Context: an optimization exercise on an open-source flow, tuned for small area. The choices shown serve that exercise and are no tape-out recipe.
At most, simulation tests tie the RTL to the original design; equivalence was not proved.
Not every run is shown, and edits may drop behaviour that the tests do not exercise.
Only the layout flow was run in run 9; the RTL was not checked for function there.
The clock port is modelled as an ideal driver; clocking choices that lean on that would not hold on a real chip.

Run 1, signal wires on met2:
Scale: 3 px per um.
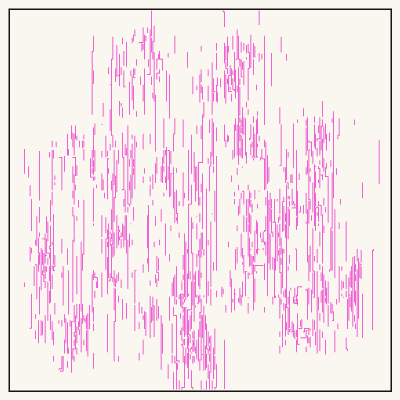
Run 1, critical path on the layout:
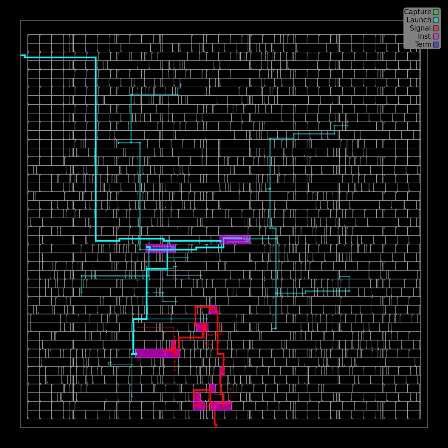
Run 1, signal wires by layer:
Scale: 4 px per um. Two of the layers only.
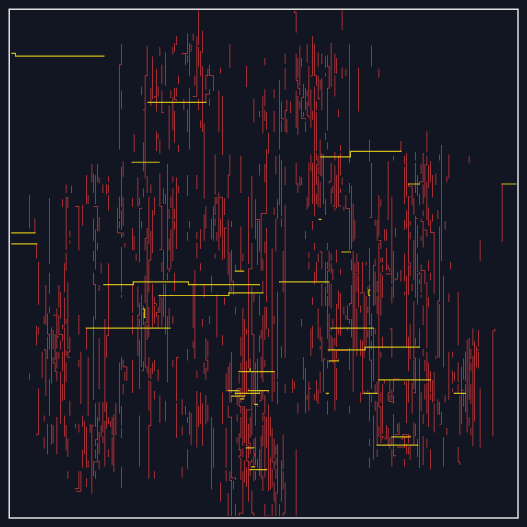
--- flow/design.v ---
`timescale 1ns / 1ps
module fnd_controller (
    input clk,
    input reset,
    input wrap,
    input [10:0] number,
    output reg [7:0] seg,
    output reg [3:0] an
);
    reg [6:0] hi;
    reg [2:0] sel;
    wire hi_wrap = (hi == 7'd99);
    always @(posedge clk or posedge reset) begin
        if (reset) begin
            hi  <= 0;
            sel <= 0;
        end else if (wrap) begin
            hi <= hi_wrap ? 7'd0 : hi + 1'b1;
            if (hi_wrap) sel <= sel + 1'b1;
        end
    end
    reg [3:0] digit;
    always @(*) begin
        case (sel[1:0])
            2'd0: digit = number[3:0];
            2'd1: digit = number[7:4];
            2'd2: digit = {1'b0, number[10:8]};
            default: digit = 4'd0;
        endcase
        case (sel[1:0])
            2'd0: an = 4'b1110;
            2'd1: an = 4'b1101;
            2'd2: an = 4'b1011;
            default: an = 4'b0111;
        endcase
        if (sel[2]) seg = 8'hff;
        else begin
            case (digit)
                4'h0: seg = 8'hc0;
                4'h1: seg = 8'hf9;
                4'h2: seg = 8'ha4;
                4'h3: seg = 8'hb0;
                4'h4: seg = 8'h99;
                4'h5: seg = 8'h92;
                4'h6: seg = 8'h82;
                4'h7: seg = 8'hf8;
                4'h8: seg = 8'h80;
                4'h9: seg = 8'h90;
                default: seg = 8'hff;
            endcase
        end
    end
endmodule
`timescale 1ns / 1ps
module ultrasonic_sensor (
    input             clk,
    input             reset,
    input             tick,
    input             start_trigger,
    output reg        trigger,
    input             echo,
    output reg [10:0] distance,
    output            echo_done
);
    localparam IDLE   = 3'd0,
               IDLE_D = 3'd1,    
               TRIG   = 3'd2,
               WAITE  = 3'd3,
               MEAS   = 3'd4,
               DONE   = 3'd5;
    reg [2:0] state;
    reg [5:0] pre;
    reg [3:0] d1, d10;
    reg [2:0] d100;
    wire idle = (state == IDLE) | (state == IDLE_D);
    assign echo_done = (state == IDLE_D);
    wire trig_end = (pre == 6'd14) & (d1 == 4'd7) & d10[0];   
    wire clr = idle | (state == WAITE);
    wire inc = (state == TRIG) | ((state == MEAS) & tick);
    wire pre_wrap = (pre == 6'd57);
    wire d1_wrap = (d1 == 4'd9);
    wire d10_wrap = (d10 == 4'd9);
    always @(posedge clk or posedge reset) begin
        if (reset) begin
            state <= IDLE;
        end else begin
            case (state)
                IDLE, IDLE_D: state <= start_trigger ? TRIG : IDLE;
                TRIG:         if (trig_end) state <= WAITE;
                WAITE:        if (echo) state <= MEAS;
                MEAS:         if (!echo) state <= DONE;
                DONE:         state <= IDLE_D;
                default:      state <= IDLE;
            endcase
        end
    end
    always @(posedge clk or posedge reset) begin
        if (reset) begin
            pre  <= 0;
            d1   <= 0;
            d10  <= 0;
            d100 <= 0;
        end else if (clr) begin
            pre  <= 0;
            d1   <= 0;
            d10  <= 0;
            d100 <= 0;
        end else if (inc) begin
            if (pre_wrap) begin
                pre <= 0;
                if (d1_wrap) begin
                    d1 <= 0;
                    if (d10_wrap) begin
                        d10  <= 0;
                        d100 <= d100 + 1'b1;
                    end else begin
                        d10 <= d10 + 1'b1;
                    end
                end else begin
                    d1 <= d1 + 1'b1;
                end
            end else begin
                pre <= pre + 1'b1;
            end
        end
    end
    always @(posedge clk or posedge reset) begin
        if (reset) begin
            trigger  <= 0;
            distance <= 0;
        end else begin
            trigger <= (state == TRIG);
            if (state == DONE) distance <= {d100, d10, d1};
        end
    end
endmodule
module tick_gen (
    input  clk,
    input  reset,
    output reg tick,
    output wrap
);
    reg [6:0] count;
    assign wrap = (count == 7'd99);
    always @(posedge clk or posedge reset) begin
        if (reset) begin
            count <= 0;
            tick  <= 0;
        end else begin
            count <= wrap ? 7'd0 : count + 1'b1;
            tick  <= wrap;
        end
    end
endmodule
`timescale 1ns / 1ps
module baud_tick_gen (
    input  clk,
    input  reset,
    output reg baud_tick
);
    reg [9:0] count;
    wire wrap = (count == 10'd650);
    always @(posedge clk or posedge reset) begin
        if (reset) begin
            count     <= 0;
            baud_tick <= 0;
        end else begin
            count     <= wrap ? 10'd0 : count + 1'b1;
            baud_tick <= wrap;
        end
    end
endmodule
module uart_rx (
    input  clk,
    input  reset,
    input  tick,
    input  rx,
    output reg rx_trigger
);
    reg [7:0] t;
    reg match;
    wire idle   = ~t[7] & ~t[5] & t[4] & t[3];
    wire sample = tick & t[7] & (t[3:0] == 4'hf);
    wire done   = tick & ~t[7] & t[4] & ~t[3] & (t[2:0] == 3'b111);
    always @(posedge clk or posedge reset) begin
        if (reset) begin
            t          <= 8'd24;
            match      <= 0;
            rx_trigger <= 0;
        end else begin
            rx_trigger <= done & match;
            if (idle) begin
                if (!rx) t <= 8'd120;
            end else if (tick) begin
                t <= t + 1'b1;
            end
            if (sample)
                match <= ((t[6:4] == 3'd0) | match) & ((t[6:4] == 3'd5) | (rx == ~t[4]));
        end
    end
endmodule
module uart_distance_sender (
    input             clk,
    input             reset,
    input      [10:0] distance,
    input             fifo_empty,
    input             distance_valid,
    output reg [10:0] msg_dist,
    output            n3,
    output            n1,
    output reg        wr
);
    reg [4:0] c;
    assign n3 = (msg_dist[10:8] != 3'd0);
    assign n1 = ~n3 & (msg_dist[7:4] == 4'd0);
    wire skip = ((c == 5'd24) & n1) | ((c == 5'd26) & ~n3);
    wire wr_next = (~c[4] & c[0]) | (c == 5'd17) | (c == 5'd19) | (c == 5'd22)
                 | ((c == 5'd24) & ~n1) | ((c == 5'd26) & n3) | (c >= 5'd29);
    always @(posedge clk or posedge reset) begin
        if (reset) begin
            c        <= 0;
            wr       <= 0;
            msg_dist <= 0;
        end else begin
            wr <= wr_next;
            if (c == 5'd0) begin
                if (distance_valid & fifo_empty) begin
                    c        <= 5'd1;
                    msg_dist <= distance;
                end
            end else begin
                c <= c + (skip ? 5'd2 : 5'd1);
            end
        end
    end
endmodule
module fifo_control_unit (
    input        clk,
    input        reset,
    input        n3,
    input        n1,
    input        wr,
    input        rd,
    output reg [3:0] raddr,
    output reg   empty
);
    reg [3:0] waddr;
    function [3:0] next_slot;
        input [3:0] p;
        input n3, n1;
        begin
            if (p == 4'd9) next_slot = n3 ? 4'd10 : (n1 ? 4'd12 : 4'd11);
            else next_slot = p + 1'b1;
        end
    endfunction
    wire [3:0] wnext = next_slot(waddr, n3, n1);
    wire [3:0] rnext = next_slot(raddr, n3, n1);
    always @(posedge clk or posedge reset) begin
        if (reset) begin
            waddr <= 0;
            raddr <= 0;
            empty <= 1;
        end else begin
            if (wr) begin
                waddr <= wnext;
                if (rd & ~empty) raddr <= rnext;
                empty <= 0;
            end else if (rd & ~empty) begin
                raddr <= rnext;
                empty <= (waddr == rnext);
            end
        end
    end
endmodule
module uart_tx (
    input        clk,
    input        reset,
    input        tick,
    input        start_trigger,
    input  [3:0] slot_in,
    input [10:0] msg_dist,
    output reg   o_tx,
    output reg   o_tx_done
);
    reg [7:0] t;
    reg [3:0] slot;
    wire idle  = ~t[7] & ~t[6] & t[4];
    wire start = ~t[7] & t[6];
    reg [7:0] ch;
    always @(*) begin
        case (slot)
            4'd0:  ch = "d";
            4'd1:  ch = "i";
            4'd2:  ch = "s";
            4'd3:  ch = "t";
            4'd4:  ch = "a";
            4'd5:  ch = "n";
            4'd6:  ch = "c";
            4'd7:  ch = "e";
            4'd8:  ch = ":";
            4'd9:  ch = " ";
            4'd10: ch = {5'b00110, msg_dist[10:8]};
            4'd11: ch = {4'b0011, msg_dist[7:4]};
            4'd12: ch = {4'b0011, msg_dist[3:0]};
            4'd13: ch = "c";
            4'd14: ch = "m";
            default: ch = "\n";
        endcase
    end
    always @(posedge clk or posedge reset) begin
        if (reset) begin
            t         <= 8'd16;
            slot      <= 0;
            o_tx      <= 1'b1;
            o_tx_done <= 1'b0;
        end else begin
            if (idle) begin
                o_tx      <= 1'b1;
                o_tx_done <= 1'b0;
                if (start_trigger) begin
                    t    <= 8'd112;
                    slot <= slot_in;
                end
            end else begin
                if (start) begin
                    o_tx      <= 1'b0;
                    o_tx_done <= 1'b1;
                end else if (t[7]) begin
                    o_tx <= ch[t[6:4]];
                end else begin
                    o_tx <= 1'b1;
                end
                if (tick) t <= t + 1'b1;
            end
        end
    end
endmodule
`timescale 1ns / 1ps
module top_module (
    input clk,
    input reset,
    input rx,
    output trigger,
    input echo,
    output tx,
    output [7:0] seg,
    output [3:0] an
);
    wire baud_tick;
    wire us_tick;
    wire us_wrap;
    wire rx_trigger;
    wire echo_done;
    wire [10:0] distance;    
    wire [10:0] msg_dist;
    wire msg_n3, msg_n1;
    wire fifo_empty;
    wire fifo_wr;
    wire [3:0] rptr;
    wire tx_done;
    baud_tick_gen TICK_GEN (
        .clk(clk), .reset(reset), .baud_tick(baud_tick)
    );
    uart_rx UART_RX (
        .clk(clk), .reset(reset), .tick(baud_tick), .rx(rx),
        .rx_trigger(rx_trigger)
    );
    tick_gen TICK_1US (
        .clk(clk), .reset(reset), .tick(us_tick), .wrap(us_wrap)
    );
    ultrasonic_sensor U_ultrasonic_sensor (
        .clk(clk), .reset(reset), .tick(us_tick),
        .start_trigger(rx_trigger), .trigger(trigger), .echo(echo),
        .distance(distance), .echo_done(echo_done)
    );
    fnd_controller U_fnd_controller (
        .clk(clk), .reset(reset), .wrap(us_wrap), .number(distance),
        .seg(seg), .an(an)
    );
    uart_distance_sender U_MSG (
        .clk(clk), .reset(reset), .distance(distance),
        .fifo_empty(fifo_empty), .distance_valid(echo_done),
        .msg_dist(msg_dist), .n3(msg_n3), .n1(msg_n1), .wr(fifo_wr)
    );
    fifo_control_unit U_TX_FIFO (
        .clk(clk), .reset(reset), .n3(msg_n3), .n1(msg_n1),
        .wr(fifo_wr), .rd(~tx_done), .raddr(rptr), .empty(fifo_empty)
    );
    uart_tx UART_TX (
        .clk(clk), .reset(reset), .tick(baud_tick),
        .start_trigger(~fifo_empty), .slot_in(rptr), .msg_dist(msg_dist),
        .o_tx(tx), .o_tx_done(tx_done)
    );
endmodule
--- flow/run.sh ---
#!/bin/bash
# synth_recipe.tcl (not shown) runs the flow's synth.tcl, then flattens the netlist and writes it again
# the make line also repeats each setting of config.mk as NAME=value (left out here)
make -C /OpenROAD-flow-scripts/flow DESIGN_CONFIG=/design/flow/config.mk WORK_HOME=/design/flow/orfs CLKGATE_MAP_FILE= SYNTH_SCRIPT=/design/flow/synth_recipe.tcl finish
--- flow/config.mk ---
export PLATFORM = sky130hd
export DESIGN_NAME = top_module
export DESIGN_NICKNAME = top_module
export VERILOG_FILES = /design/flow/design.v
export SDC_FILE = /design/flow/constraint.sdc
export NUM_CORES = 4
export LEC_CHECK = 0
export CAP_MARGIN = 20
export CORE_MARGIN = 2
export CORE_UTILIZATION = 40
export SLEW_MARGIN = 20
--- flow/constraint.sdc ---
create_clock -name core_clock -period 15.0 [get_ports {clk}]
set_input_delay 3.0000 -clock core_clock [delete_from_list [all_inputs] [get_ports {clk}]]
set_output_delay 3.0000 -clock core_clock [all_outputs]
set_load 0.01 [all_outputs]
==> flow_metrics.py, run 1 <==
metrics = {
    "run_status": {
        "outcome": "no timing/DRC/antenna violations",
    },
    "timing": {
        "setup_violations": 0,
        "final-hold-violation-count": 0,
        "skew_ns": 0.00516,
        "fmax_mhz": 164,
    },
    "finish": {
        "syn2layout_area_growth_pct": 9.77,
        "multi_input_area_share": 0.456,
        "inv_count": 32,
        "seq_share": 0.420,
        "multi_input_area_um2": 3020,
        "ff_latch_area_um2": 2780,
        "final_area_um2": 6620,
        "layout-drive-gt1-share": 0.109,
        "reg_top3": "U_MSG.msg_dist (11), U_ultrasonic_sensor.distance (11), TICK_GEN.count (10)",
        "multi_input_gates": 436,
        "largest_cell_class": "multi-input gates",
        "n_fill_cell": 1357,
    },
    "synthesis": {
        "synth_most_common_cell": "dfrtp_1",
        "synth-edff-count": 0,
        "synth_adder_area_share": 0.0693,
        "netlist_top_cells_area": "dfrtp_1 (44%), ha_1 (6.4%), mux2_2 (4.9%)",
        "synth_top_area_share": 0.440,
        "syn_inst": 601,
        "synth_ff_type": "dfrtp_1",
        "synth-simple-area-share": 0.181,
        "ys_ff_latch": 111,
        "syn_area_um2": 6030,
        "synthArstFlopShare": 1.00,
        "synth_common_cells": "dfrtp_1 (106), o21ai_0 (53), nand2_1 (48), nor2_1 (43), ha_1 (31)",
        "synth_compound_area_frac": 0.149,
    },
    "die": {
        "dieArea_um2": 16100,
        "rows": 44,
        "io_pins": 18,
    },
    "global_routing": {
        "grt_usage": 0.151,
        "use_met3": 0.0350,
        "grt_pass1_vias": 4285,
        "antenna_found_initial": 0,
        "grt_util_met2": 0.249,
    },
    "routing": {
        "ant_nets": 0,
        "vias": 4339,
        "drt-initial-drc-count": 271,
        "highest_layer": "met4",
        "dr.pass1.iters": 4,
        "viasPerCell": 5.45,
        "drc": 0,
        "wl_met2_um": 5450,
        "met3WireLength_um": 297,
        "wire_per_inst_um": 14.3,
    },
    "clock_tree": {
        "htreeDepth": 3,
        "postCtsHoldBufs": 0,
        "clockBufferDepth": 2,
        "cts_tree": "done",
        "clk_latency_ns": 0.36,
        "cts.sinks": 111,
    },
    "setup_path": {
        "cp.required_ns": 12.00,
        "cp.arrival_ns": 3.10,
        "slowest_stage": "clkdlybuf4s50_1",
        "rr_worst_depth": 8,
        "crit_path_end_kind": "primary output",
        "startpoint_type": "flop",
        "critPathBufInv": 3,
        "worstReg2RegEnd": "U_MSG.c[1]",
        "crit_path_start": "U_fnd_controller.sel[0]",
        "critPathMaxFanout": 5,
        "timing.rr.start": "U_MSG.msg_dist[4]",
    },
    "placed_design": {
        "dp_slack_ns": 9.35,
        "place_inst": 780,
        "port_buffers": 16,
    },
    "worst_hold_path": {
        "hold_path_end": "U_fnd_controller.hi[6]",
    },
}
About 'signal wires on met2':
main direction	vertical
nets with wire on the layer	531

About 'critical path on the layout':
Post-Layout Cell Count: 796
final worst setup slack: 8.90 ns
setup TNS: 0 ns
Layout Utilization: 0.452
post-layout min period: 6.10 ns

About 'signal wires by layer':
colour	layer	wire length
red	M2	5450 um
yellow	M3	298 um

## Run 2: files that changed since run 1, shown whole
removed: flow/run.sh
==> flow/design.v <==
`timescale 1ns / 1ps
module fnd_controller (
    input clk,
    input reset,
    input wrap,
    input [10:0] number,
    output reg [7:0] seg,
    output reg [3:0] an
);
    reg [6:0] hi;
    reg [2:0] sel;
    wire hi_wrap = (hi == 7'd99);
    always @(posedge clk or posedge reset) begin
        if (reset) begin
            hi  <= 0;
            sel <= 0;
        end else if (wrap) begin
            hi <= hi_wrap ? 7'd0 : hi + 1'b1;
            if (hi_wrap) sel <= sel + 1'b1;
        end
    end
    reg [3:0] digit;
    always @(*) begin
        case (sel[1:0])
            2'd0: digit = number[3:0];
            2'd1: digit = number[7:4];
            2'd2: digit = {1'b0, number[10:8]};
            default: digit = 4'd0;
        endcase
        case (sel[1:0])
            2'd0: an = 4'b1110;
            2'd1: an = 4'b1101;
            2'd2: an = 4'b1011;
            default: an = 4'b0111;
        endcase
        if (sel[2]) seg = 8'hff;
        else begin
            case (digit)
                4'h0: seg = 8'hc0;
                4'h1: seg = 8'hf9;
                4'h2: seg = 8'ha4;
                4'h3: seg = 8'hb0;
                4'h4: seg = 8'h99;
                4'h5: seg = 8'h92;
                4'h6: seg = 8'h82;
                4'h7: seg = 8'hf8;
                4'h8: seg = 8'h80;
                4'h9: seg = 8'h90;
                default: seg = 8'hff;
            endcase
        end
    end
endmodule
`timescale 1ns / 1ps
module ultrasonic_sensor (
    input             clk,
    input             reset,
    input             tick,
    input             start_trigger,
    output            trigger,
    input             echo,
    output reg [10:0] distance,
    output            echo_done
);
    localparam IDLE   = 3'b000,
               IDLE_D = 3'b001,    
               TRIG1  = 3'b100,
               TRIG   = 3'b110,
               WAITE1 = 3'b111,
               WAITE  = 3'b011,
               MEAS   = 3'b010,
               DONE   = 3'b101;
    reg [2:0] state;
    reg [5:0] pre;
    reg [3:0] d1, d10;
    reg [2:0] d100;
    assign trigger   = (state == TRIG) | (state == WAITE1);
    assign echo_done = (state == IDLE_D);
    wire trig_end = (pre == 6'd14) & (d1 == 4'd7) & d10[0];   
    wire clr = (state == IDLE) | (state == IDLE_D) | (state == WAITE) | (state == WAITE1);
    wire inc = (state == TRIG1) | (state == TRIG) | ((state == MEAS) & tick);
    wire pre_wrap = (pre == 6'd57);
    wire d1_wrap = (d1 == 4'd9);
    wire d10_wrap = (d10 == 4'd9);
    reg [2:0] next_state;
    always @(*) begin
        case (state)
            IDLE, IDLE_D: next_state = start_trigger ? TRIG1 : IDLE;
            TRIG1:        next_state = TRIG;
            TRIG:         next_state = trig_end ? WAITE1 : TRIG;
            WAITE1:       next_state = echo ? MEAS : WAITE;
            WAITE:        next_state = echo ? MEAS : WAITE;
            MEAS:         next_state = echo ? MEAS : DONE;
            default:      next_state = IDLE_D;    
        endcase
    end
    always @(posedge clk or posedge reset) begin
        if (reset) state <= IDLE;
        else       state <= next_state;
    end
    always @(posedge clk) begin
        if (clr) begin
            pre  <= 0;
            d1   <= 0;
            d10  <= 0;
            d100 <= 0;
        end else if (inc) begin
            if (pre_wrap) begin
                pre <= 0;
                if (d1_wrap) begin
                    d1 <= 0;
                    if (d10_wrap) begin
                        d10  <= 0;
                        d100 <= d100 + 1'b1;
                    end else begin
                        d10 <= d10 + 1'b1;
                    end
                end else begin
                    d1 <= d1 + 1'b1;
                end
            end else begin
                pre <= pre + 1'b1;
            end
        end
    end
    always @(posedge clk or posedge reset) begin
        if (reset) distance <= 0;
        else if (state == DONE) distance <= {d100, d10, d1};
    end
endmodule
module tick_gen (
    input  clk,
    input  reset,
    output tick,
    output wrap
);
    reg [6:0] s;
    assign wrap = (s == 7'b1100011);
    assign tick = (s == 7'b1000111);
    always @(posedge clk or posedge reset) begin
        if (reset) s <= 7'b1000111;
        else       s <= {s[5:0], s[6] ^ s[0] ^ wrap};
    end
endmodule
`timescale 1ns / 1ps
module baud_tick_gen (
    input  clk,
    input  reset,
    output baud_tick
);
    reg [9:0] s;
    assign baud_tick = (s == 10'b0110011111);
    always @(posedge clk or posedge reset) begin
        if (reset) s <= 10'b0110011111;
        else       s <= {s[8:0], s[9] ^ s[2] ^ baud_tick};
    end
endmodule
module uart_rx (
    input  clk,
    input  reset,
    input  tick,
    input  rx,
    output rx_trigger
);
    reg [7:0] t;
    reg match;
    wire idle   = ~t[7] & ~t[5] & t[4] & t[3];
    wire sample = tick & t[7] & (t[3:0] == 4'hf);
    assign rx_trigger = idle & ~t[0] & match;
    always @(posedge clk or posedge reset) begin
        if (reset) begin
            t <= 8'd25;
        end else if (idle) begin
            t <= {1'b0, ~rx, ~rx, 2'b11, 2'b00, rx};    
        end else if (tick) begin
            t <= t + 1'b1;
        end
    end
    always @(posedge clk) begin
        if (sample)
            match <= ((t[6:4] == 3'd0) | match) & ((t[6:4] == 3'd5) | (rx == ~t[4]));
    end
endmodule
module uart_distance_sender (
    input             clk,
    input             reset,
    input      [10:0] distance,
    input             distance_valid,
    input             rd,            
    output reg [10:0] msg_dist,
    output reg [4:0]  q,
    output            empty
);
    wire n3 = (msg_dist[10:8] != 3'd0);
    wire n1 = ~n3 & (msg_dist[7:4] == 4'd0);
    wire none = (q == 5'd15);
    assign empty = none | (q[4] & ~(q[1] & q[0]));
    wire start = distance_valid & none;
    wire adv = (q[4] & ~(q[1] & q[0])) | (rd & ~empty);
    always @(posedge clk or posedge reset) begin
        if (reset) begin
            q <= 5'd15;
        end else if (start) begin
            q <= 5'd29;
        end else if (adv) begin
            if (q == 5'd9) q <= n3 ? 5'd10 : (n1 ? 5'd12 : 5'd11);
            else q <= q + 1'b1;
        end
    end
    always @(posedge clk) begin
        if (start) msg_dist <= distance;
    end
endmodule
module uart_tx (
    input        clk,
    input        reset,
    input        tick,
    input        start_trigger,
    input  [4:0] slot,           
    input [10:0] msg_dist,
    output reg   o_tx,
    output       o_take
);
    reg [7:0] t;
    wire idle  = ~t[7] & ~t[6] & t[4];
    assign o_take = idle & start_trigger;
    wire start = ~t[7] & t[6];
    reg [7:0] ch;
    always @(*) begin
        case (slot[4] ? 4'd15 : slot[3:0])
            4'd0:  ch = "d";
            4'd1:  ch = "i";
            4'd2:  ch = "s";
            4'd3:  ch = "t";
            4'd4:  ch = "a";
            4'd5:  ch = "n";
            4'd6:  ch = "c";
            4'd7:  ch = "e";
            4'd8:  ch = ":";
            4'd9:  ch = " ";
            4'd10: ch = {5'b00110, msg_dist[10:8]};
            4'd11: ch = {4'b0011, msg_dist[7:4]};
            4'd12: ch = {4'b0011, msg_dist[3:0]};
            4'd13: ch = "c";
            4'd14: ch = "m";
            default: ch = "\n";
        endcase
    end
    always @(posedge clk or posedge reset) begin
        if (reset) begin
            t         <= 8'd16;
            o_tx <= 1'b1;
        end else begin
            if (idle) begin
                o_tx <= 1'b1;
                if (start_trigger) t <= 8'd112;
            end else begin
                if (start) begin
                    o_tx <= 1'b0;
                end else if (t[7]) begin
                    o_tx <= ch[t[6:4]];
                end else begin
                    o_tx <= 1'b1;
                end
                if (tick) t <= t + 1'b1;
            end
        end
    end
endmodule
`timescale 1ns / 1ps
module top_module (
    input clk,
    input reset,
    input rx,
    output trigger,
    input echo,
    output tx,
    output [7:0] seg,
    output [3:0] an
);
    wire baud_tick;
    wire us_tick;
    wire us_wrap;
    wire rx_trigger;
    wire echo_done;
    wire [10:0] distance;    
    wire [10:0] msg_dist;
    wire fifo_empty;
    wire [4:0] rptr;
    wire tx_take;
    baud_tick_gen TICK_GEN (
        .clk(clk), .reset(reset), .baud_tick(baud_tick)
    );
    uart_rx UART_RX (
        .clk(clk), .reset(reset), .tick(baud_tick), .rx(rx),
        .rx_trigger(rx_trigger)
    );
    tick_gen TICK_1US (
        .clk(clk), .reset(reset), .tick(us_tick), .wrap(us_wrap)
    );
    ultrasonic_sensor U_ultrasonic_sensor (
        .clk(clk), .reset(reset), .tick(us_tick),
        .start_trigger(rx_trigger), .trigger(trigger), .echo(echo),
        .distance(distance), .echo_done(echo_done)
    );
    fnd_controller U_fnd_controller (
        .clk(clk), .reset(reset), .wrap(us_wrap), .number(distance),
        .seg(seg), .an(an)
    );
    uart_distance_sender U_MSG (
        .clk(clk), .reset(reset), .distance(distance),
        .distance_valid(echo_done), .rd(tx_take),
        .msg_dist(msg_dist), .q(rptr), .empty(fifo_empty)
    );
    uart_tx UART_TX (
        .clk(clk), .reset(reset), .tick(baud_tick),
        .start_trigger(~fifo_empty), .slot(rptr), .msg_dist(msg_dist),
        .o_tx(tx), .o_take(tx_take)
    );
endmodule
==> flow/flow/run.sh <==
#!/bin/bash
# Layout flow: the standard ORFS flow (standard.sh) with three changes
# that only affect how the layout is built:
#  - synthesis maps the combinational logic with an area-oriented ABC
#    script (flow/abc_area.script); registers are mapped exactly as in the
#    standard synthesis, before ABC runs
#  - ports are buffered with the smallest buffer cell
#  - the clock tree is built by flow/clock_tree.tcl: the clock port drives
#    four clkbuf_16, each feeding the registers of one placement cluster
# Each tool's full output is in the ORFS logs under orfs/logs and in
# flow_make.log.
set -euo pipefail
cp -r "$FLOW_HOME/scripts" "$PWD/scripts"
cp flow/abc_area.script scripts/abc_speed.script
bash standard.sh SCRIPTS_DIR="$PWD/scripts" \
  "BUFFER_PORTS_ARGS=-buffer_cell sky130_fd_sc_hd__buf_1" \
  "CTS_ARGS=-repair_clock_nets -dont_use_dummy_load" \
  PRE_CTS_TCL="$PWD/flow/clock_tree.tcl" \
  finish > flow_make.log 2>&1
==> flow/flow/abc_area.script <==
&get -n
&st
&deepsyn -T 30
&dch -f
&nf -R 1000
&put
==> flow/flow/clock_tree.tcl <==
# Clock tree: the clock port drives four clkbuf_16 directly, each feeding
# the clock sinks of one cluster (k-means on the placed sink positions).
set nb 4
set cell sky130_fd_sc_hd__buf_12
set block [ord::get_db_block]
set clk_net [$block findNet clk]
set master [[ord::get_db] findMaster $cell]
set pts {}
foreach it [$clk_net getITerms] {
  set b [[$it getInst] getBBox]
  lappend pts [list $it [expr {([$b xMin] + [$b xMax]) / 2}] [expr {([$b yMin] + [$b yMax]) / 2}]]
}
# k-means on sink positions
set n [llength $pts]
set cent {}
set sorted [lsort -real -index 1 $pts]
for {set k 0} {$k < $nb} {incr k} {
  set p [lindex $sorted [expr {int(($k + 0.5) * $n / $nb)}]]
  lappend cent [list [lindex $p 1] [lindex $p 2]]
}
for {set iter 0} {$iter < 50} {incr iter} {
  set asg {}
  foreach p $pts {
    set best 0; set bd 1e30
    for {set k 0} {$k < $nb} {incr k} {
      set c [lindex $cent $k]
      set d [expr {abs([lindex $p 1] - [lindex $c 0]) + abs([lindex $p 2] - [lindex $c 1])}]
      if {$d < $bd} {set bd $d; set best $k}
    }
    lappend asg $best
  }
  set newc {}
  for {set k 0} {$k < $nb} {incr k} {
    set sx 0; set sy 0; set m 0
    foreach p $pts a $asg { if {$a == $k} { set sx [expr {$sx + [lindex $p 1]}]; set sy [expr {$sy + [lindex $p 2]}]; incr m } }
    if {$m > 0} { lappend newc [list [expr {$sx / $m}] [expr {$sy / $m}]] } else { lappend newc [lindex $cent $k] }
  }
  set cent $newc
}
for {set k 0} {$k < $nb} {incr k} {
  set buf [odb::dbInst_create $block $master clkbuf_leaf_$k]
  set leaf [odb::dbNet_create $block clknet_leaf_$k]
  $leaf setSigType CLOCK
  set m 0
  foreach p $pts a $asg {
    if {$a == $k} { set it [lindex $p 0]; $it disconnect; $it connect $leaf; incr m }
  }
  [$buf findITerm A] connect $clk_net
  [$buf findITerm X] connect $leaf
  set c [lindex $cent $k]
  $buf setLocation [expr {int([lindex $c 0])}] [expr {int([lindex $c 1])}]
  $buf setPlacementStatus PLACED
  puts "clkbuf_leaf_$k drives $m sinks"
  lappend skip clknet_leaf_$k
}
detailed_placement
set_cts_config -skip_nets [concat clk $skip]
==> flow/standard.sh <==
#!/bin/bash
# synth_recipe.tcl (not shown) runs the flow's synth.tcl, then flattens the netlist and writes it again
# the make line also repeats each setting of config.mk as NAME=value (left out here)
make -C /OpenROAD-flow-scripts/flow DESIGN_CONFIG=/design/flow/config.mk WORK_HOME=/design/flow/orfs CLKGATE_MAP_FILE= SYNTH_SCRIPT=/design/flow/synth_recipe.tcl "${@:-finish}"
==> flow/config.mk <==
export PLATFORM = sky130hd
export DESIGN_NAME = top_module
export DESIGN_NICKNAME = top_module
export VERILOG_FILES = /design/flow/design.v
export SDC_FILE = /design/flow/constraint.sdc
export NUM_CORES = 4
export LEC_CHECK = 0
export CAP_MARGIN = 0
export CORE_MARGIN = 2
export CORE_UTILIZATION = 75
export GPL_TIMING_DRIVEN = 0
export SLEW_MARGIN = 0
Run 2, critical path on the layout:
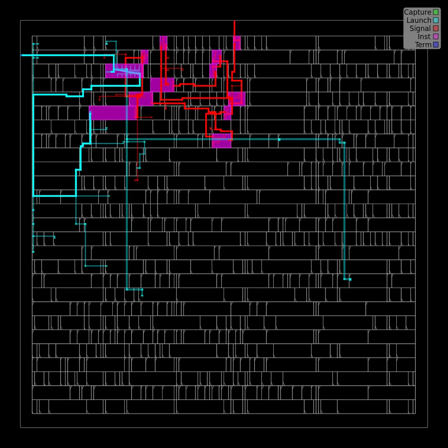
Layout Utilization: 0.822
Post-Layout Cell Count: 506
final worst setup slack: 9.63 ns

Run 2, logic cells by family:
Scale: 8 px per um.
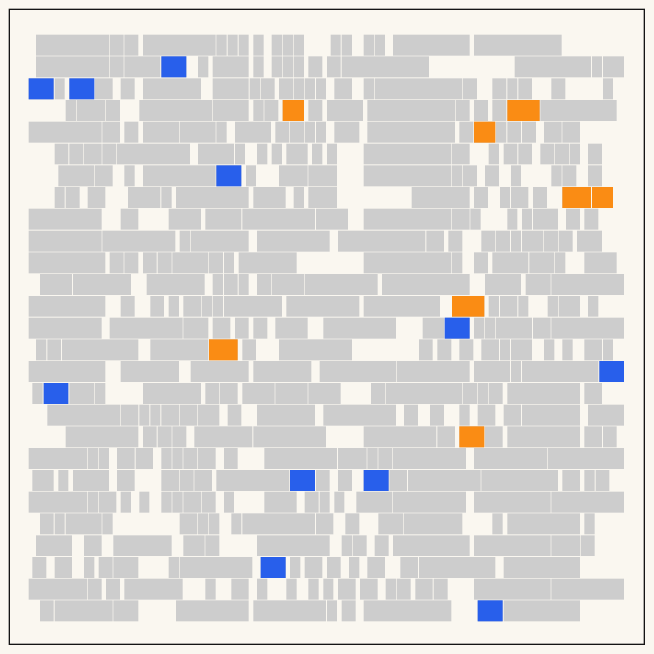
colour	family	cells
blue	xor and xnor cells	11
orange	non-inverting ao/oa cells	8

==> flow_metrics.py, run 2 <==
metrics = {
    "run_status": {
        "outcome": "no timing/DRC/antenna violations",
    },
    "synthesis": {
        "synth_most_common_cell": "dfrtp_1",
        "ys_ff_latch": 92,
        "syn_inst": 413,
        "synth-edff-count": 12,
        "synth_top_area_share": 0.254,
        "syn_area_um2": 4240,
        "netlist_top_cells_area": "dfrtp_1 (25%), dfstp_2 (12%), edfxtp_1 (8.5%)",
        "synth_common_cells": "dfrtp_1 (43), nand2_1 (37), a21oi_1 (36), nor2_1 (34), o21ai_0 (33)",
        "synth_ff_type": "dfrtp_1",
        "synth-simple-area-share": 0.170,
        "synthArstFlopShare": 0.685,
        "yosys.area_share.xor_xnor": 0.0227,
        "yosys.area.top_type": "dfrtp_1",
        "synth_compound_area_frac": 0.147,
        "synth_adder_area_share": 0.0590,
    },
    "setup_path": {
        "timing.rr.start": "TICK_1US.s[0]",
        "critPathBufInv": 3,
        "crit_path_start": "U_fnd_controller.sel[1]",
        "r2r_slack_ns": 11.91,
        "startpoint_type": "flop",
        "crit_path_end_kind": "primary output",
        "cp.required_ns": 12.00,
        "slowest_stage": "a222oi_1",
        "worstReg2RegEnd": "U_ultrasonic_sensor.d10[3]",
        "cp.arrival_ns": 2.37,
        "rr_worst_depth": 10,
        "critPathMaxFanout": 5,
    },
    "clock_tree": {
        "clk_latency_ns": 0.13,
        "postCtsHoldBufs": 0,
        "postCtsSetupBuffers": 0,
    },
    "timing": {
        "skew_ns": 0.00975,
        "period_needed_ns": 5.37,
        "fmax_mhz": 186,
        "setup_violations": 0,
        "finalSetupTns_ns": 0,
        "final-hold-violation-count": 0,
    },
    "finish": {
        "largest_cell_class": "flip-flops and latches",
        "layout-drive-gt1-share": 0.0645,
        "ff_latch_area_um2": 2300,
        "syn2layout_area_growth_pct": 6.08,
        "layout_commonest_cell": "dfrtp_1",
        "multi_input_area_um2": 1840,
        "multi_input_gates": 295,
        "seq_cells": 92,
        "multi_input_area_share": 0.410,
        "seq_share": 0.512,
        "inv_count": 25,
        "n_fill_cell": 347,
        "reg_top3": "U_MSG.msg_dist (11), U_ultrasonic_sensor.distance (11), TICK_GEN.s (10)",
    },
    "global_routing": {
        "grt_usage": 0.263,
        "grt_util_met2": 0.480,
        "use_met3": 0.0136,
        "grt_pass1_vias": 2959,
        "antenna_found_initial": 0,
    },
    "routing": {
        "highest_layer": "met4",
        "vias": 3150,
        "wire_per_inst_um": 15.7,
        "wl_um": 7930,
        "drt-initial-drc-count": 152,
        "dr.pass1.iters": 4,
        "ant_nets": 0,
        "wl_met2_um": 4060,
        "met3WireLength_um": 229,
        "viasPerCell": 6.23,
        "drc": 0,
    },
    "placed_design": {
        "port_buffers": 16,
        "dp_slack_ns": 9.85,
        "place_inst": 502,
    },
    "worst_hold_path": {
        "hold_path_depth": 0,
        "hold_path_end": "TICK_1US.s[2]",
    },
    "die": {
        "die_w_um": 79.2,
        "rows": 27,
        "dieArea_um2": 6270,
    },
}
Run 2, finished layout with every layer on:
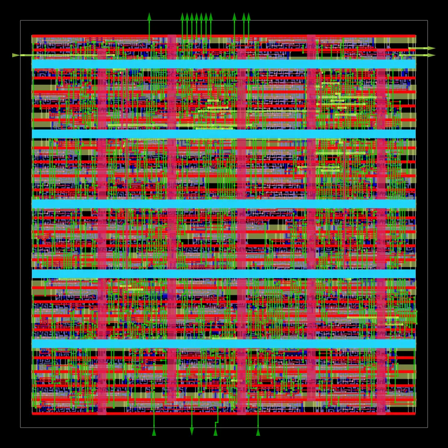
final instance area: 4500 um^2
I/O pins: 18
Die H: 79.2 um

==> run 3, diff against run 2 <==
--- a/flow/config.mk
+++ b/flow/config.mk
@@ -6,7 +6,7 @@
 export NUM_CORES = 4
 export LEC_CHECK = 0
-export CAP_MARGIN = 0
+export CAP_MARGIN = 20
 export CORE_MARGIN = 2
 export CORE_UTILIZATION = 75
 export GPL_TIMING_DRIVEN = 0
-export SLEW_MARGIN = 0
+export SLEW_MARGIN = 20
Run 3, logic cells by family:
Scale: 8 px per um.
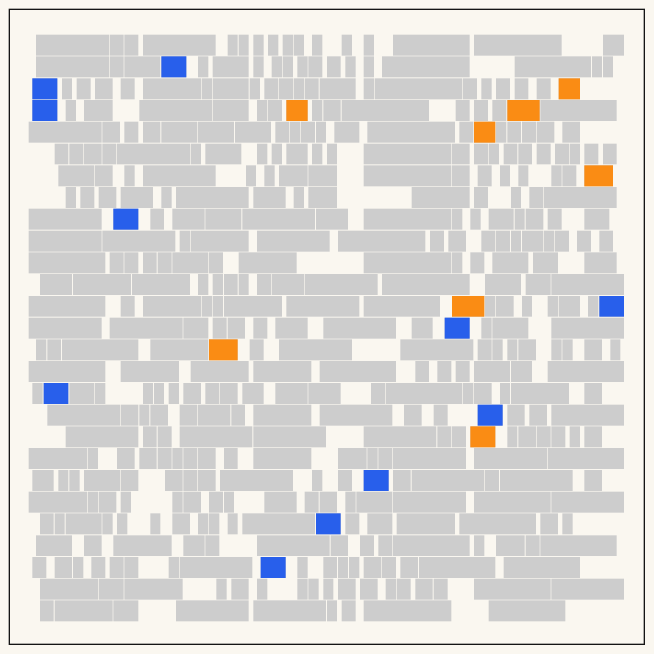
colour	family	cells
blue	xor and xnor cells	11
orange	non-inverting ao/oa cells	8

Run 3, signal wires on met2:
Scale: 4 px per um.
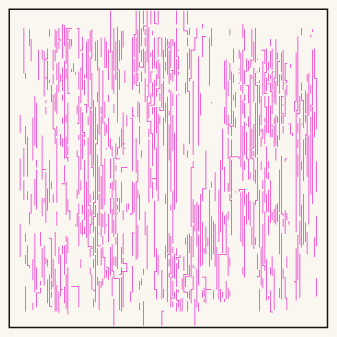
longest straight run	38.9 um
main direction	vertical

==> flow_metrics.py, run 3 <==
metrics = {
    "finish": {
        "final_cell_mix": "dfrtp_1 (43), nand2_1 (37), a21oi_1 (36), nor2_1 (34), o21ai_0 (33)",
        "multi_input_area_share": 0.409,
        "reg_top3": "U_MSG.msg_dist (11), U_ultrasonic_sensor.distance (11), TICK_GEN.s (10)",
        "utilization": 0.822,
        "multi_input_area_um2": 1840,
        "ff_latch_area_um2": 2300,
        "multi_input_gates": 295,
        "layout_commonest_cell": "dfrtp_1",
        "seq_share": 0.512,
        "seq_cells": 92,
        "fin_cells": 507,
        "syn2layout_area_growth_pct": 6.05,
        "n_fill_cell": 364,
        "final_area_um2": 4500,
        "final_nets": 461,
        "diodes": 0,
        "largest_cell_class": "flip-flops and latches",
        "inv_count": 25,
        "layout-drive-gt1-share": 0.0644,
    },
    "global_routing": {
        "grt_util_met2": 0.486,
        "grt_max_degree": 37,
        "grt_pass1_vias": 3047,
        "busiest_layer": "met2",
        "use_met3": 0.0125,
        "antenna_found_initial": 0,
        "grt_usage": 0.266,
    },
    "setup_path": {
        "rr_worst_depth": 10,
        "cp.arrival_ns": 2.36,
        "cp.required_ns": 12.00,
        "path_cells": "clkinv_1 -> ha_1 -> a222oi_1 -> nand2_1 -> a21o_1 -> a21oi_1 -> o21ai_0 -> buf_1",
        "r2r_slack_ns": 11.76,
        "cp-endpoint": "seg[5]",
        "startpoint_type": "flop",
        "crit_path_start": "U_fnd_controller.sel[0]",
        "timing.rr.start": "TICK_1US.s[0]",
        "crit_path_end_kind": "primary output",
        "worstReg2RegEnd": "U_ultrasonic_sensor.d10[3]",
        "worst-path-stages": 8,
        "critPathMaxFanout": 5,
        "slowest_stage": "a222oi_1",
        "critPathBufInv": 2,
    },
    "clock_tree": {
        "postCtsSetupBuffers": 0,
        "post_cts_resized": 0,
        "postCtsHoldBufs": 0,
        "clk_latency_ns": 0.13,
        "clk_pin_slew_ns": 0.08,
    },
    "placed_design": {
        "place_inst": 503,
        "dp_hpwl_um": 5790,
        "port_buffers": 16,
        "dp_slack_ns": 9.85,
    },
    "die": {
        "die_h_um": 79.2,
        "rows": 27,
        "dieArea_um2": 6270,
        "core_um2": 5470,
        "io_pins": 18,
        "start_util": 0.775,
        "die_w_um": 79.2,
    },
    "routing": {
        "viasPerCell": 6.28,
        "wl_met2_um": 4170,
        "dr.pass1.iters": 5,
        "wl_um": 8040,
        "highest_layer": "met4",
        "drc": 0,
        "vias": 3184,
        "wire_per_inst_um": 15.8,
        "ant_nets": 0,
        "drt-initial-drc-count": 193,
        "met3WireLength_um": 246,
    },
    "flow_run": {
        "max_cap_violations": 0,
    },
    "synthesis": {
        "synth_top_family_by_area": "simple AND/OR/NAND/NOR gates",
        "yosys.area_share.xor_xnor": 0.0227,
        "synth_top_area_share": 0.254,
        "yosys.area.top_type": "dfrtp_1",
        "synth_compound_area_frac": 0.147,
        "yosysSeqAreaShare": 0.543,
        "synth-simple-area-share": 0.170,
        "syn_area_um2": 4240,
        "synth-edff-count": 12,
        "synth_common_cells": "dfrtp_1 (43), nand2_1 (37), a21oi_1 (36), nor2_1 (34), o21ai_0 (33)",
        "syn_inst": 413,
        "synth_adder_area_share": 0.0590,
        "synth_ff_type": "dfrtp_1",
        "synthArstFlopShare": 0.685,
        "muxShareOfSynthArea": 0.0342,
        "synth_most_common_cell": "dfrtp_1",
        "netlist_top_cells_area": "dfrtp_1 (25%), dfstp_2 (12%), edfxtp_1 (8.5%)",
        "ys_ff_latch": 92,
    },
    "worst_hold_path": {
        "hold_path_depth": 0,
        "hp-class": "reg2reg",
        "hold_path_end": "TICK_GEN.s[4]",
        "hp-start": "TICK_GEN.s[3]",
    },
    "timing": {
        "postLayoutSetupSlackWorst_ns": 9.64,
        "skew_ns": 0.0174,
        "period_needed_ns": 5.36,
        "finalSetupTns_ns": 0,
        "setup_violations": 0,
        "fmax_mhz": 187,
        "final-hold-violation-count": 0,
        "slew_viol_final": 0,
    },
    "run_status": {
        "outcome": "no timing/DRC/antenna violations",
    },
}
Run 3, zoomed window:
Window x 27 to 52, y 43 to 68 um. Cells in grey, sequential cells in the stronger grey; small squares are vias.
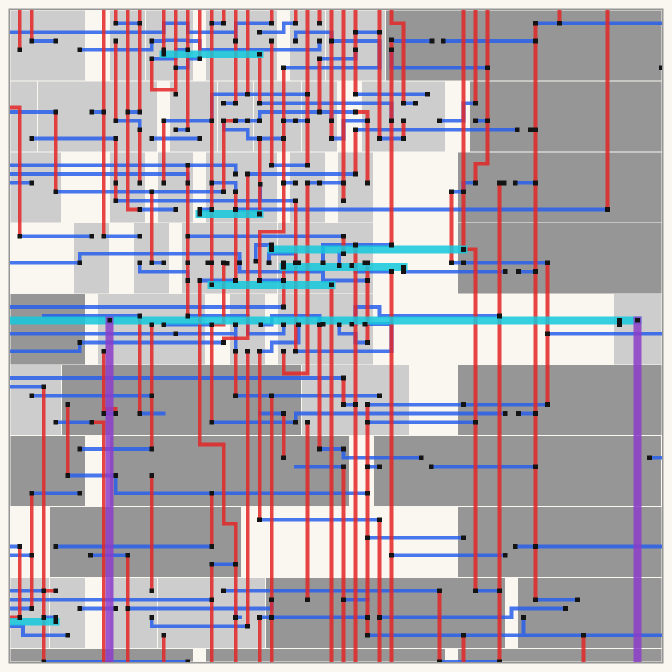
colour	layer
purple	M4
cyan	M3
red	M2
blue	M1
sequential cells in the window	12
cells with their middle in the window	41
most frequent	edfxtp_1 (8), nand2_1 (4), nor2_1 (4)
netlist names of flops here include	U_MSG.msg_dist (8), U_ultrasonic_sensor.distance (3)

==> run 4, diff against run 3 <==
--- a/flow/flow/clock_tree.tcl
+++ b/flow/flow/clock_tree.tcl
@@ -2,5 +2,5 @@
 # the clock sinks of one cluster (k-means on the placed sink positions).
 set nb 4
-set cell sky130_fd_sc_hd__buf_12
+set cell sky130_fd_sc_hd__clkbuf_16
 set block [ord::get_db_block]
 set clk_net [$block findNet clk]
Run 4, finished layout with every layer on:
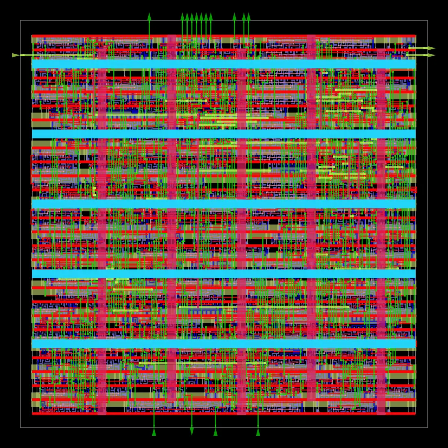
die area: 6270 um^2
Detailed Route WL: 8040 um

Run 4, logic cells by family:
Scale: 8 px per um.
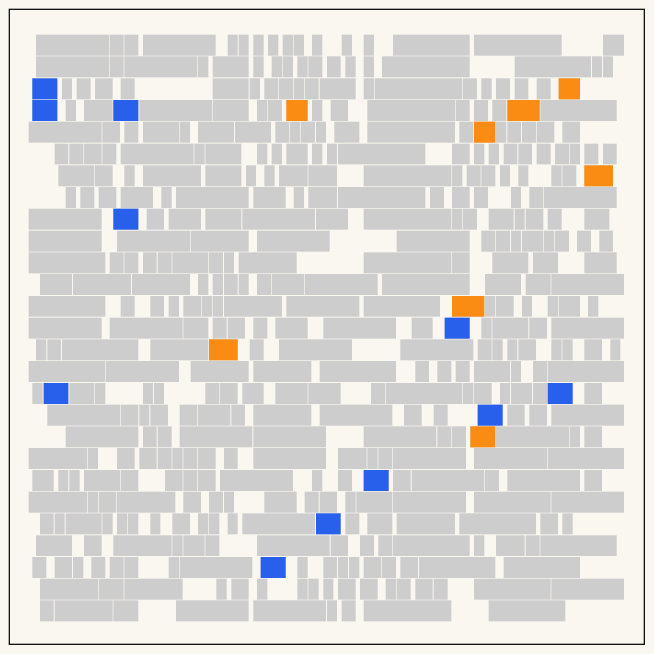
colour	family	cells
blue	xor and xnor cells	11
orange	non-inverting ao/oa cells	8

==> flow_metrics.py, run 4 <==
metrics = {
    "synthesis": {
        "synth_most_common_cell": "dfrtp_1",
        "yosys.area_share.xor_xnor": 0.0227,
        "synth_adder_area_share": 0.0590,
        "muxShareOfSynthArea": 0.0342,
        "synth-simple-area-share": 0.170,
        "synth_top_area_share": 0.254,
        "syn_inst": 413,
    },
    "flow_run": {
        "max_cap_violations": 0,
    },
    "global_routing": {
        "busiest_layer": "met2",
        "grt_usage": 0.264,
        "use_met3": 0.0239,
        "antenna_found_initial": 0,
    },
    "setup_path": {
        "cp-endpoint": "seg[4]",
        "rr_worst_depth": 10,
        "crit_path_start": "U_fnd_controller.sel[0]",
        "critPathBufInv": 3,
        "crit_path_end_kind": "primary output",
        "critPathMaxFanout": 4,
        "cp.arrival_ns": 2.37,
    },
    "finish": {
        "seq_share": 0.510,
        "fin_cells": 507,
        "reg_top3": "U_MSG.msg_dist (11), U_ultrasonic_sensor.distance (11), TICK_GEN.s (10)",
        "inv_count": 25,
        "ff_latch_area_um2": 2300,
        "final_area_um2": 4520,
        "seq_cells": 92,
        "multi_input_area_share": 0.407,
        "utilization": 0.826,
        "final_cell_mix": "dfrtp_1 (43), nand2_1 (37), a21oi_1 (36), nor2_1 (34), o21ai_0 (33)",
        "layout_commonest_cell": "dfrtp_1",
    },
    "timing": {
        "setup_violations": 0,
        "final-hold-violation-count": 0,
        "skew_ns": 0.0171,
    },
    "worst_hold_path": {
        "hp-start": "TICK_1US.s[1]",
    },
    "clock_tree": {
        "postCtsHoldBufs": 0,
        "postCtsSetupBuffers": 0,
        "clk_latency_ns": 0.16,
        "clk_pin_slew_ns": 0.08,
    },
    "run_status": {
        "outcome": "no timing/DRC/antenna violations",
    },
    "routing": {
        "drt-initial-drc-count": 202,
        "wl_met2_um": 4150,
        "ant_nets": 0,
        "dr.pass1.iters": 5,
        "highest_layer": "met4",
        "met3WireLength_um": 314,
        "vias": 3152,
        "viasPerCell": 6.22,
    },
    "placed_design": {
        "port_buffers": 16,
    },
    "die": {
        "die_w_um": 79.2,
        "die_h_um": 79.2,
        "io_pins": 18,
    },
}
Run 4, zoomed window:
Window x 27 to 52, y 43 to 68 um. Cells in grey, sequential cells in the stronger grey; small squares are vias.
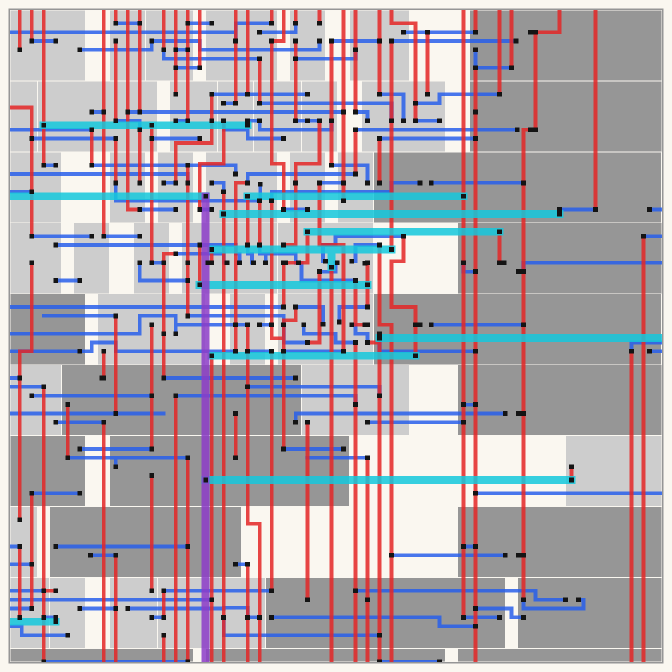
colour	layer
purple	M4
red	M2
cyan	M3
blue	M1
netlist names of flops here include	U_MSG.msg_dist (8), U_ultrasonic_sensor.distance (3)
cells with their middle in the window	42
sequential cells in the window	12
most frequent	edfxtp_1 (8)

==> run 5, diff against run 4 <==
--- a/flow/flow/run.sh
+++ b/flow/flow/run.sh
@@ -7,5 +7,5 @@
 #  - ports are buffered with the smallest buffer cell
 #  - the clock tree is built by flow/clock_tree.tcl: the clock port drives
-#    four clkbuf_16, each feeding the registers of one placement cluster
+#    four buf_12, each feeding the registers of one placement cluster
 # Each tool's full output is in the ORFS logs under orfs/logs and in
 # flow_make.log.
@@ -17,3 +17,4 @@
   "CTS_ARGS=-repair_clock_nets -dont_use_dummy_load" \
   PRE_CTS_TCL="$PWD/flow/clock_tree.tcl" \
+  SYNTH_INSBUF=0 \
   finish > flow_make.log 2>&1
--- a/flow/flow/clock_tree.tcl
+++ b/flow/flow/clock_tree.tcl
@@ -1,6 +1,6 @@
-# Clock tree: the clock port drives four clkbuf_16 directly, each feeding
+# Clock tree: the clock port drives four buf_12 directly, each feeding
 # the clock sinks of one cluster (k-means on the placed sink positions).
 set nb 4
-set cell sky130_fd_sc_hd__clkbuf_16
+set cell sky130_fd_sc_hd__buf_12
 set block [ord::get_db_block]
 set clk_net [$block findNet clk]
Run 5, critical path on the layout:
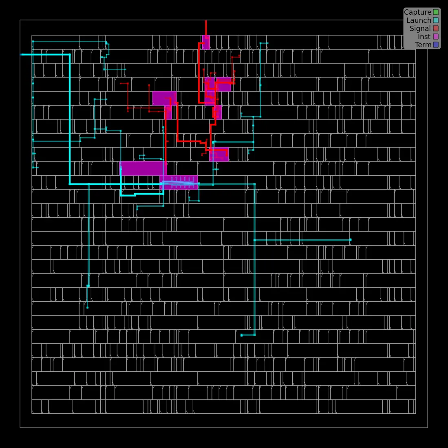
final worst setup slack: 9.62 ns
post-layout min period: 5.38 ns
Layout Utilization: 0.821

Run 5, signal wires by layer:
Scale: 6 px per um. Two of the layers only.
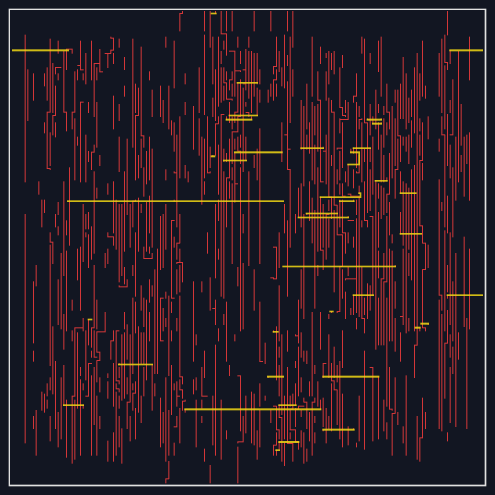
colour	layer	wire length
red	M2	4240 um
yellow	M3	206 um

==> flow_metrics.py, run 5 <==
metrics = {
    "finish": {
        "inv_count": 25,
        "seq_share": 0.513,
        "syn2layout_area_growth_pct": 6.06,
        "multi_input_area_share": 0.409,
        "layout-drive-gt1-share": 0.0622,
        "n_fill_cell": 350,
        "fin_cells": 506,
        "multi_input_gates": 295,
    },
    "setup_path": {
        "startpoint_type": "flop",
        "path_cells": "clkinv_1 -> ha_1 -> a222oi_1 -> nand2_1 -> a21o_1 -> a21oi_1 -> o21ai_0 -> buf_1",
        "critPathMaxFanout": 5,
        "cp.required_ns": 12.00,
        "worstReg2RegEnd": "U_ultrasonic_sensor.d10[3]",
        "crit_path_end_kind": "primary output",
        "cp-endpoint": "seg[5]",
    },
    "worst_hold_path": {
        "hold_path_end": "TICK_GEN.s[4]",
        "hp-start": "TICK_GEN.s[3]",
        "hold_path_depth": 0,
    },
    "timing": {
        "slew_viol_final": 0,
        "setup_violations": 0,
    },
    "routing": {
        "drt-initial-drc-count": 174,
        "ant_nets": 0,
        "highest_layer": "met4",
        "wire_per_inst_um": 15.7,
        "wl_met2_um": 4240,
        "wl_um": 7950,
    },
    "synthesis": {
        "netlist_top_cells_area": "dfrtp_1 (25%), dfstp_2 (12%), edfxtp_1 (8.5%)",
        "synth_most_common_cell": "dfrtp_1",
        "syn_inst": 412,
        "yosys.area.top_type": "dfrtp_1",
    },
    "die": {
        "start_util": 0.774,
    },
    "global_routing": {
        "grt_pass1_vias": 3159,
        "busiest_layer": "met2",
        "grt_usage": 0.264,
    },
    "run_status": {
        "outcome": "no timing/DRC/antenna violations",
    },
    "clock_tree": {
        "clk_pin_slew_ns": 0.10,
        "post_cts_resized": 0,
        "clk_latency_ns": 0.13,
    },
    "placed_design": {
        "dp_hpwl_um": 5990,
    },
}
Run 5, finished layout with every layer on:
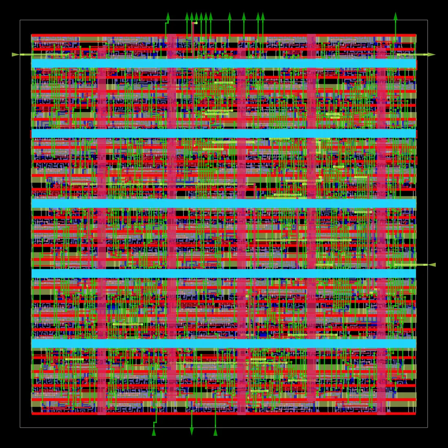
die area: 6260 um^2
Die X-Extent: 79.1 um

==> run 6, diff against run 5 <==
--- a/flow/flow/run.sh
+++ b/flow/flow/run.sh
@@ -17,4 +17,3 @@
   "CTS_ARGS=-repair_clock_nets -dont_use_dummy_load" \
   PRE_CTS_TCL="$PWD/flow/clock_tree.tcl" \
-  SYNTH_INSBUF=0 \
   finish > flow_make.log 2>&1
Run 6, critical path on the layout:
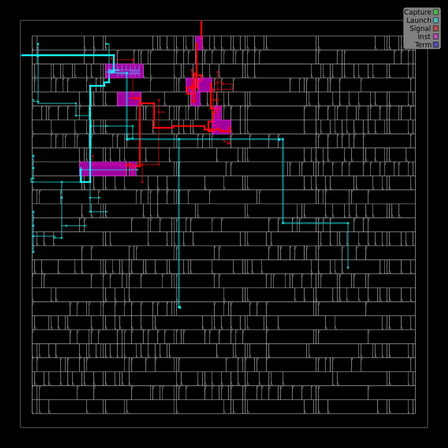
Layout Utilization: 0.822
Post-Layout Cell Count: 507

Run 6, signal wires by layer:
Scale: 6 px per um. Two of the layers only.
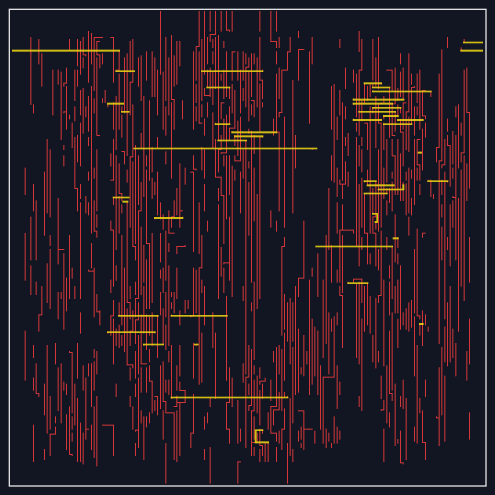
colour	layer	wire length
yellow	M3	247 um
red	M2	4170 um

==> flow_metrics.py, run 6 <==
metrics = {
    "setup_path": {
        "crit_path_start": "U_fnd_controller.sel[0]",
        "timing.rr.start": "TICK_1US.s[0]",
        "worstReg2RegEnd": "U_ultrasonic_sensor.d10[3]",
        "r2r_slack_ns": 11.76,
        "slowest_stage": "a222oi_1",
        "critPathMaxFanout": 5,
        "worst-path-stages": 8,
    },
    "synthesis": {
        "synth_top_family_by_area": "simple AND/OR/NAND/NOR gates",
        "synth_common_cells": "dfrtp_1 (43), nand2_1 (37), a21oi_1 (36), nor2_1 (34), o21ai_0 (33)",
        "synth_adder_area_share": 0.0590,
        "synth_ff_type": "dfrtp_1",
        "syn_inst": 413,
        "ys_ff_latch": 92,
        "yosys.area.top_type": "dfrtp_1",
        "yosysSeqAreaShare": 0.543,
        "synth_top_area_share": 0.254,
        "muxShareOfSynthArea": 0.0342,
    },
    "routing": {
        "ant_nets": 0,
        "vias": 3184,
        "wire_per_inst_um": 15.8,
    },
    "finish": {
        "largest_cell_class": "flip-flops and latches",
        "seq_cells": 92,
        "multi_input_gates": 295,
        "n_fill_cell": 364,
        "seq_share": 0.512,
    },
    "worst_hold_path": {
        "hp-class": "reg2reg",
        "hp-start": "TICK_GEN.s[3]",
    },
    "clock_tree": {
        "post_cts_resized": 0,
        "clk_pin_slew_ns": 0.08,
        "clk_latency_ns": 0.13,
    },
    "global_routing": {
        "busiest_layer": "met2",
        "grt_usage": 0.266,
    },
    "die": {
        "rows": 27,
        "io_pins": 18,
    },
    "run_status": {
        "outcome": "no timing/DRC/antenna violations",
    },
    "placed_design": {
        "port_buffers": 16,
        "dp_hpwl_um": 5790,
        "dp_slack_ns": 9.85,
    },
    "timing": {
        "finalSetupTns_ns": 0,
        "period_needed_ns": 5.36,
        "fmax_mhz": 187,
    },
    "flow_run": {
        "max_cap_violations": 0,
    },
}
Run 6, finished layout with every layer on:
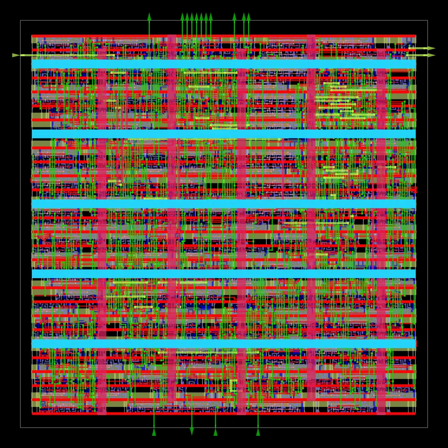
Die X-Extent: 79.2 um
die area: 6270 um^2
Detailed Route WL: 8040 um
final instance area: 4500 um^2

==> run 7, diff against run 6 <==
--- a/flow/flow/run.sh
+++ b/flow/flow/run.sh
@@ -5,5 +5,6 @@
 #    script (flow/abc_area.script); registers are mapped exactly as in the
 #    standard synthesis, before ABC runs
-#  - ports are buffered with the smallest buffer cell
+#  - ports are buffered with the smallest buffer cell, the constant output
+#    too (SYNTH_INSBUF=0: synthesis adds no buffer of its own there)
 #  - the clock tree is built by flow/clock_tree.tcl: the clock port drives
 #    four buf_12, each feeding the registers of one placement cluster
@@ -17,3 +18,4 @@
   "CTS_ARGS=-repair_clock_nets -dont_use_dummy_load" \
   PRE_CTS_TCL="$PWD/flow/clock_tree.tcl" \
+  SYNTH_INSBUF=0 \
   finish > flow_make.log 2>&1
Run 7, logic cells by family:
Scale: 8 px per um.
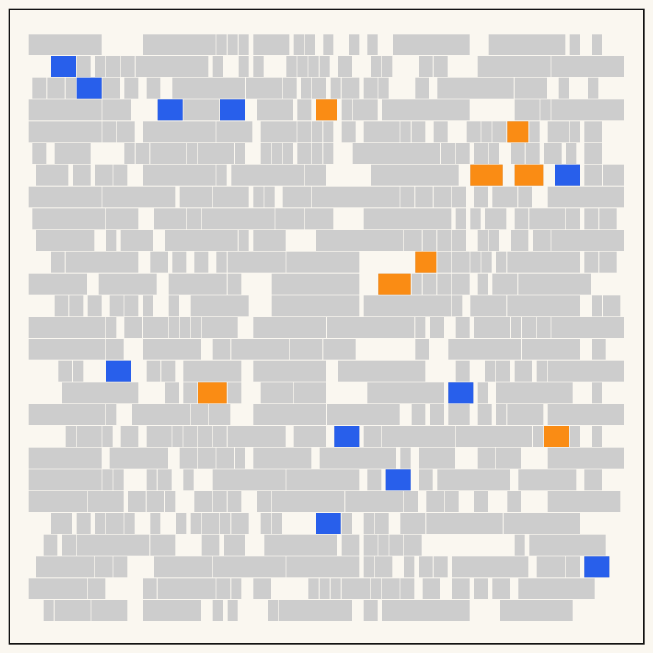
colour	family	cells
blue	xor and xnor cells	11
orange	non-inverting ao/oa cells	8

Run 7, signal wires on met2:
Scale: 4 px per um.
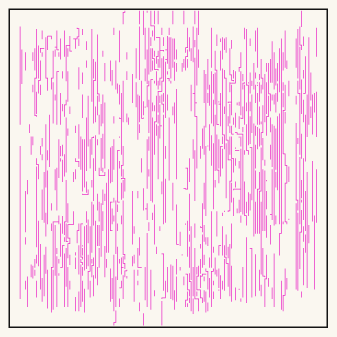
share of all routed wire	53%
wire length on this layer	4240 um
nets with wire on the layer	396
longest straight run	48.6 um
main direction	vertical

==> flow_metrics.py, run 7 <==
metrics = {
    "global_routing": {
        "grt_pass1_vias": 3159,
        "grt_usage": 0.264,
        "busiest_layer": "met2",
        "grt_util_met2": 0.511,
        "grt_max_degree": 41,
    },
    "finish": {
        "fin_cells": 506,
        "n_fill_cell": 350,
        "inv_count": 25,
        "final_area_um2": 4490,
        "multi_input_area_um2": 1840,
        "largest_cell_class": "flip-flops and latches",
        "final_nets": 460,
        "multi_input_area_share": 0.409,
        "seq_cells": 92,
        "seq_share": 0.513,
        "layout_commonest_cell": "dfrtp_1",
        "reg_top3": "U_MSG.msg_dist (11), U_ultrasonic_sensor.distance (11), TICK_GEN.s (10)",
        "utilization": 0.821,
        "syn2layout_area_growth_pct": 6.06,
        "layout-drive-gt1-share": 0.0622,
    },
    "setup_path": {
        "cp.arrival_ns": 2.38,
        "worst-path-stages": 8,
        "cp-endpoint": "seg[5]",
        "timing.rr.start": "TICK_1US.s[0]",
        "rr_worst_depth": 10,
        "r2r_slack_ns": 11.97,
        "slowest_stage": "a222oi_1",
        "cp.required_ns": 12.00,
        "crit_path_start": "U_fnd_controller.sel[0]",
    },
    "timing": {
        "finalSetupTns_ns": 0,
        "period_needed_ns": 5.38,
        "postLayoutSetupSlackWorst_ns": 9.62,
        "slew_viol_final": 0,
        "fmax_mhz": 186,
        "final-hold-violation-count": 0,
    },
    "synthesis": {
        "synth_adder_area_share": 0.0591,
        "synth_top_family_by_area": "simple AND/OR/NAND/NOR gates",
        "netlist_top_cells_area": "dfrtp_1 (25%), dfstp_2 (12%), edfxtp_1 (8.5%)",
        "yosys.area_share.xor_xnor": 0.0228,
        "synth-edff-count": 12,
        "syn_inst": 412,
        "synth-simple-area-share": 0.170,
        "synth_most_common_cell": "dfrtp_1",
        "synth_top_area_share": 0.254,
        "synth_ff_type": "dfrtp_1",
        "synth_common_cells": "dfrtp_1 (43), nand2_1 (37), a21oi_1 (36), nor2_1 (34), o21ai_0 (33)",
    },
    "flow_run": {
        "max_cap_violations": 0,
    },
    "die": {
        "core_um2": 5470,
        "start_util": 0.774,
        "dieArea_um2": 6260,
        "die_w_um": 79.1,
        "io_pins": 18,
    },
    "placed_design": {
        "dp_slack_ns": 9.82,
        "port_buffers": 16,
        "dp_hpwl_um": 5990,
        "place_inst": 502,
    },
    "routing": {
        "drc": 0,
        "vias": 3159,
        "highest_layer": "met4",
        "met3WireLength_um": 206,
        "wl_met2_um": 4240,
    },
    "worst_hold_path": {
        "hold_path_end": "TICK_GEN.s[4]",
        "hold_path_depth": 0,
    },
    "run_status": {
        "outcome": "no timing/DRC/antenna violations",
    },
}
Run 7, zoomed window:
Window x 27 to 52, y 43 to 68 um. Cells in grey, sequential cells in the stronger grey; small squares are vias.
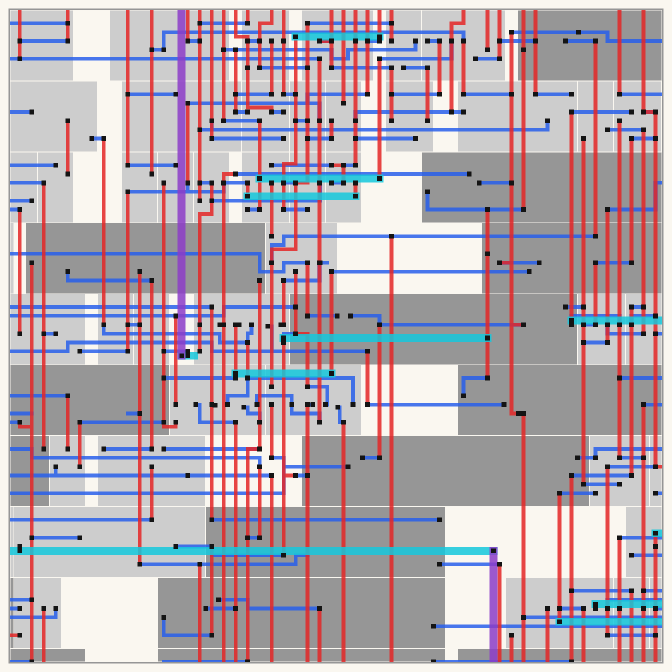
colour	layer
purple	M4
cyan	M3
blue	M1
red	M2
netlist names of flops here include	U_MSG.msg_dist (7), U_ultrasonic_sensor.distance (3)
most frequent	edfxtp_1 (7)
sequential cells in the window	10
cells with their middle in the window	49

==> run 8, diff against run 7 <==
==> flow/run.sh (new file) <==
#!/bin/bash
# synth_recipe.tcl (not shown) runs the flow's synth.tcl, then flattens the netlist and writes it again
# the make line also repeats each setting of config.mk as NAME=value (left out here)
make -C /OpenROAD-flow-scripts/flow DESIGN_CONFIG=/design/flow/config.mk WORK_HOME=/design/flow/orfs CLKGATE_MAP_FILE= SYNTH_SCRIPT=/design/flow/synth_recipe.tcl finish
removed: flow/flow/run.sh
removed: flow/flow/abc_area.script
removed: flow/flow/clock_tree.tcl
removed: flow/standard.sh
Run 8, critical path on the layout:
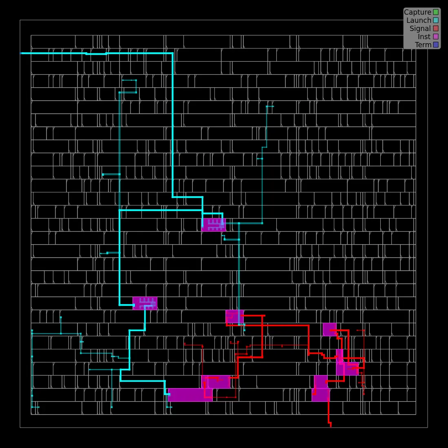
post-layout min period: 6.35 ns
Layout Utilization: 0.850
Post-Layout Cell Count: 601
final worst setup slack: 8.65 ns

Run 8, signal wires by layer:
Scale: 6 px per um. Two of the layers only.
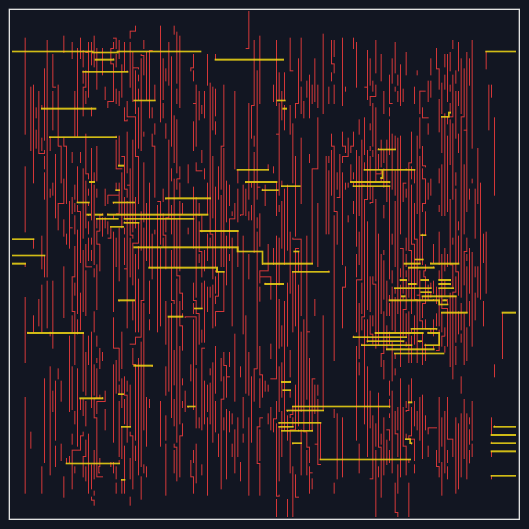
colour	layer	wire length
yellow	M3	469 um
red	M2	5180 um

==> flow_metrics.py, run 8 <==
metrics = {
    "clock_tree": {
        "postCtsHoldBufs": 0,
        "clockBufferDepth": 2,
        "clk_latency_ns": 0.36,
        "cts.sinks": 92,
    },
    "finish": {
        "multi_input_area_um2": 2400,
        "final_area_um2": 5370,
        "seq_cells": 92,
        "final_nets": 543,
        "n_fill_cell": 339,
        "largest_cell_class": "multi-input gates",
        "final_cell_mix": "nand2_1 (44), dfrtp_1 (43), nor2_1 (38), o21ai_0 (37), inv_1 (23)",
        "reg_top3": "U_MSG.msg_dist (11), U_ultrasonic_sensor.distance (11), TICK_GEN.s (10)",
        "inv_count": 24,
    },
    "flow_run": {
        "max_cap_violations": 0,
    },
    "setup_path": {
        "startpoint_type": "flop",
        "worst-path-stages": 8,
    },
    "placed_design": {
        "port_buffers": 16,
        "dp_slack_ns": 9.09,
    },
    "timing": {
        "fmax_mhz": 157,
        "slew_viol_final": 0,
        "skew_ns": 0.0181,
    },
    "synthesis": {
        "muxShareOfSynthArea": 0.0376,
        "synth_top_family_by_area": "simple AND/OR/NAND/NOR gates",
        "synthArstFlopShare": 0.685,
        "synth_common_cells": "nand2_1 (44), dfrtp_1 (43), nor2_1 (38), o21ai_0 (37), inv_1 (24)",
        "syn_area_um2": 4890,
    },
    "global_routing": {
        "use_met3": 0.0433,
        "grt_pass1_vias": 3709,
        "grt_usage": 0.299,
    },
    "run_status": {
        "outcome": "no timing/DRC/antenna violations",
    },
    "routing": {
        "wl_met2_um": 5180,
        "dr.pass1.iters": 5,
        "drt-initial-drc-count": 411,
        "vias": 3873,
        "highest_layer": "met4",
    },
    "worst_hold_path": {
        "hold_path_depth": 0,
        "hp-class": "reg2reg",
    },
}
Run 8, finished layout with every layer on:
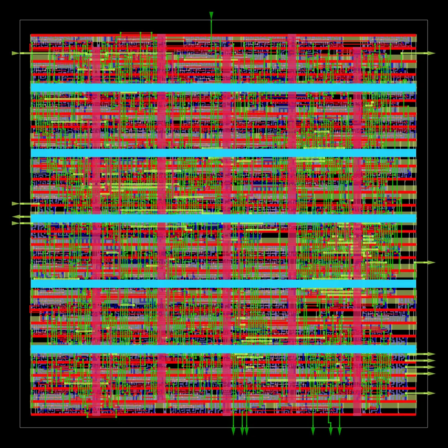
Die X-Extent: 84.8 um
Row Count: 29
Detailed Route WL: 10200 um

## Run 9: files that changed since run 8, shown whole
==> flow/design.v <==
`timescale 1ns / 1ps
module fnd_controller (
    input clk,
    input reset,
    input [15:0] number,
    output [7:0] seg,
    output [3:0] an
);
    wire [3:0]  w_bcd,
                w_digit_1, w_digit_10, 
                w_digit_100, w_digit_1000; 
    wire [2:0] w_seg_sel;
    wire w_clk_100hz;
    wire w_en_100hz;
    clk_divider U_Clk_Divider (
        .clk  (clk),
        .reset(reset),
        .o_clk(w_clk_100hz),
        .o_en (w_en_100hz)
    );
    counter_8 U_Counter_8 (
        .clk  (clk),
        .en   (w_en_100hz),
        .reset(reset),
        .o_sel(w_seg_sel)
    );
    decoder_3x8 U_decoder_3x8 (
        .seg_sel (w_seg_sel),
        .seg_comm(an)
    );
    digit_splitter U_digit_splitter (
        .bcd(number),
        .digit_1(w_digit_1),
        .digit_10(w_digit_10),
        .digit_100(w_digit_100),
        .digit_1000(w_digit_1000)
    );
    mux_8x1 U_Mux_8x1 (
        .sel(w_seg_sel),
        .x_0(w_digit_1),
        .x_1(w_digit_10),
        .x_2(w_digit_100),
        .x_3(w_digit_1000),
        .x_4(4'ha),
        .x_5(4'ha),
        .x_6(4'ha),
        .x_7(4'ha),
        .y  (w_bcd)
    );
    bcdtoseg U_bcdtoseg (
        .bcd(w_bcd),     
        .seg(seg)
    );
endmodule
module clk_divider (
    input  clk,
    input  reset,
    output o_clk,
    output o_en
);
    parameter FCOUNT = 10_000;   
    reg [$clog2(FCOUNT)-1:0] r_counter;
    reg r_clk;
    assign o_clk = r_clk;
    assign o_en = (r_counter == FCOUNT - 1);
    always @(posedge clk, posedge reset) begin
        if (reset) begin
            r_counter <= 0;
            r_clk <= 1'b0;
        end else begin
            if (r_counter == FCOUNT - 1) begin
                r_counter <= 0;
                r_clk <= 1'b1;   
            end else begin
                r_counter <= r_counter + 1;
                r_clk <= 1'b0;   
            end
        end
    end
endmodule
module counter_8 (
    input        clk,
    input        en,
    input        reset,
    output [3:0] o_sel
);
    reg [3:0] r_counter;
    assign o_sel = r_counter;
    always @(posedge clk, posedge reset) begin
        if (reset) begin
            r_counter <= 0;
        end else if (en) begin
            r_counter <= r_counter + 1;
        end
    end
endmodule
module digit_splitter (
    input  [15:0] bcd,
    output [3:0] digit_1,
    output [3:0] digit_10,
    output [3:0] digit_100,
    output [3:0] digit_1000
);
    assign digit_1  = bcd % 10;  
    assign digit_10 = bcd / 10 % 10; 
    assign digit_100 = bcd / 100 % 10;  
    assign digit_1000 = bcd / 1000 % 10;  
endmodule
module decoder_3x8 (
    input [2:0] seg_sel,
    output reg [3:0] seg_comm
);
    always @(seg_sel) begin
        case (seg_sel)
            3'b000:  seg_comm = 4'b1110;
            3'b001:  seg_comm = 4'b1101;
            3'b010:  seg_comm = 4'b1011;
            3'b011:  seg_comm = 4'b0111;
            3'b100:  seg_comm = 4'b1110;
            3'b101:  seg_comm = 4'b1101;
            3'b110:  seg_comm = 4'b1011;
            3'b111:  seg_comm = 4'b0111;
            default: seg_comm = 4'b1110;
        endcase
    end
endmodule
module mux_8x1 (
    input [2:0] sel,
    input [3:0] x_0,
    input [3:0] x_1,
    input [3:0] x_2,
    input [3:0] x_3,
    input [3:0] x_4,
    input [3:0] x_5,
    input [3:0] x_6,
    input [3:0] x_7,
    output reg [3:0] y
);
    always @(*) begin
        case (sel)
            3'b000:  y = x_0;
            3'b001:  y = x_1;
            3'b010:  y = x_2;
            3'b011:  y = x_3;
            3'b100:  y = x_4;
            3'b101:  y = x_5;
            3'b110:  y = x_6;
            3'b111:  y = x_7;
            default: y = 4'bx;
        endcase
    end
endmodule
module bcdtoseg (
    input [3:0] bcd,   
    output reg [7:0] seg
);
    always @(bcd) begin
        case (bcd)
            4'h0: seg = 8'hc0;
            4'h1: seg = 8'hF9;
            4'h2: seg = 8'hA4;
            4'h3: seg = 8'hB0;
            4'h4: seg = 8'h99;
            4'h5: seg = 8'h92;
            4'h6: seg = 8'h82;
            4'h7: seg = 8'hf8;
            4'h8: seg = 8'h80;
            4'h9: seg = 8'h90;
            4'hf: seg = 8'h7f;  
            default: seg = 8'hff;  
        endcase
    end
endmodule
`timescale 1ns / 1ps
module ultrasonic_sensor (
    input             clk,             
    input             reset,
    input             start_trigger,   
    output reg        trigger,         
    input             echo,            
    output reg [15:0] distance,        
    output reg        echo_done
);
    parameter CLKS_PER_US = 100;   
    parameter
        IDLE = 3'd0,
        TRIG_HIGH = 3'd1,
        WAIT_ECHO_HIGH = 3'd2,
        MEASURE = 3'd3,
        DONE = 3'd4;
    reg [2:0] state, next_state;
    reg [21:0] counter;
    reg [21:0] echo_duration;
    wire tick;
    tick_gen tick_1us (
        .clk  (clk),
        .reset(reset),
        .tick (tick)
    );
    always @(posedge clk or posedge reset) begin
        if (reset) state <= IDLE;
        else state <= next_state;
    end
    always @(*) begin
        case (state)
            IDLE: begin
                if (start_trigger) next_state = TRIG_HIGH;
                else next_state = IDLE;
            end
            TRIG_HIGH: begin
                if (counter >= CLKS_PER_US * 10) next_state = WAIT_ECHO_HIGH;
                else next_state = TRIG_HIGH;
            end
            WAIT_ECHO_HIGH: begin
                if (echo) next_state = MEASURE;
                else next_state = WAIT_ECHO_HIGH;
            end
            MEASURE: begin
                if (!echo) next_state = DONE;
                else next_state = MEASURE;
            end
            DONE: begin
                next_state = IDLE;
            end
            default: begin
                next_state = IDLE;
            end
        endcase
    end
    always @(posedge clk or posedge reset) begin
        if (reset) begin
            counter <= 0;
            echo_duration <= 0;
            trigger <= 0;
            distance <= 0;
            echo_done <= 0;
        end else begin
            case (state)
                IDLE: begin
                    trigger <= 0;
                    counter <= 0;
                    echo_duration <= 0;
                    echo_done <= 0;
                end
                TRIG_HIGH: begin
                    trigger <= 1;
                    counter <= counter + 1;
                end
                WAIT_ECHO_HIGH: begin
                    trigger <= 0;
                end
                MEASURE: begin
                    if (tick) echo_duration <= echo_duration + 1;
                end
                DONE: begin
                    distance  <= echo_duration / 58;
                    echo_done <= 1;
                end
                default: begin
                    trigger <= 0;
                    counter <= 0;
                    echo_duration <= 0;
                    echo_done <= 0;
                end
            endcase
        end
    end
endmodule
module tick_gen #(
    parameter DIV = 100
) (
    input clk,
    input reset,
    output reg tick
);
    reg [$clog2(DIV)-1:0] count;
    always @(posedge clk or posedge reset) begin
        if (reset) begin
            count <= 0;
            tick  <= 0;
        end else if (count == DIV - 1) begin
            count <= 0;
            tick  <= 1;
        end else begin
            count <= count + 1;
            tick  <= 0;
        end
    end
endmodule
`timescale 1ns / 1ps
module fifo (
    input clk,
    input reset,
    input  [7:0] wdata,
    input        wr,
    output       full,
    input        rd,
    output [7:0] rdata,
    output       empty
);
    wire [3:0] waddr, raddr;
    fifo_control_unit U_FIFO_CU (
        .clk(clk),
        .reset(reset),
        .wr(wr),
        .waddr(waddr),
        .full(full),
        .rd(rd),
        .raddr(raddr),
        .empty(empty)
    );
    register_file U_REG_FILE (
        .clk(clk),
        .waddr(waddr),
        .wdata(wdata),
        .wr((~full & wr)),
        .raddr(raddr),
        .rdata(rdata)
    );
endmodule
module uart_rx (
    input        clk,
    input        reset,
    input        tick,
    input        rx,
    output       rx_done,
    output [7:0] rx_data
);
    localparam IDLE = 2'b00;
    localparam START = 2'b01;
    localparam DATA = 2'b10;
    localparam STOP = 2'b11;
    reg [1:0] state, next_state;
    reg rx_done_reg, rx_done_next;
    reg [2:0] bit_count_reg, bit_count_next;
    reg [4:0] tick_count_reg, tick_count_next;
    reg [7:0] rx_data_reg, rx_data_next;
    assign rx_done = rx_done_reg;
    assign rx_data = rx_data_reg;
    always @(posedge clk, posedge reset) begin
        if (reset) begin
            state          <= 0;
            rx_done_reg    <= 0;
            rx_data_reg    <= 0;
            bit_count_reg  <= 0;
            tick_count_reg <= 0;
        end else begin
            state          <= next_state;
            rx_done_reg    <= rx_done_next;
            rx_data_reg    <= rx_data_next;
            bit_count_reg  <= bit_count_next;
            tick_count_reg <= tick_count_next;
        end
    end
    always @(*) begin
        next_state = state;
        tick_count_next = tick_count_reg;
        bit_count_next = bit_count_reg;
        rx_data_next = rx_data_reg;
        rx_done_next = rx_done_reg;
        case (state)
            IDLE: begin
                tick_count_next = 0;
                bit_count_next = 0;
                rx_done_next = 0;
                if (rx == 1'b0) begin
                    next_state = START;
                end
            end
            START: begin
                if (tick == 1'b1) begin
                    if (tick_count_reg == 7) begin
                        next_state = DATA;
                        tick_count_next = 0;
                    end else begin
                        tick_count_next = tick_count_reg + 1;
                    end
                end
            end
            DATA: begin
                if (tick == 1'b1) begin
                    if (tick_count_reg == 15) begin
                        rx_data_next[bit_count_reg] = rx;
                        tick_count_next = 0;
                        if (bit_count_reg == 7) begin
                            next_state = STOP;
                            bit_count_next = 0;
                        end else begin
                            next_state = DATA;
                            bit_count_next = bit_count_reg + 1;
                        end
                    end else begin
                        tick_count_next = tick_count_reg + 1;
                    end
                end
            end
            STOP: begin
                if (tick == 1'b1) begin
                    if (tick_count_reg == 23) begin
                        rx_done_next = 1'b1;
                        next_state = IDLE;
                        tick_count_next = 0;
                    end else begin
                        tick_count_next = tick_count_reg + 1;
                    end
                end
            end
        endcase
    end
endmodule
module baud_tick_gen (
    input  clk,
    input  reset,
    output baud_tick
);
    parameter BAUD_RATE = 9600;
    localparam BAUD_COUNT = (100_000_000 / BAUD_RATE) / 16;
    reg [$clog2(BAUD_COUNT)-1 : 0] count_reg, count_next;
    reg tick_reg, tick_next;
    assign baud_tick = tick_reg;
    always @(posedge clk, posedge reset) begin
        if (reset) begin
            count_reg <= 0;
            tick_reg  <= 0;
        end else begin
            count_reg <= count_next;
            tick_reg  <= tick_next;
        end
    end
    always @(*) begin
        count_next = count_reg;
        tick_next  = tick_reg;
        if (count_reg == BAUD_COUNT - 1) begin
            count_next = 0;
            tick_next  = tick_reg + 1;
        end else begin
            count_next = count_reg + 1;
            tick_next  = 1'b0;
        end
    end
endmodule
module uart_tx (
    input clk,
    input reset,
    input tick,
    input start_trigger,
    input [7:0] data_in,
    output o_tx,
    output o_tx_done
);
    parameter IDLE = 2'b00;
    parameter START = 2'b01;
    parameter DATA = 2'b10;
    parameter STOP = 2'b11;
    reg [7:0] data_in_reg, data_in_next;
    reg [2:0] state, next_state;
    reg tx_reg, tx_next;
    reg tx_done, tx_done_next;
    reg [2:0] data_counter, data_counter_next;
    reg [3:0] tick_count_reg, tick_count_next;
    assign o_tx = tx_reg;
    assign o_tx_done = tx_done;
    always @(posedge clk, posedge reset) begin
        if (reset) begin
            state <= 1'b0;
            tx_reg <= 1'b1;
            tx_done <= 1'b0;
            data_counter <= 3'b000;
            tick_count_reg <= 4'h0;
            data_in_reg <= 0;
        end else begin
            state <= next_state;
            tx_reg <= tx_next;
            tx_done <= tx_done_next;
            data_counter <= data_counter_next;
            tick_count_reg <= tick_count_next;
            data_in_reg <= data_in_next;
        end
    end
    always @(*) begin
        next_state = state;
        tx_next = tx_reg;
        tx_done_next = tx_done;
        data_counter_next = data_counter;
        tick_count_next = tick_count_reg;
        data_in_next = data_in_reg;
        case (state)
            IDLE: begin
                tx_next = 1'b1;
                tx_done_next = 1'b0;
                tick_count_next = 4'h0;
                if (start_trigger) begin
                    next_state   = START;
                    data_in_next = data_in;
                end
            end
            START: begin
                tx_done_next = 1'b1;
                tx_next = 1'b0;
                if (tick == 1'b1) begin
                    if (tick_count_reg == 4'hf) begin
                        next_state = DATA;
                        data_counter_next = 3'b000;
                        tick_count_next = 4'h0;
                    end else begin
                        tick_count_next = tick_count_reg + 1;
                    end
                end
            end
            DATA: begin
                tx_next = data_in_reg[data_counter];
                if (tick == 1'b1) begin
                    if (tick_count_reg == 4'hf) begin
                        tick_count_next = 4'h0;
                        if (data_counter == 3'b111) begin
                            next_state = STOP;
                        end else begin
                            next_state = DATA;
                            data_counter_next = data_counter + 1;
                        end
                    end else begin
                        tick_count_next = tick_count_reg + 1;
                    end
                end
            end
            STOP: begin
                tx_next = 1'b1;
                if (tick == 1'b1) begin
                    if (tick_count_reg == 4'hf) begin
                        next_state = IDLE;
                        tick_count_next = 4'h0;
                    end else begin
                        tick_count_next = tick_count_reg + 1;
                    end
                end
            end
        endcase
    end
endmodule
module register_file (
    input clk,
    input [3:0] waddr,
    input [7:0] wdata,
    input wr,
    input  [3:0] raddr,
    output [7:0] rdata
);
    reg [7:0] mem[0:15];   
    always @(posedge clk) begin
        if (wr) begin
            mem[waddr] <= wdata;
        end
    end
    assign rdata = mem[raddr];
endmodule
module fifo_control_unit (
    input clk,
    input reset,
    input wr,
    output [3:0] waddr,
    output full,
    input rd,
    output [3:0] raddr,
    output empty
);
    reg full_reg, full_next;
    reg empty_reg, empty_next;
    reg [3:0] wptr_reg, wptr_next;
    reg [3:0] rptr_reg, rptr_next;
    assign full  = full_reg;
    assign empty = empty_reg;
    assign waddr = wptr_reg;
    assign raddr = rptr_reg;
    always @(posedge clk, posedge reset) begin
        if (reset) begin
            full_reg  <= 0;
            empty_reg <= 1;
            wptr_reg  <= 0;
            rptr_reg  <= 0;
        end else begin
            full_reg  <= full_next;
            empty_reg <= empty_next;
            wptr_reg  <= wptr_next;
            rptr_reg  <= rptr_next;
        end
    end
    always @(*) begin
        full_next  = full_reg;
        empty_next = empty_reg;
        wptr_next  = wptr_reg;
        rptr_next  = rptr_reg;
        case ({
            wr, rd
        })   
            2'b01: begin   
                if (empty_reg == 1'b0) begin
                    rptr_next = rptr_reg + 1;
                    full_next = 1'b0;
                    if (wptr_reg == rptr_next) begin
                        empty_next = 1'b1;
                    end
                end
            end
            2'b10: begin   
                if (full_reg == 1'b0) begin
                    wptr_next  = wptr_reg + 1;
                    empty_next = 1'b0;
                    if (wptr_next == rptr_reg) begin
                        full_next = 1'b1;
                    end
                end
            end
            2'b11: begin
                if (empty_reg == 1'b1) begin   
                    wptr_next  = wptr_reg + 1;
                    empty_next = 1'b0;
                end else if (full_reg == 1'b1) begin
                    rptr_next = rptr_reg + 1;
                    full_next = 1'b0;
                end else begin
                    wptr_next  = wptr_reg + 1;
                    rptr_next  = rptr_reg + 1;
                    empty_next = empty_reg;
                    full_next  = full_reg;
                end
            end
            default: begin
                wptr_next  = wptr_reg;
                rptr_next  = rptr_reg;
                full_next  = full_reg;
                empty_next = empty_reg;
            end
        endcase
    end
endmodule
module uart_distance_sender (
    input             clk,
    input             reset,
    input      [15:0] distance,
    input             fifo_empty,      
    input             distance_valid,
    output reg        wr,              
    output reg [7:0]  wdata
);
parameter IDLE      = 0,
          LOAD_STR  = 1,
          WR_STR    = 2,
          LOAD_NUM  = 3,
          WR_NUM    = 4,
          SEND_C    = 5,
          SEND_M    = 6,
          SEND_NL   = 7;
    reg [2:0] state;
    reg [15:0] latched_dist;
    reg [3:0] str_index;
    reg [3:0] num_index;
    reg [7:0] num_ascii [0:2];  
    reg [7:0] dist_str_char;
    always @(*) begin
        case (str_index)
            4'd0: dist_str_char = "d";
            4'd1: dist_str_char = "i";
            4'd2: dist_str_char = "s";
            4'd3: dist_str_char = "t";
            4'd4: dist_str_char = "a";
            4'd5: dist_str_char = "n";
            4'd6: dist_str_char = "c";
            4'd7: dist_str_char = "e";
            4'd8: dist_str_char = ":";
            4'd9: dist_str_char = " ";
            default: dist_str_char = 8'd0;
        endcase
    end
    task convert_to_ascii;
        input [15:0] val;
        output [7:0] out0;
        output [7:0] out1;
        output [7:0] out2;
        reg [3:0] h, t, o;
        begin
            h = (val / 100) % 10;
            t = (val / 10) % 10;
            o = val % 10;
            if (val >= 100) begin
                out0 = h + 8'd48;
                out1 = t + 8'd48;
                out2 = o + 8'd48;
            end else if (val >= 10) begin
                out0 = t + 8'd48;
                out1 = o + 8'd48;
                out2 = 8'd0;
            end else begin
                out0 = o + 8'd48;
                out1 = 8'd0;
                out2 = 8'd0;
            end
        end
    endtask
    always @(posedge clk or posedge reset) begin
        if (reset) begin
            state <= IDLE;
            wr <= 0;
            wdata <= 0;
            str_index <= 0;
            latched_dist <= 0;
            num_index <= 0;
        end else begin
            wr <= 0;
            case (state)
                IDLE: begin
                    if (distance_valid && fifo_empty) begin
                        latched_dist <= distance;
                        convert_to_ascii(distance, num_ascii[0], num_ascii[1], num_ascii[2]);
                        state <= LOAD_STR;
                        str_index <= 0;
                    end
                end
                LOAD_STR: begin
                    if (str_index < 10) begin
                        wdata <= dist_str_char;
                        wr <= 1;
                        state <= WR_STR;
                    end else begin
                        num_index <= 0;
                        state <= LOAD_NUM;
                    end
                end
                WR_STR: begin
                    str_index <= str_index + 1;
                    state <= LOAD_STR;
                end
                LOAD_NUM: begin
                    if (num_index < 3) begin
                        if (num_ascii[num_index] != 8'd0) begin
                            wdata <= num_ascii[num_index];
                            wr <= 1;
                            state <= WR_NUM;
                        end else begin
                            num_index <= num_index + 1;
                            state <= LOAD_NUM;
                        end
                    end else begin
                        state <= SEND_C;
                    end
                end
                WR_NUM: begin
                    wr <= 0;
                    num_index <= num_index + 1;
                    state <= LOAD_NUM;
                end
                SEND_C: begin
                    wdata <= "c";
                    wr <= 1;
                    state <= SEND_M;
                end
                SEND_M: begin
                    wdata <= "m";
                    wr <= 1;
                    state <= SEND_NL;
                end
                SEND_NL: begin
                    wdata <= "\n";
                    wr <= 1;
                    state <= IDLE;
                end
                default: state <= IDLE;
            endcase
        end
    end
endmodule
`timescale 1ns / 1ps
module top_module (
    input clk,
    input reset,
    input rx,
    output trigger,
    input echo,
    output tx,
    output [7:0] seg,
    output [3:0] an
);
    wire [15:0] distance;
    wire [7:0] w_rx_data;
    wire tick;
    wire w_rx_done;
    wire rx_trigger;
    wire echo_done;
    baud_tick_gen TICK_GEN (
        .clk(clk),
        .reset(reset),
        .baud_tick(tick)
    );
    uart_rx UART_RX (
        .clk(clk),
        .reset(reset),
        .tick(tick),
        .rx(rx),
        .rx_done(w_rx_done),
        .rx_data(w_rx_data)
    );
    assign rx_trigger = w_rx_done && (w_rx_data == 8'h55 || w_rx_data == 8'h75);  
    ultrasonic_sensor U_ultrasonic_sensor (
        .clk(clk),
        .reset(reset),
        .start_trigger(rx_trigger),
        .trigger(trigger),
        .echo(echo),
        .distance(distance),
        .echo_done(echo_done)
    );
    fnd_controller U_fnd_controller (
        .clk(clk),
        .reset(reset),
        .number(distance),
        .seg(seg),
        .an(an)
    );
    wire tx_fifo_empty;
    wire [7:0] fifo_wdata, o_data;
    wire fifo_wr;
    wire o_tx_done;
    uart_distance_sender U_MSG (
        .clk(clk),
        .reset(reset),
        .distance(distance),
        .fifo_empty(tx_fifo_empty),
        .distance_valid(echo_done),
        .wdata(fifo_wdata),
        .wr(fifo_wr)
    );
    fifo U_TX_FIFO_REG (
        .clk(clk),
        .reset(reset),
        .wdata(fifo_wdata),
        .wr(fifo_wr),
        .full(),
        .rd(~o_tx_done),
        .rdata(o_data),
        .empty(tx_fifo_empty)
    );
    uart_tx UART_TX (
        .clk(clk),
        .reset(reset),
        .tick(tick),
        .start_trigger(!tx_fifo_empty),
        .data_in(o_data),
        .o_tx(tx),
        .o_tx_done(o_tx_done)
    );
endmodule
==> flow/config.mk <==
export PLATFORM = sky130hd
export DESIGN_NAME = top_module
export DESIGN_NICKNAME = top_module
export VERILOG_FILES = /design/flow/design.v
export SDC_FILE = /design/flow/constraint.sdc
export NUM_CORES = 4
export LEC_CHECK = 0
export CAP_MARGIN = 20
export CORE_MARGIN = 2
export CORE_UTILIZATION = 40
export SLEW_MARGIN = 20
Run 9, zoomed window:
Window x 117 to 142, y 169 to 194 um. Cells in grey, sequential cells in the stronger grey; small squares are vias.
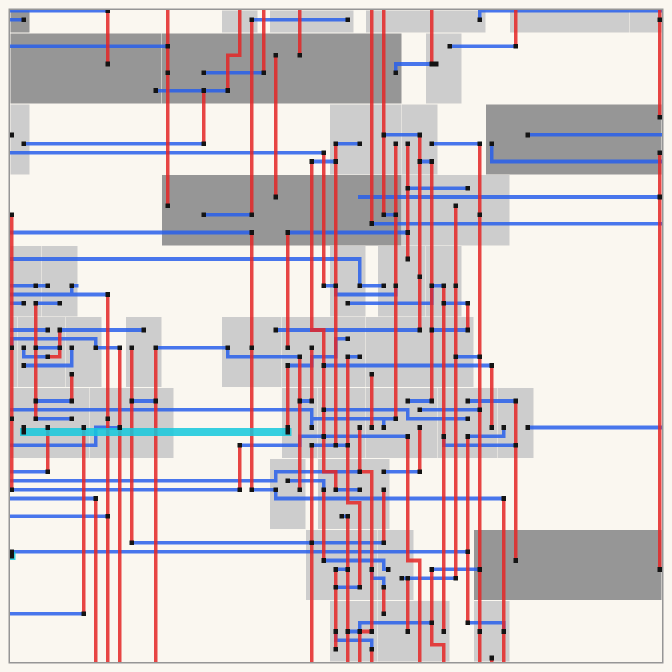
colour	layer
cyan	M3
red	M2
blue	M1
most frequent	nor2_1 (9), dfrtp_1 (5), a21oi_1 (4)
cells with their middle in the window	35
sequential cells in the window	5
netlist names of flops here include	U_TX_FIFO_REG.U_FIFO_CU.wptr_reg (2)

Run 9, signal wires on met2:
Scale: 1.5 px per um.
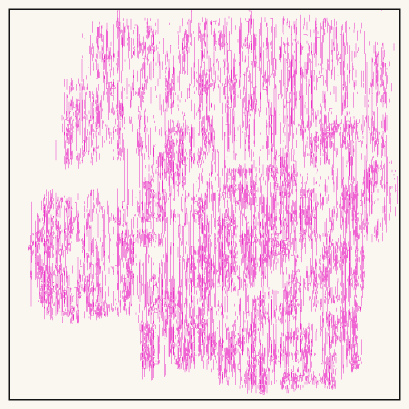
share of all routed wire	47%
wire length on this layer	34.7 mm
nets with wire on the layer	2712

==> flow_metrics.py, run 9 <==
metrics = {
    "finish": {
        "final_area_um2": 29300,
        "inv_count": 112,
        "seq_cells": 292,
        "diodes": 0,
        "fin_cells": 3979,
        "n_fill_cell": 6160,
        "syn2layout_area_growth_pct": 12.2,
        "largest_cell_class": "multi-input gates",
        "reg_top3": "U_TX_FIFO_REG.U_REG_FILE.mem (112), U_ultrasonic_sensor.counter (22), U_ultrasonic_sensor.echo_duration (22)",
        "final_nets": 3174,
        "multi_input_area_um2": 17700,
        "utilization": 0.454,
        "top_register": "U_TX_FIFO_REG.U_REG_FILE.mem",
        "seq_share": 0.272,
        "layout-drive-gt1-share": 0.142,
        "final_cell_mix": "nor2_1 (325), nand2_1 (298), o21ai_0 (215), a21oi_1 (164), dfrtp_1 (161)",
    },
    "die": {
        "start_util": 0.405,
        "die_w_um": 259,
        "rows": 93,
        "dieArea_um2": 67300,
        "io_pins": 18,
    },
    "placed_design": {
        "dp_hpwl_um": 52300,
        "place_inst": 3872,
        "dp_slack_ns": 0.0470,
        "port_buffers": 17,
        "gp_congestion": 0.930,
    },
    "global_routing": {
        "use_met3": 0.0262,
        "grt_max_degree": 75,
        "antenna_found_initial": 0,
        "busiest_layer": "met2",
        "grt_usage": 0.210,
        "grt_util_met2": 0.348,
    },
    "synthesis": {
        "synth_compound_area_frac": 0.263,
        "syn_area_um2": 26100,
        "muxShareOfSynthArea": 0.0689,
        "synthArstFlopShare": 0.568,
        "synth-simple-area-share": 0.217,
        "synth_top_family_by_area": "compound AO/OA/AOI/OAI gates",
        "synth_most_common_cell": "nor2_1",
        "netlist_top_cells_area": "dfrtp_1 (16%), edfxtp_1 (15%), nor2_1 (4.8%)",
        "synth_ff_type": "dfrtp_1",
        "synth_adder_area_share": 0.0404,
        "yosys.area.top_type": "dfrtp_1",
        "synth_top_area_share": 0.157,
        "synth_common_cells": "nor2_1 (332), nand2_1 (301), o21ai_0 (224), a21oi_1 (171), dfrtp_1 (164)",
        "yosysSeqAreaShare": 0.304,
        "syn_inst": 3101,
        "ys_ff_latch": 292,
    },
    "setup_path": {
        "crit_path_end_kind": "primary output",
        "crit_path_start": "U_ultrasonic_sensor.distance[13]",
        "crit_type": "reg2out",
        "critPathMaxFanout": 9,
        "slowest_stage": "clkdlybuf4s50_1",
        "critPathBufInv": 6,
        "cp-endpoint": "seg[6]",
        "worst-path-stages": 43,
        "startpoint_type": "flop",
        "r2r_slack_ns": 2.33,
        "timing.rr.start": "U_ultrasonic_sensor.echo_duration[17]",
        "cp.arrival_ns": 11.62,
    },
    "routing": {
        "highest_layer": "met4",
        "wire_per_inst_um": 18.7,
        "wl_met2_um": 34700,
        "dr.pass1.iters": 6,
        "drt-initial-drc-count": 2159,
        "met3WireLength_um": 3790,
        "ant_nets": 0,
        "vias": 24500,
        "viasPerCell": 6.16,
        "drc": 0,
    },
    "timing": {
        "postLayoutSetupSlackWorst_ns": 0.380,
        "skew_ns": 0.0212,
        "fmax_mhz": 68.4,
        "final-hold-violation-count": 0,
        "finalSetupTns_ns": 0,
        "period_needed_ns": 14.62,
        "slew_viol_final": 0,
        "setup_violations": 0,
    },
    "clock_tree": {
        "cts.sinks": 292,
        "cts_tree": "done",
        "clk_latency_ns": 0.56,
        "post_cts_resized": 16,
        "postCtsHoldBufs": 0,
        "clk_pin_slew_ns": 0.06,
        "postCtsSetupBuffers": 1,
        "htreeDepth": 2,
        "clockBufferDepth": 3,
    },
    "run_status": {
        "outcome": "no timing/DRC/antenna violations",
    },
    "worst_hold_path": {
        "hold_path_end": "U_fnd_controller.U_Clk_Divider.r_counter[0]",
        "hold_path_depth": 1,
        "hp-start": "U_fnd_controller.U_Clk_Divider.r_counter[0]",
    },
    "flow_run": {
        "max_cap_violations": 0,
    },
}
Run 9, finished layout with every layer on:
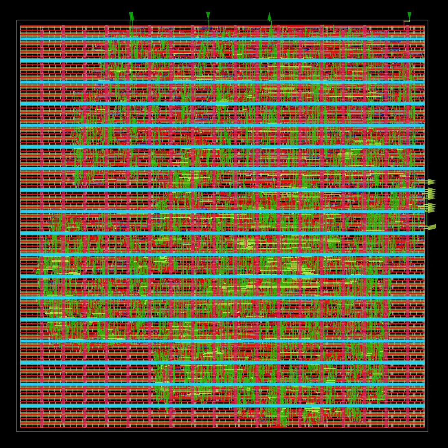
Die H: 259 um
Detailed Route WL: 74400 um

## re-timing with driven ports
In the flow no input, the clock included, has a driving cell. The finished layouts below were timed again as built, in two steps.
Step 1 (the two cells are an assumption about what drives the block):
set clk [get_ports {clk}]
set_driving_cell -lib_cell sky130_fd_sc_hd__clkbuf_16 $clk
set_driving_cell -lib_cell sky130_fd_sc_hd__buf_2 [delete_from_list [all_inputs] $clk]
Step 2 adds t to the input delays and takes it off the output delays; t is the mean of the earliest and latest rising clock arrival at the registers after step 1. Input paths then give back, and output paths get back, about the clock's delay inside the block.
a / b / c = ideal ports / drivers / drivers and shift; a / b = the first two.
run	t (ns)	slack for setup (ns)	hold WS [ns]	worst setup path after step 2	clock arrival spread, ns
run 1	0.400	8.901 / 8.860 / 9.260	0.491 / 0.491 / 0.491	register to output	0.008 / 0.007
run 2	0.206	9.631 / 9.547 / 9.753	0.369 / 0.369 / 0.369	register to output	0.014 / 0.014
run 3	0.207	9.640 / 9.557 / 9.764	0.367 / 0.367 / 0.367	register to output	0.020 / 0.020
run 4	0.224	9.626 / 9.553 / 9.777	0.368 / 0.368 / 0.368	register to output	0.019 / 0.018
run 5	0.204	9.618 / 9.536 / 9.739	0.370 / 0.370 / 0.370	register to output	0.021 / 0.021
run 6	0.207	9.640 / 9.557 / 9.764	0.367 / 0.367 / 0.367	register to output	0.020 / 0.020
run 7	0.204	9.618 / 9.536 / 9.739	0.370 / 0.370 / 0.370	register to output	0.021 / 0.021
run 8	0.381	8.650 / 8.618 / 8.999	0.361 / 0.361 / 0.361	register to output	0.020 / 0.020
run 9	0.601	0.380 / 0.323 / 0.924	0.488 / 0.488 / 0.488	register to output	0.023 / 0.022
After both steps setup and hold are still met in every run listed.
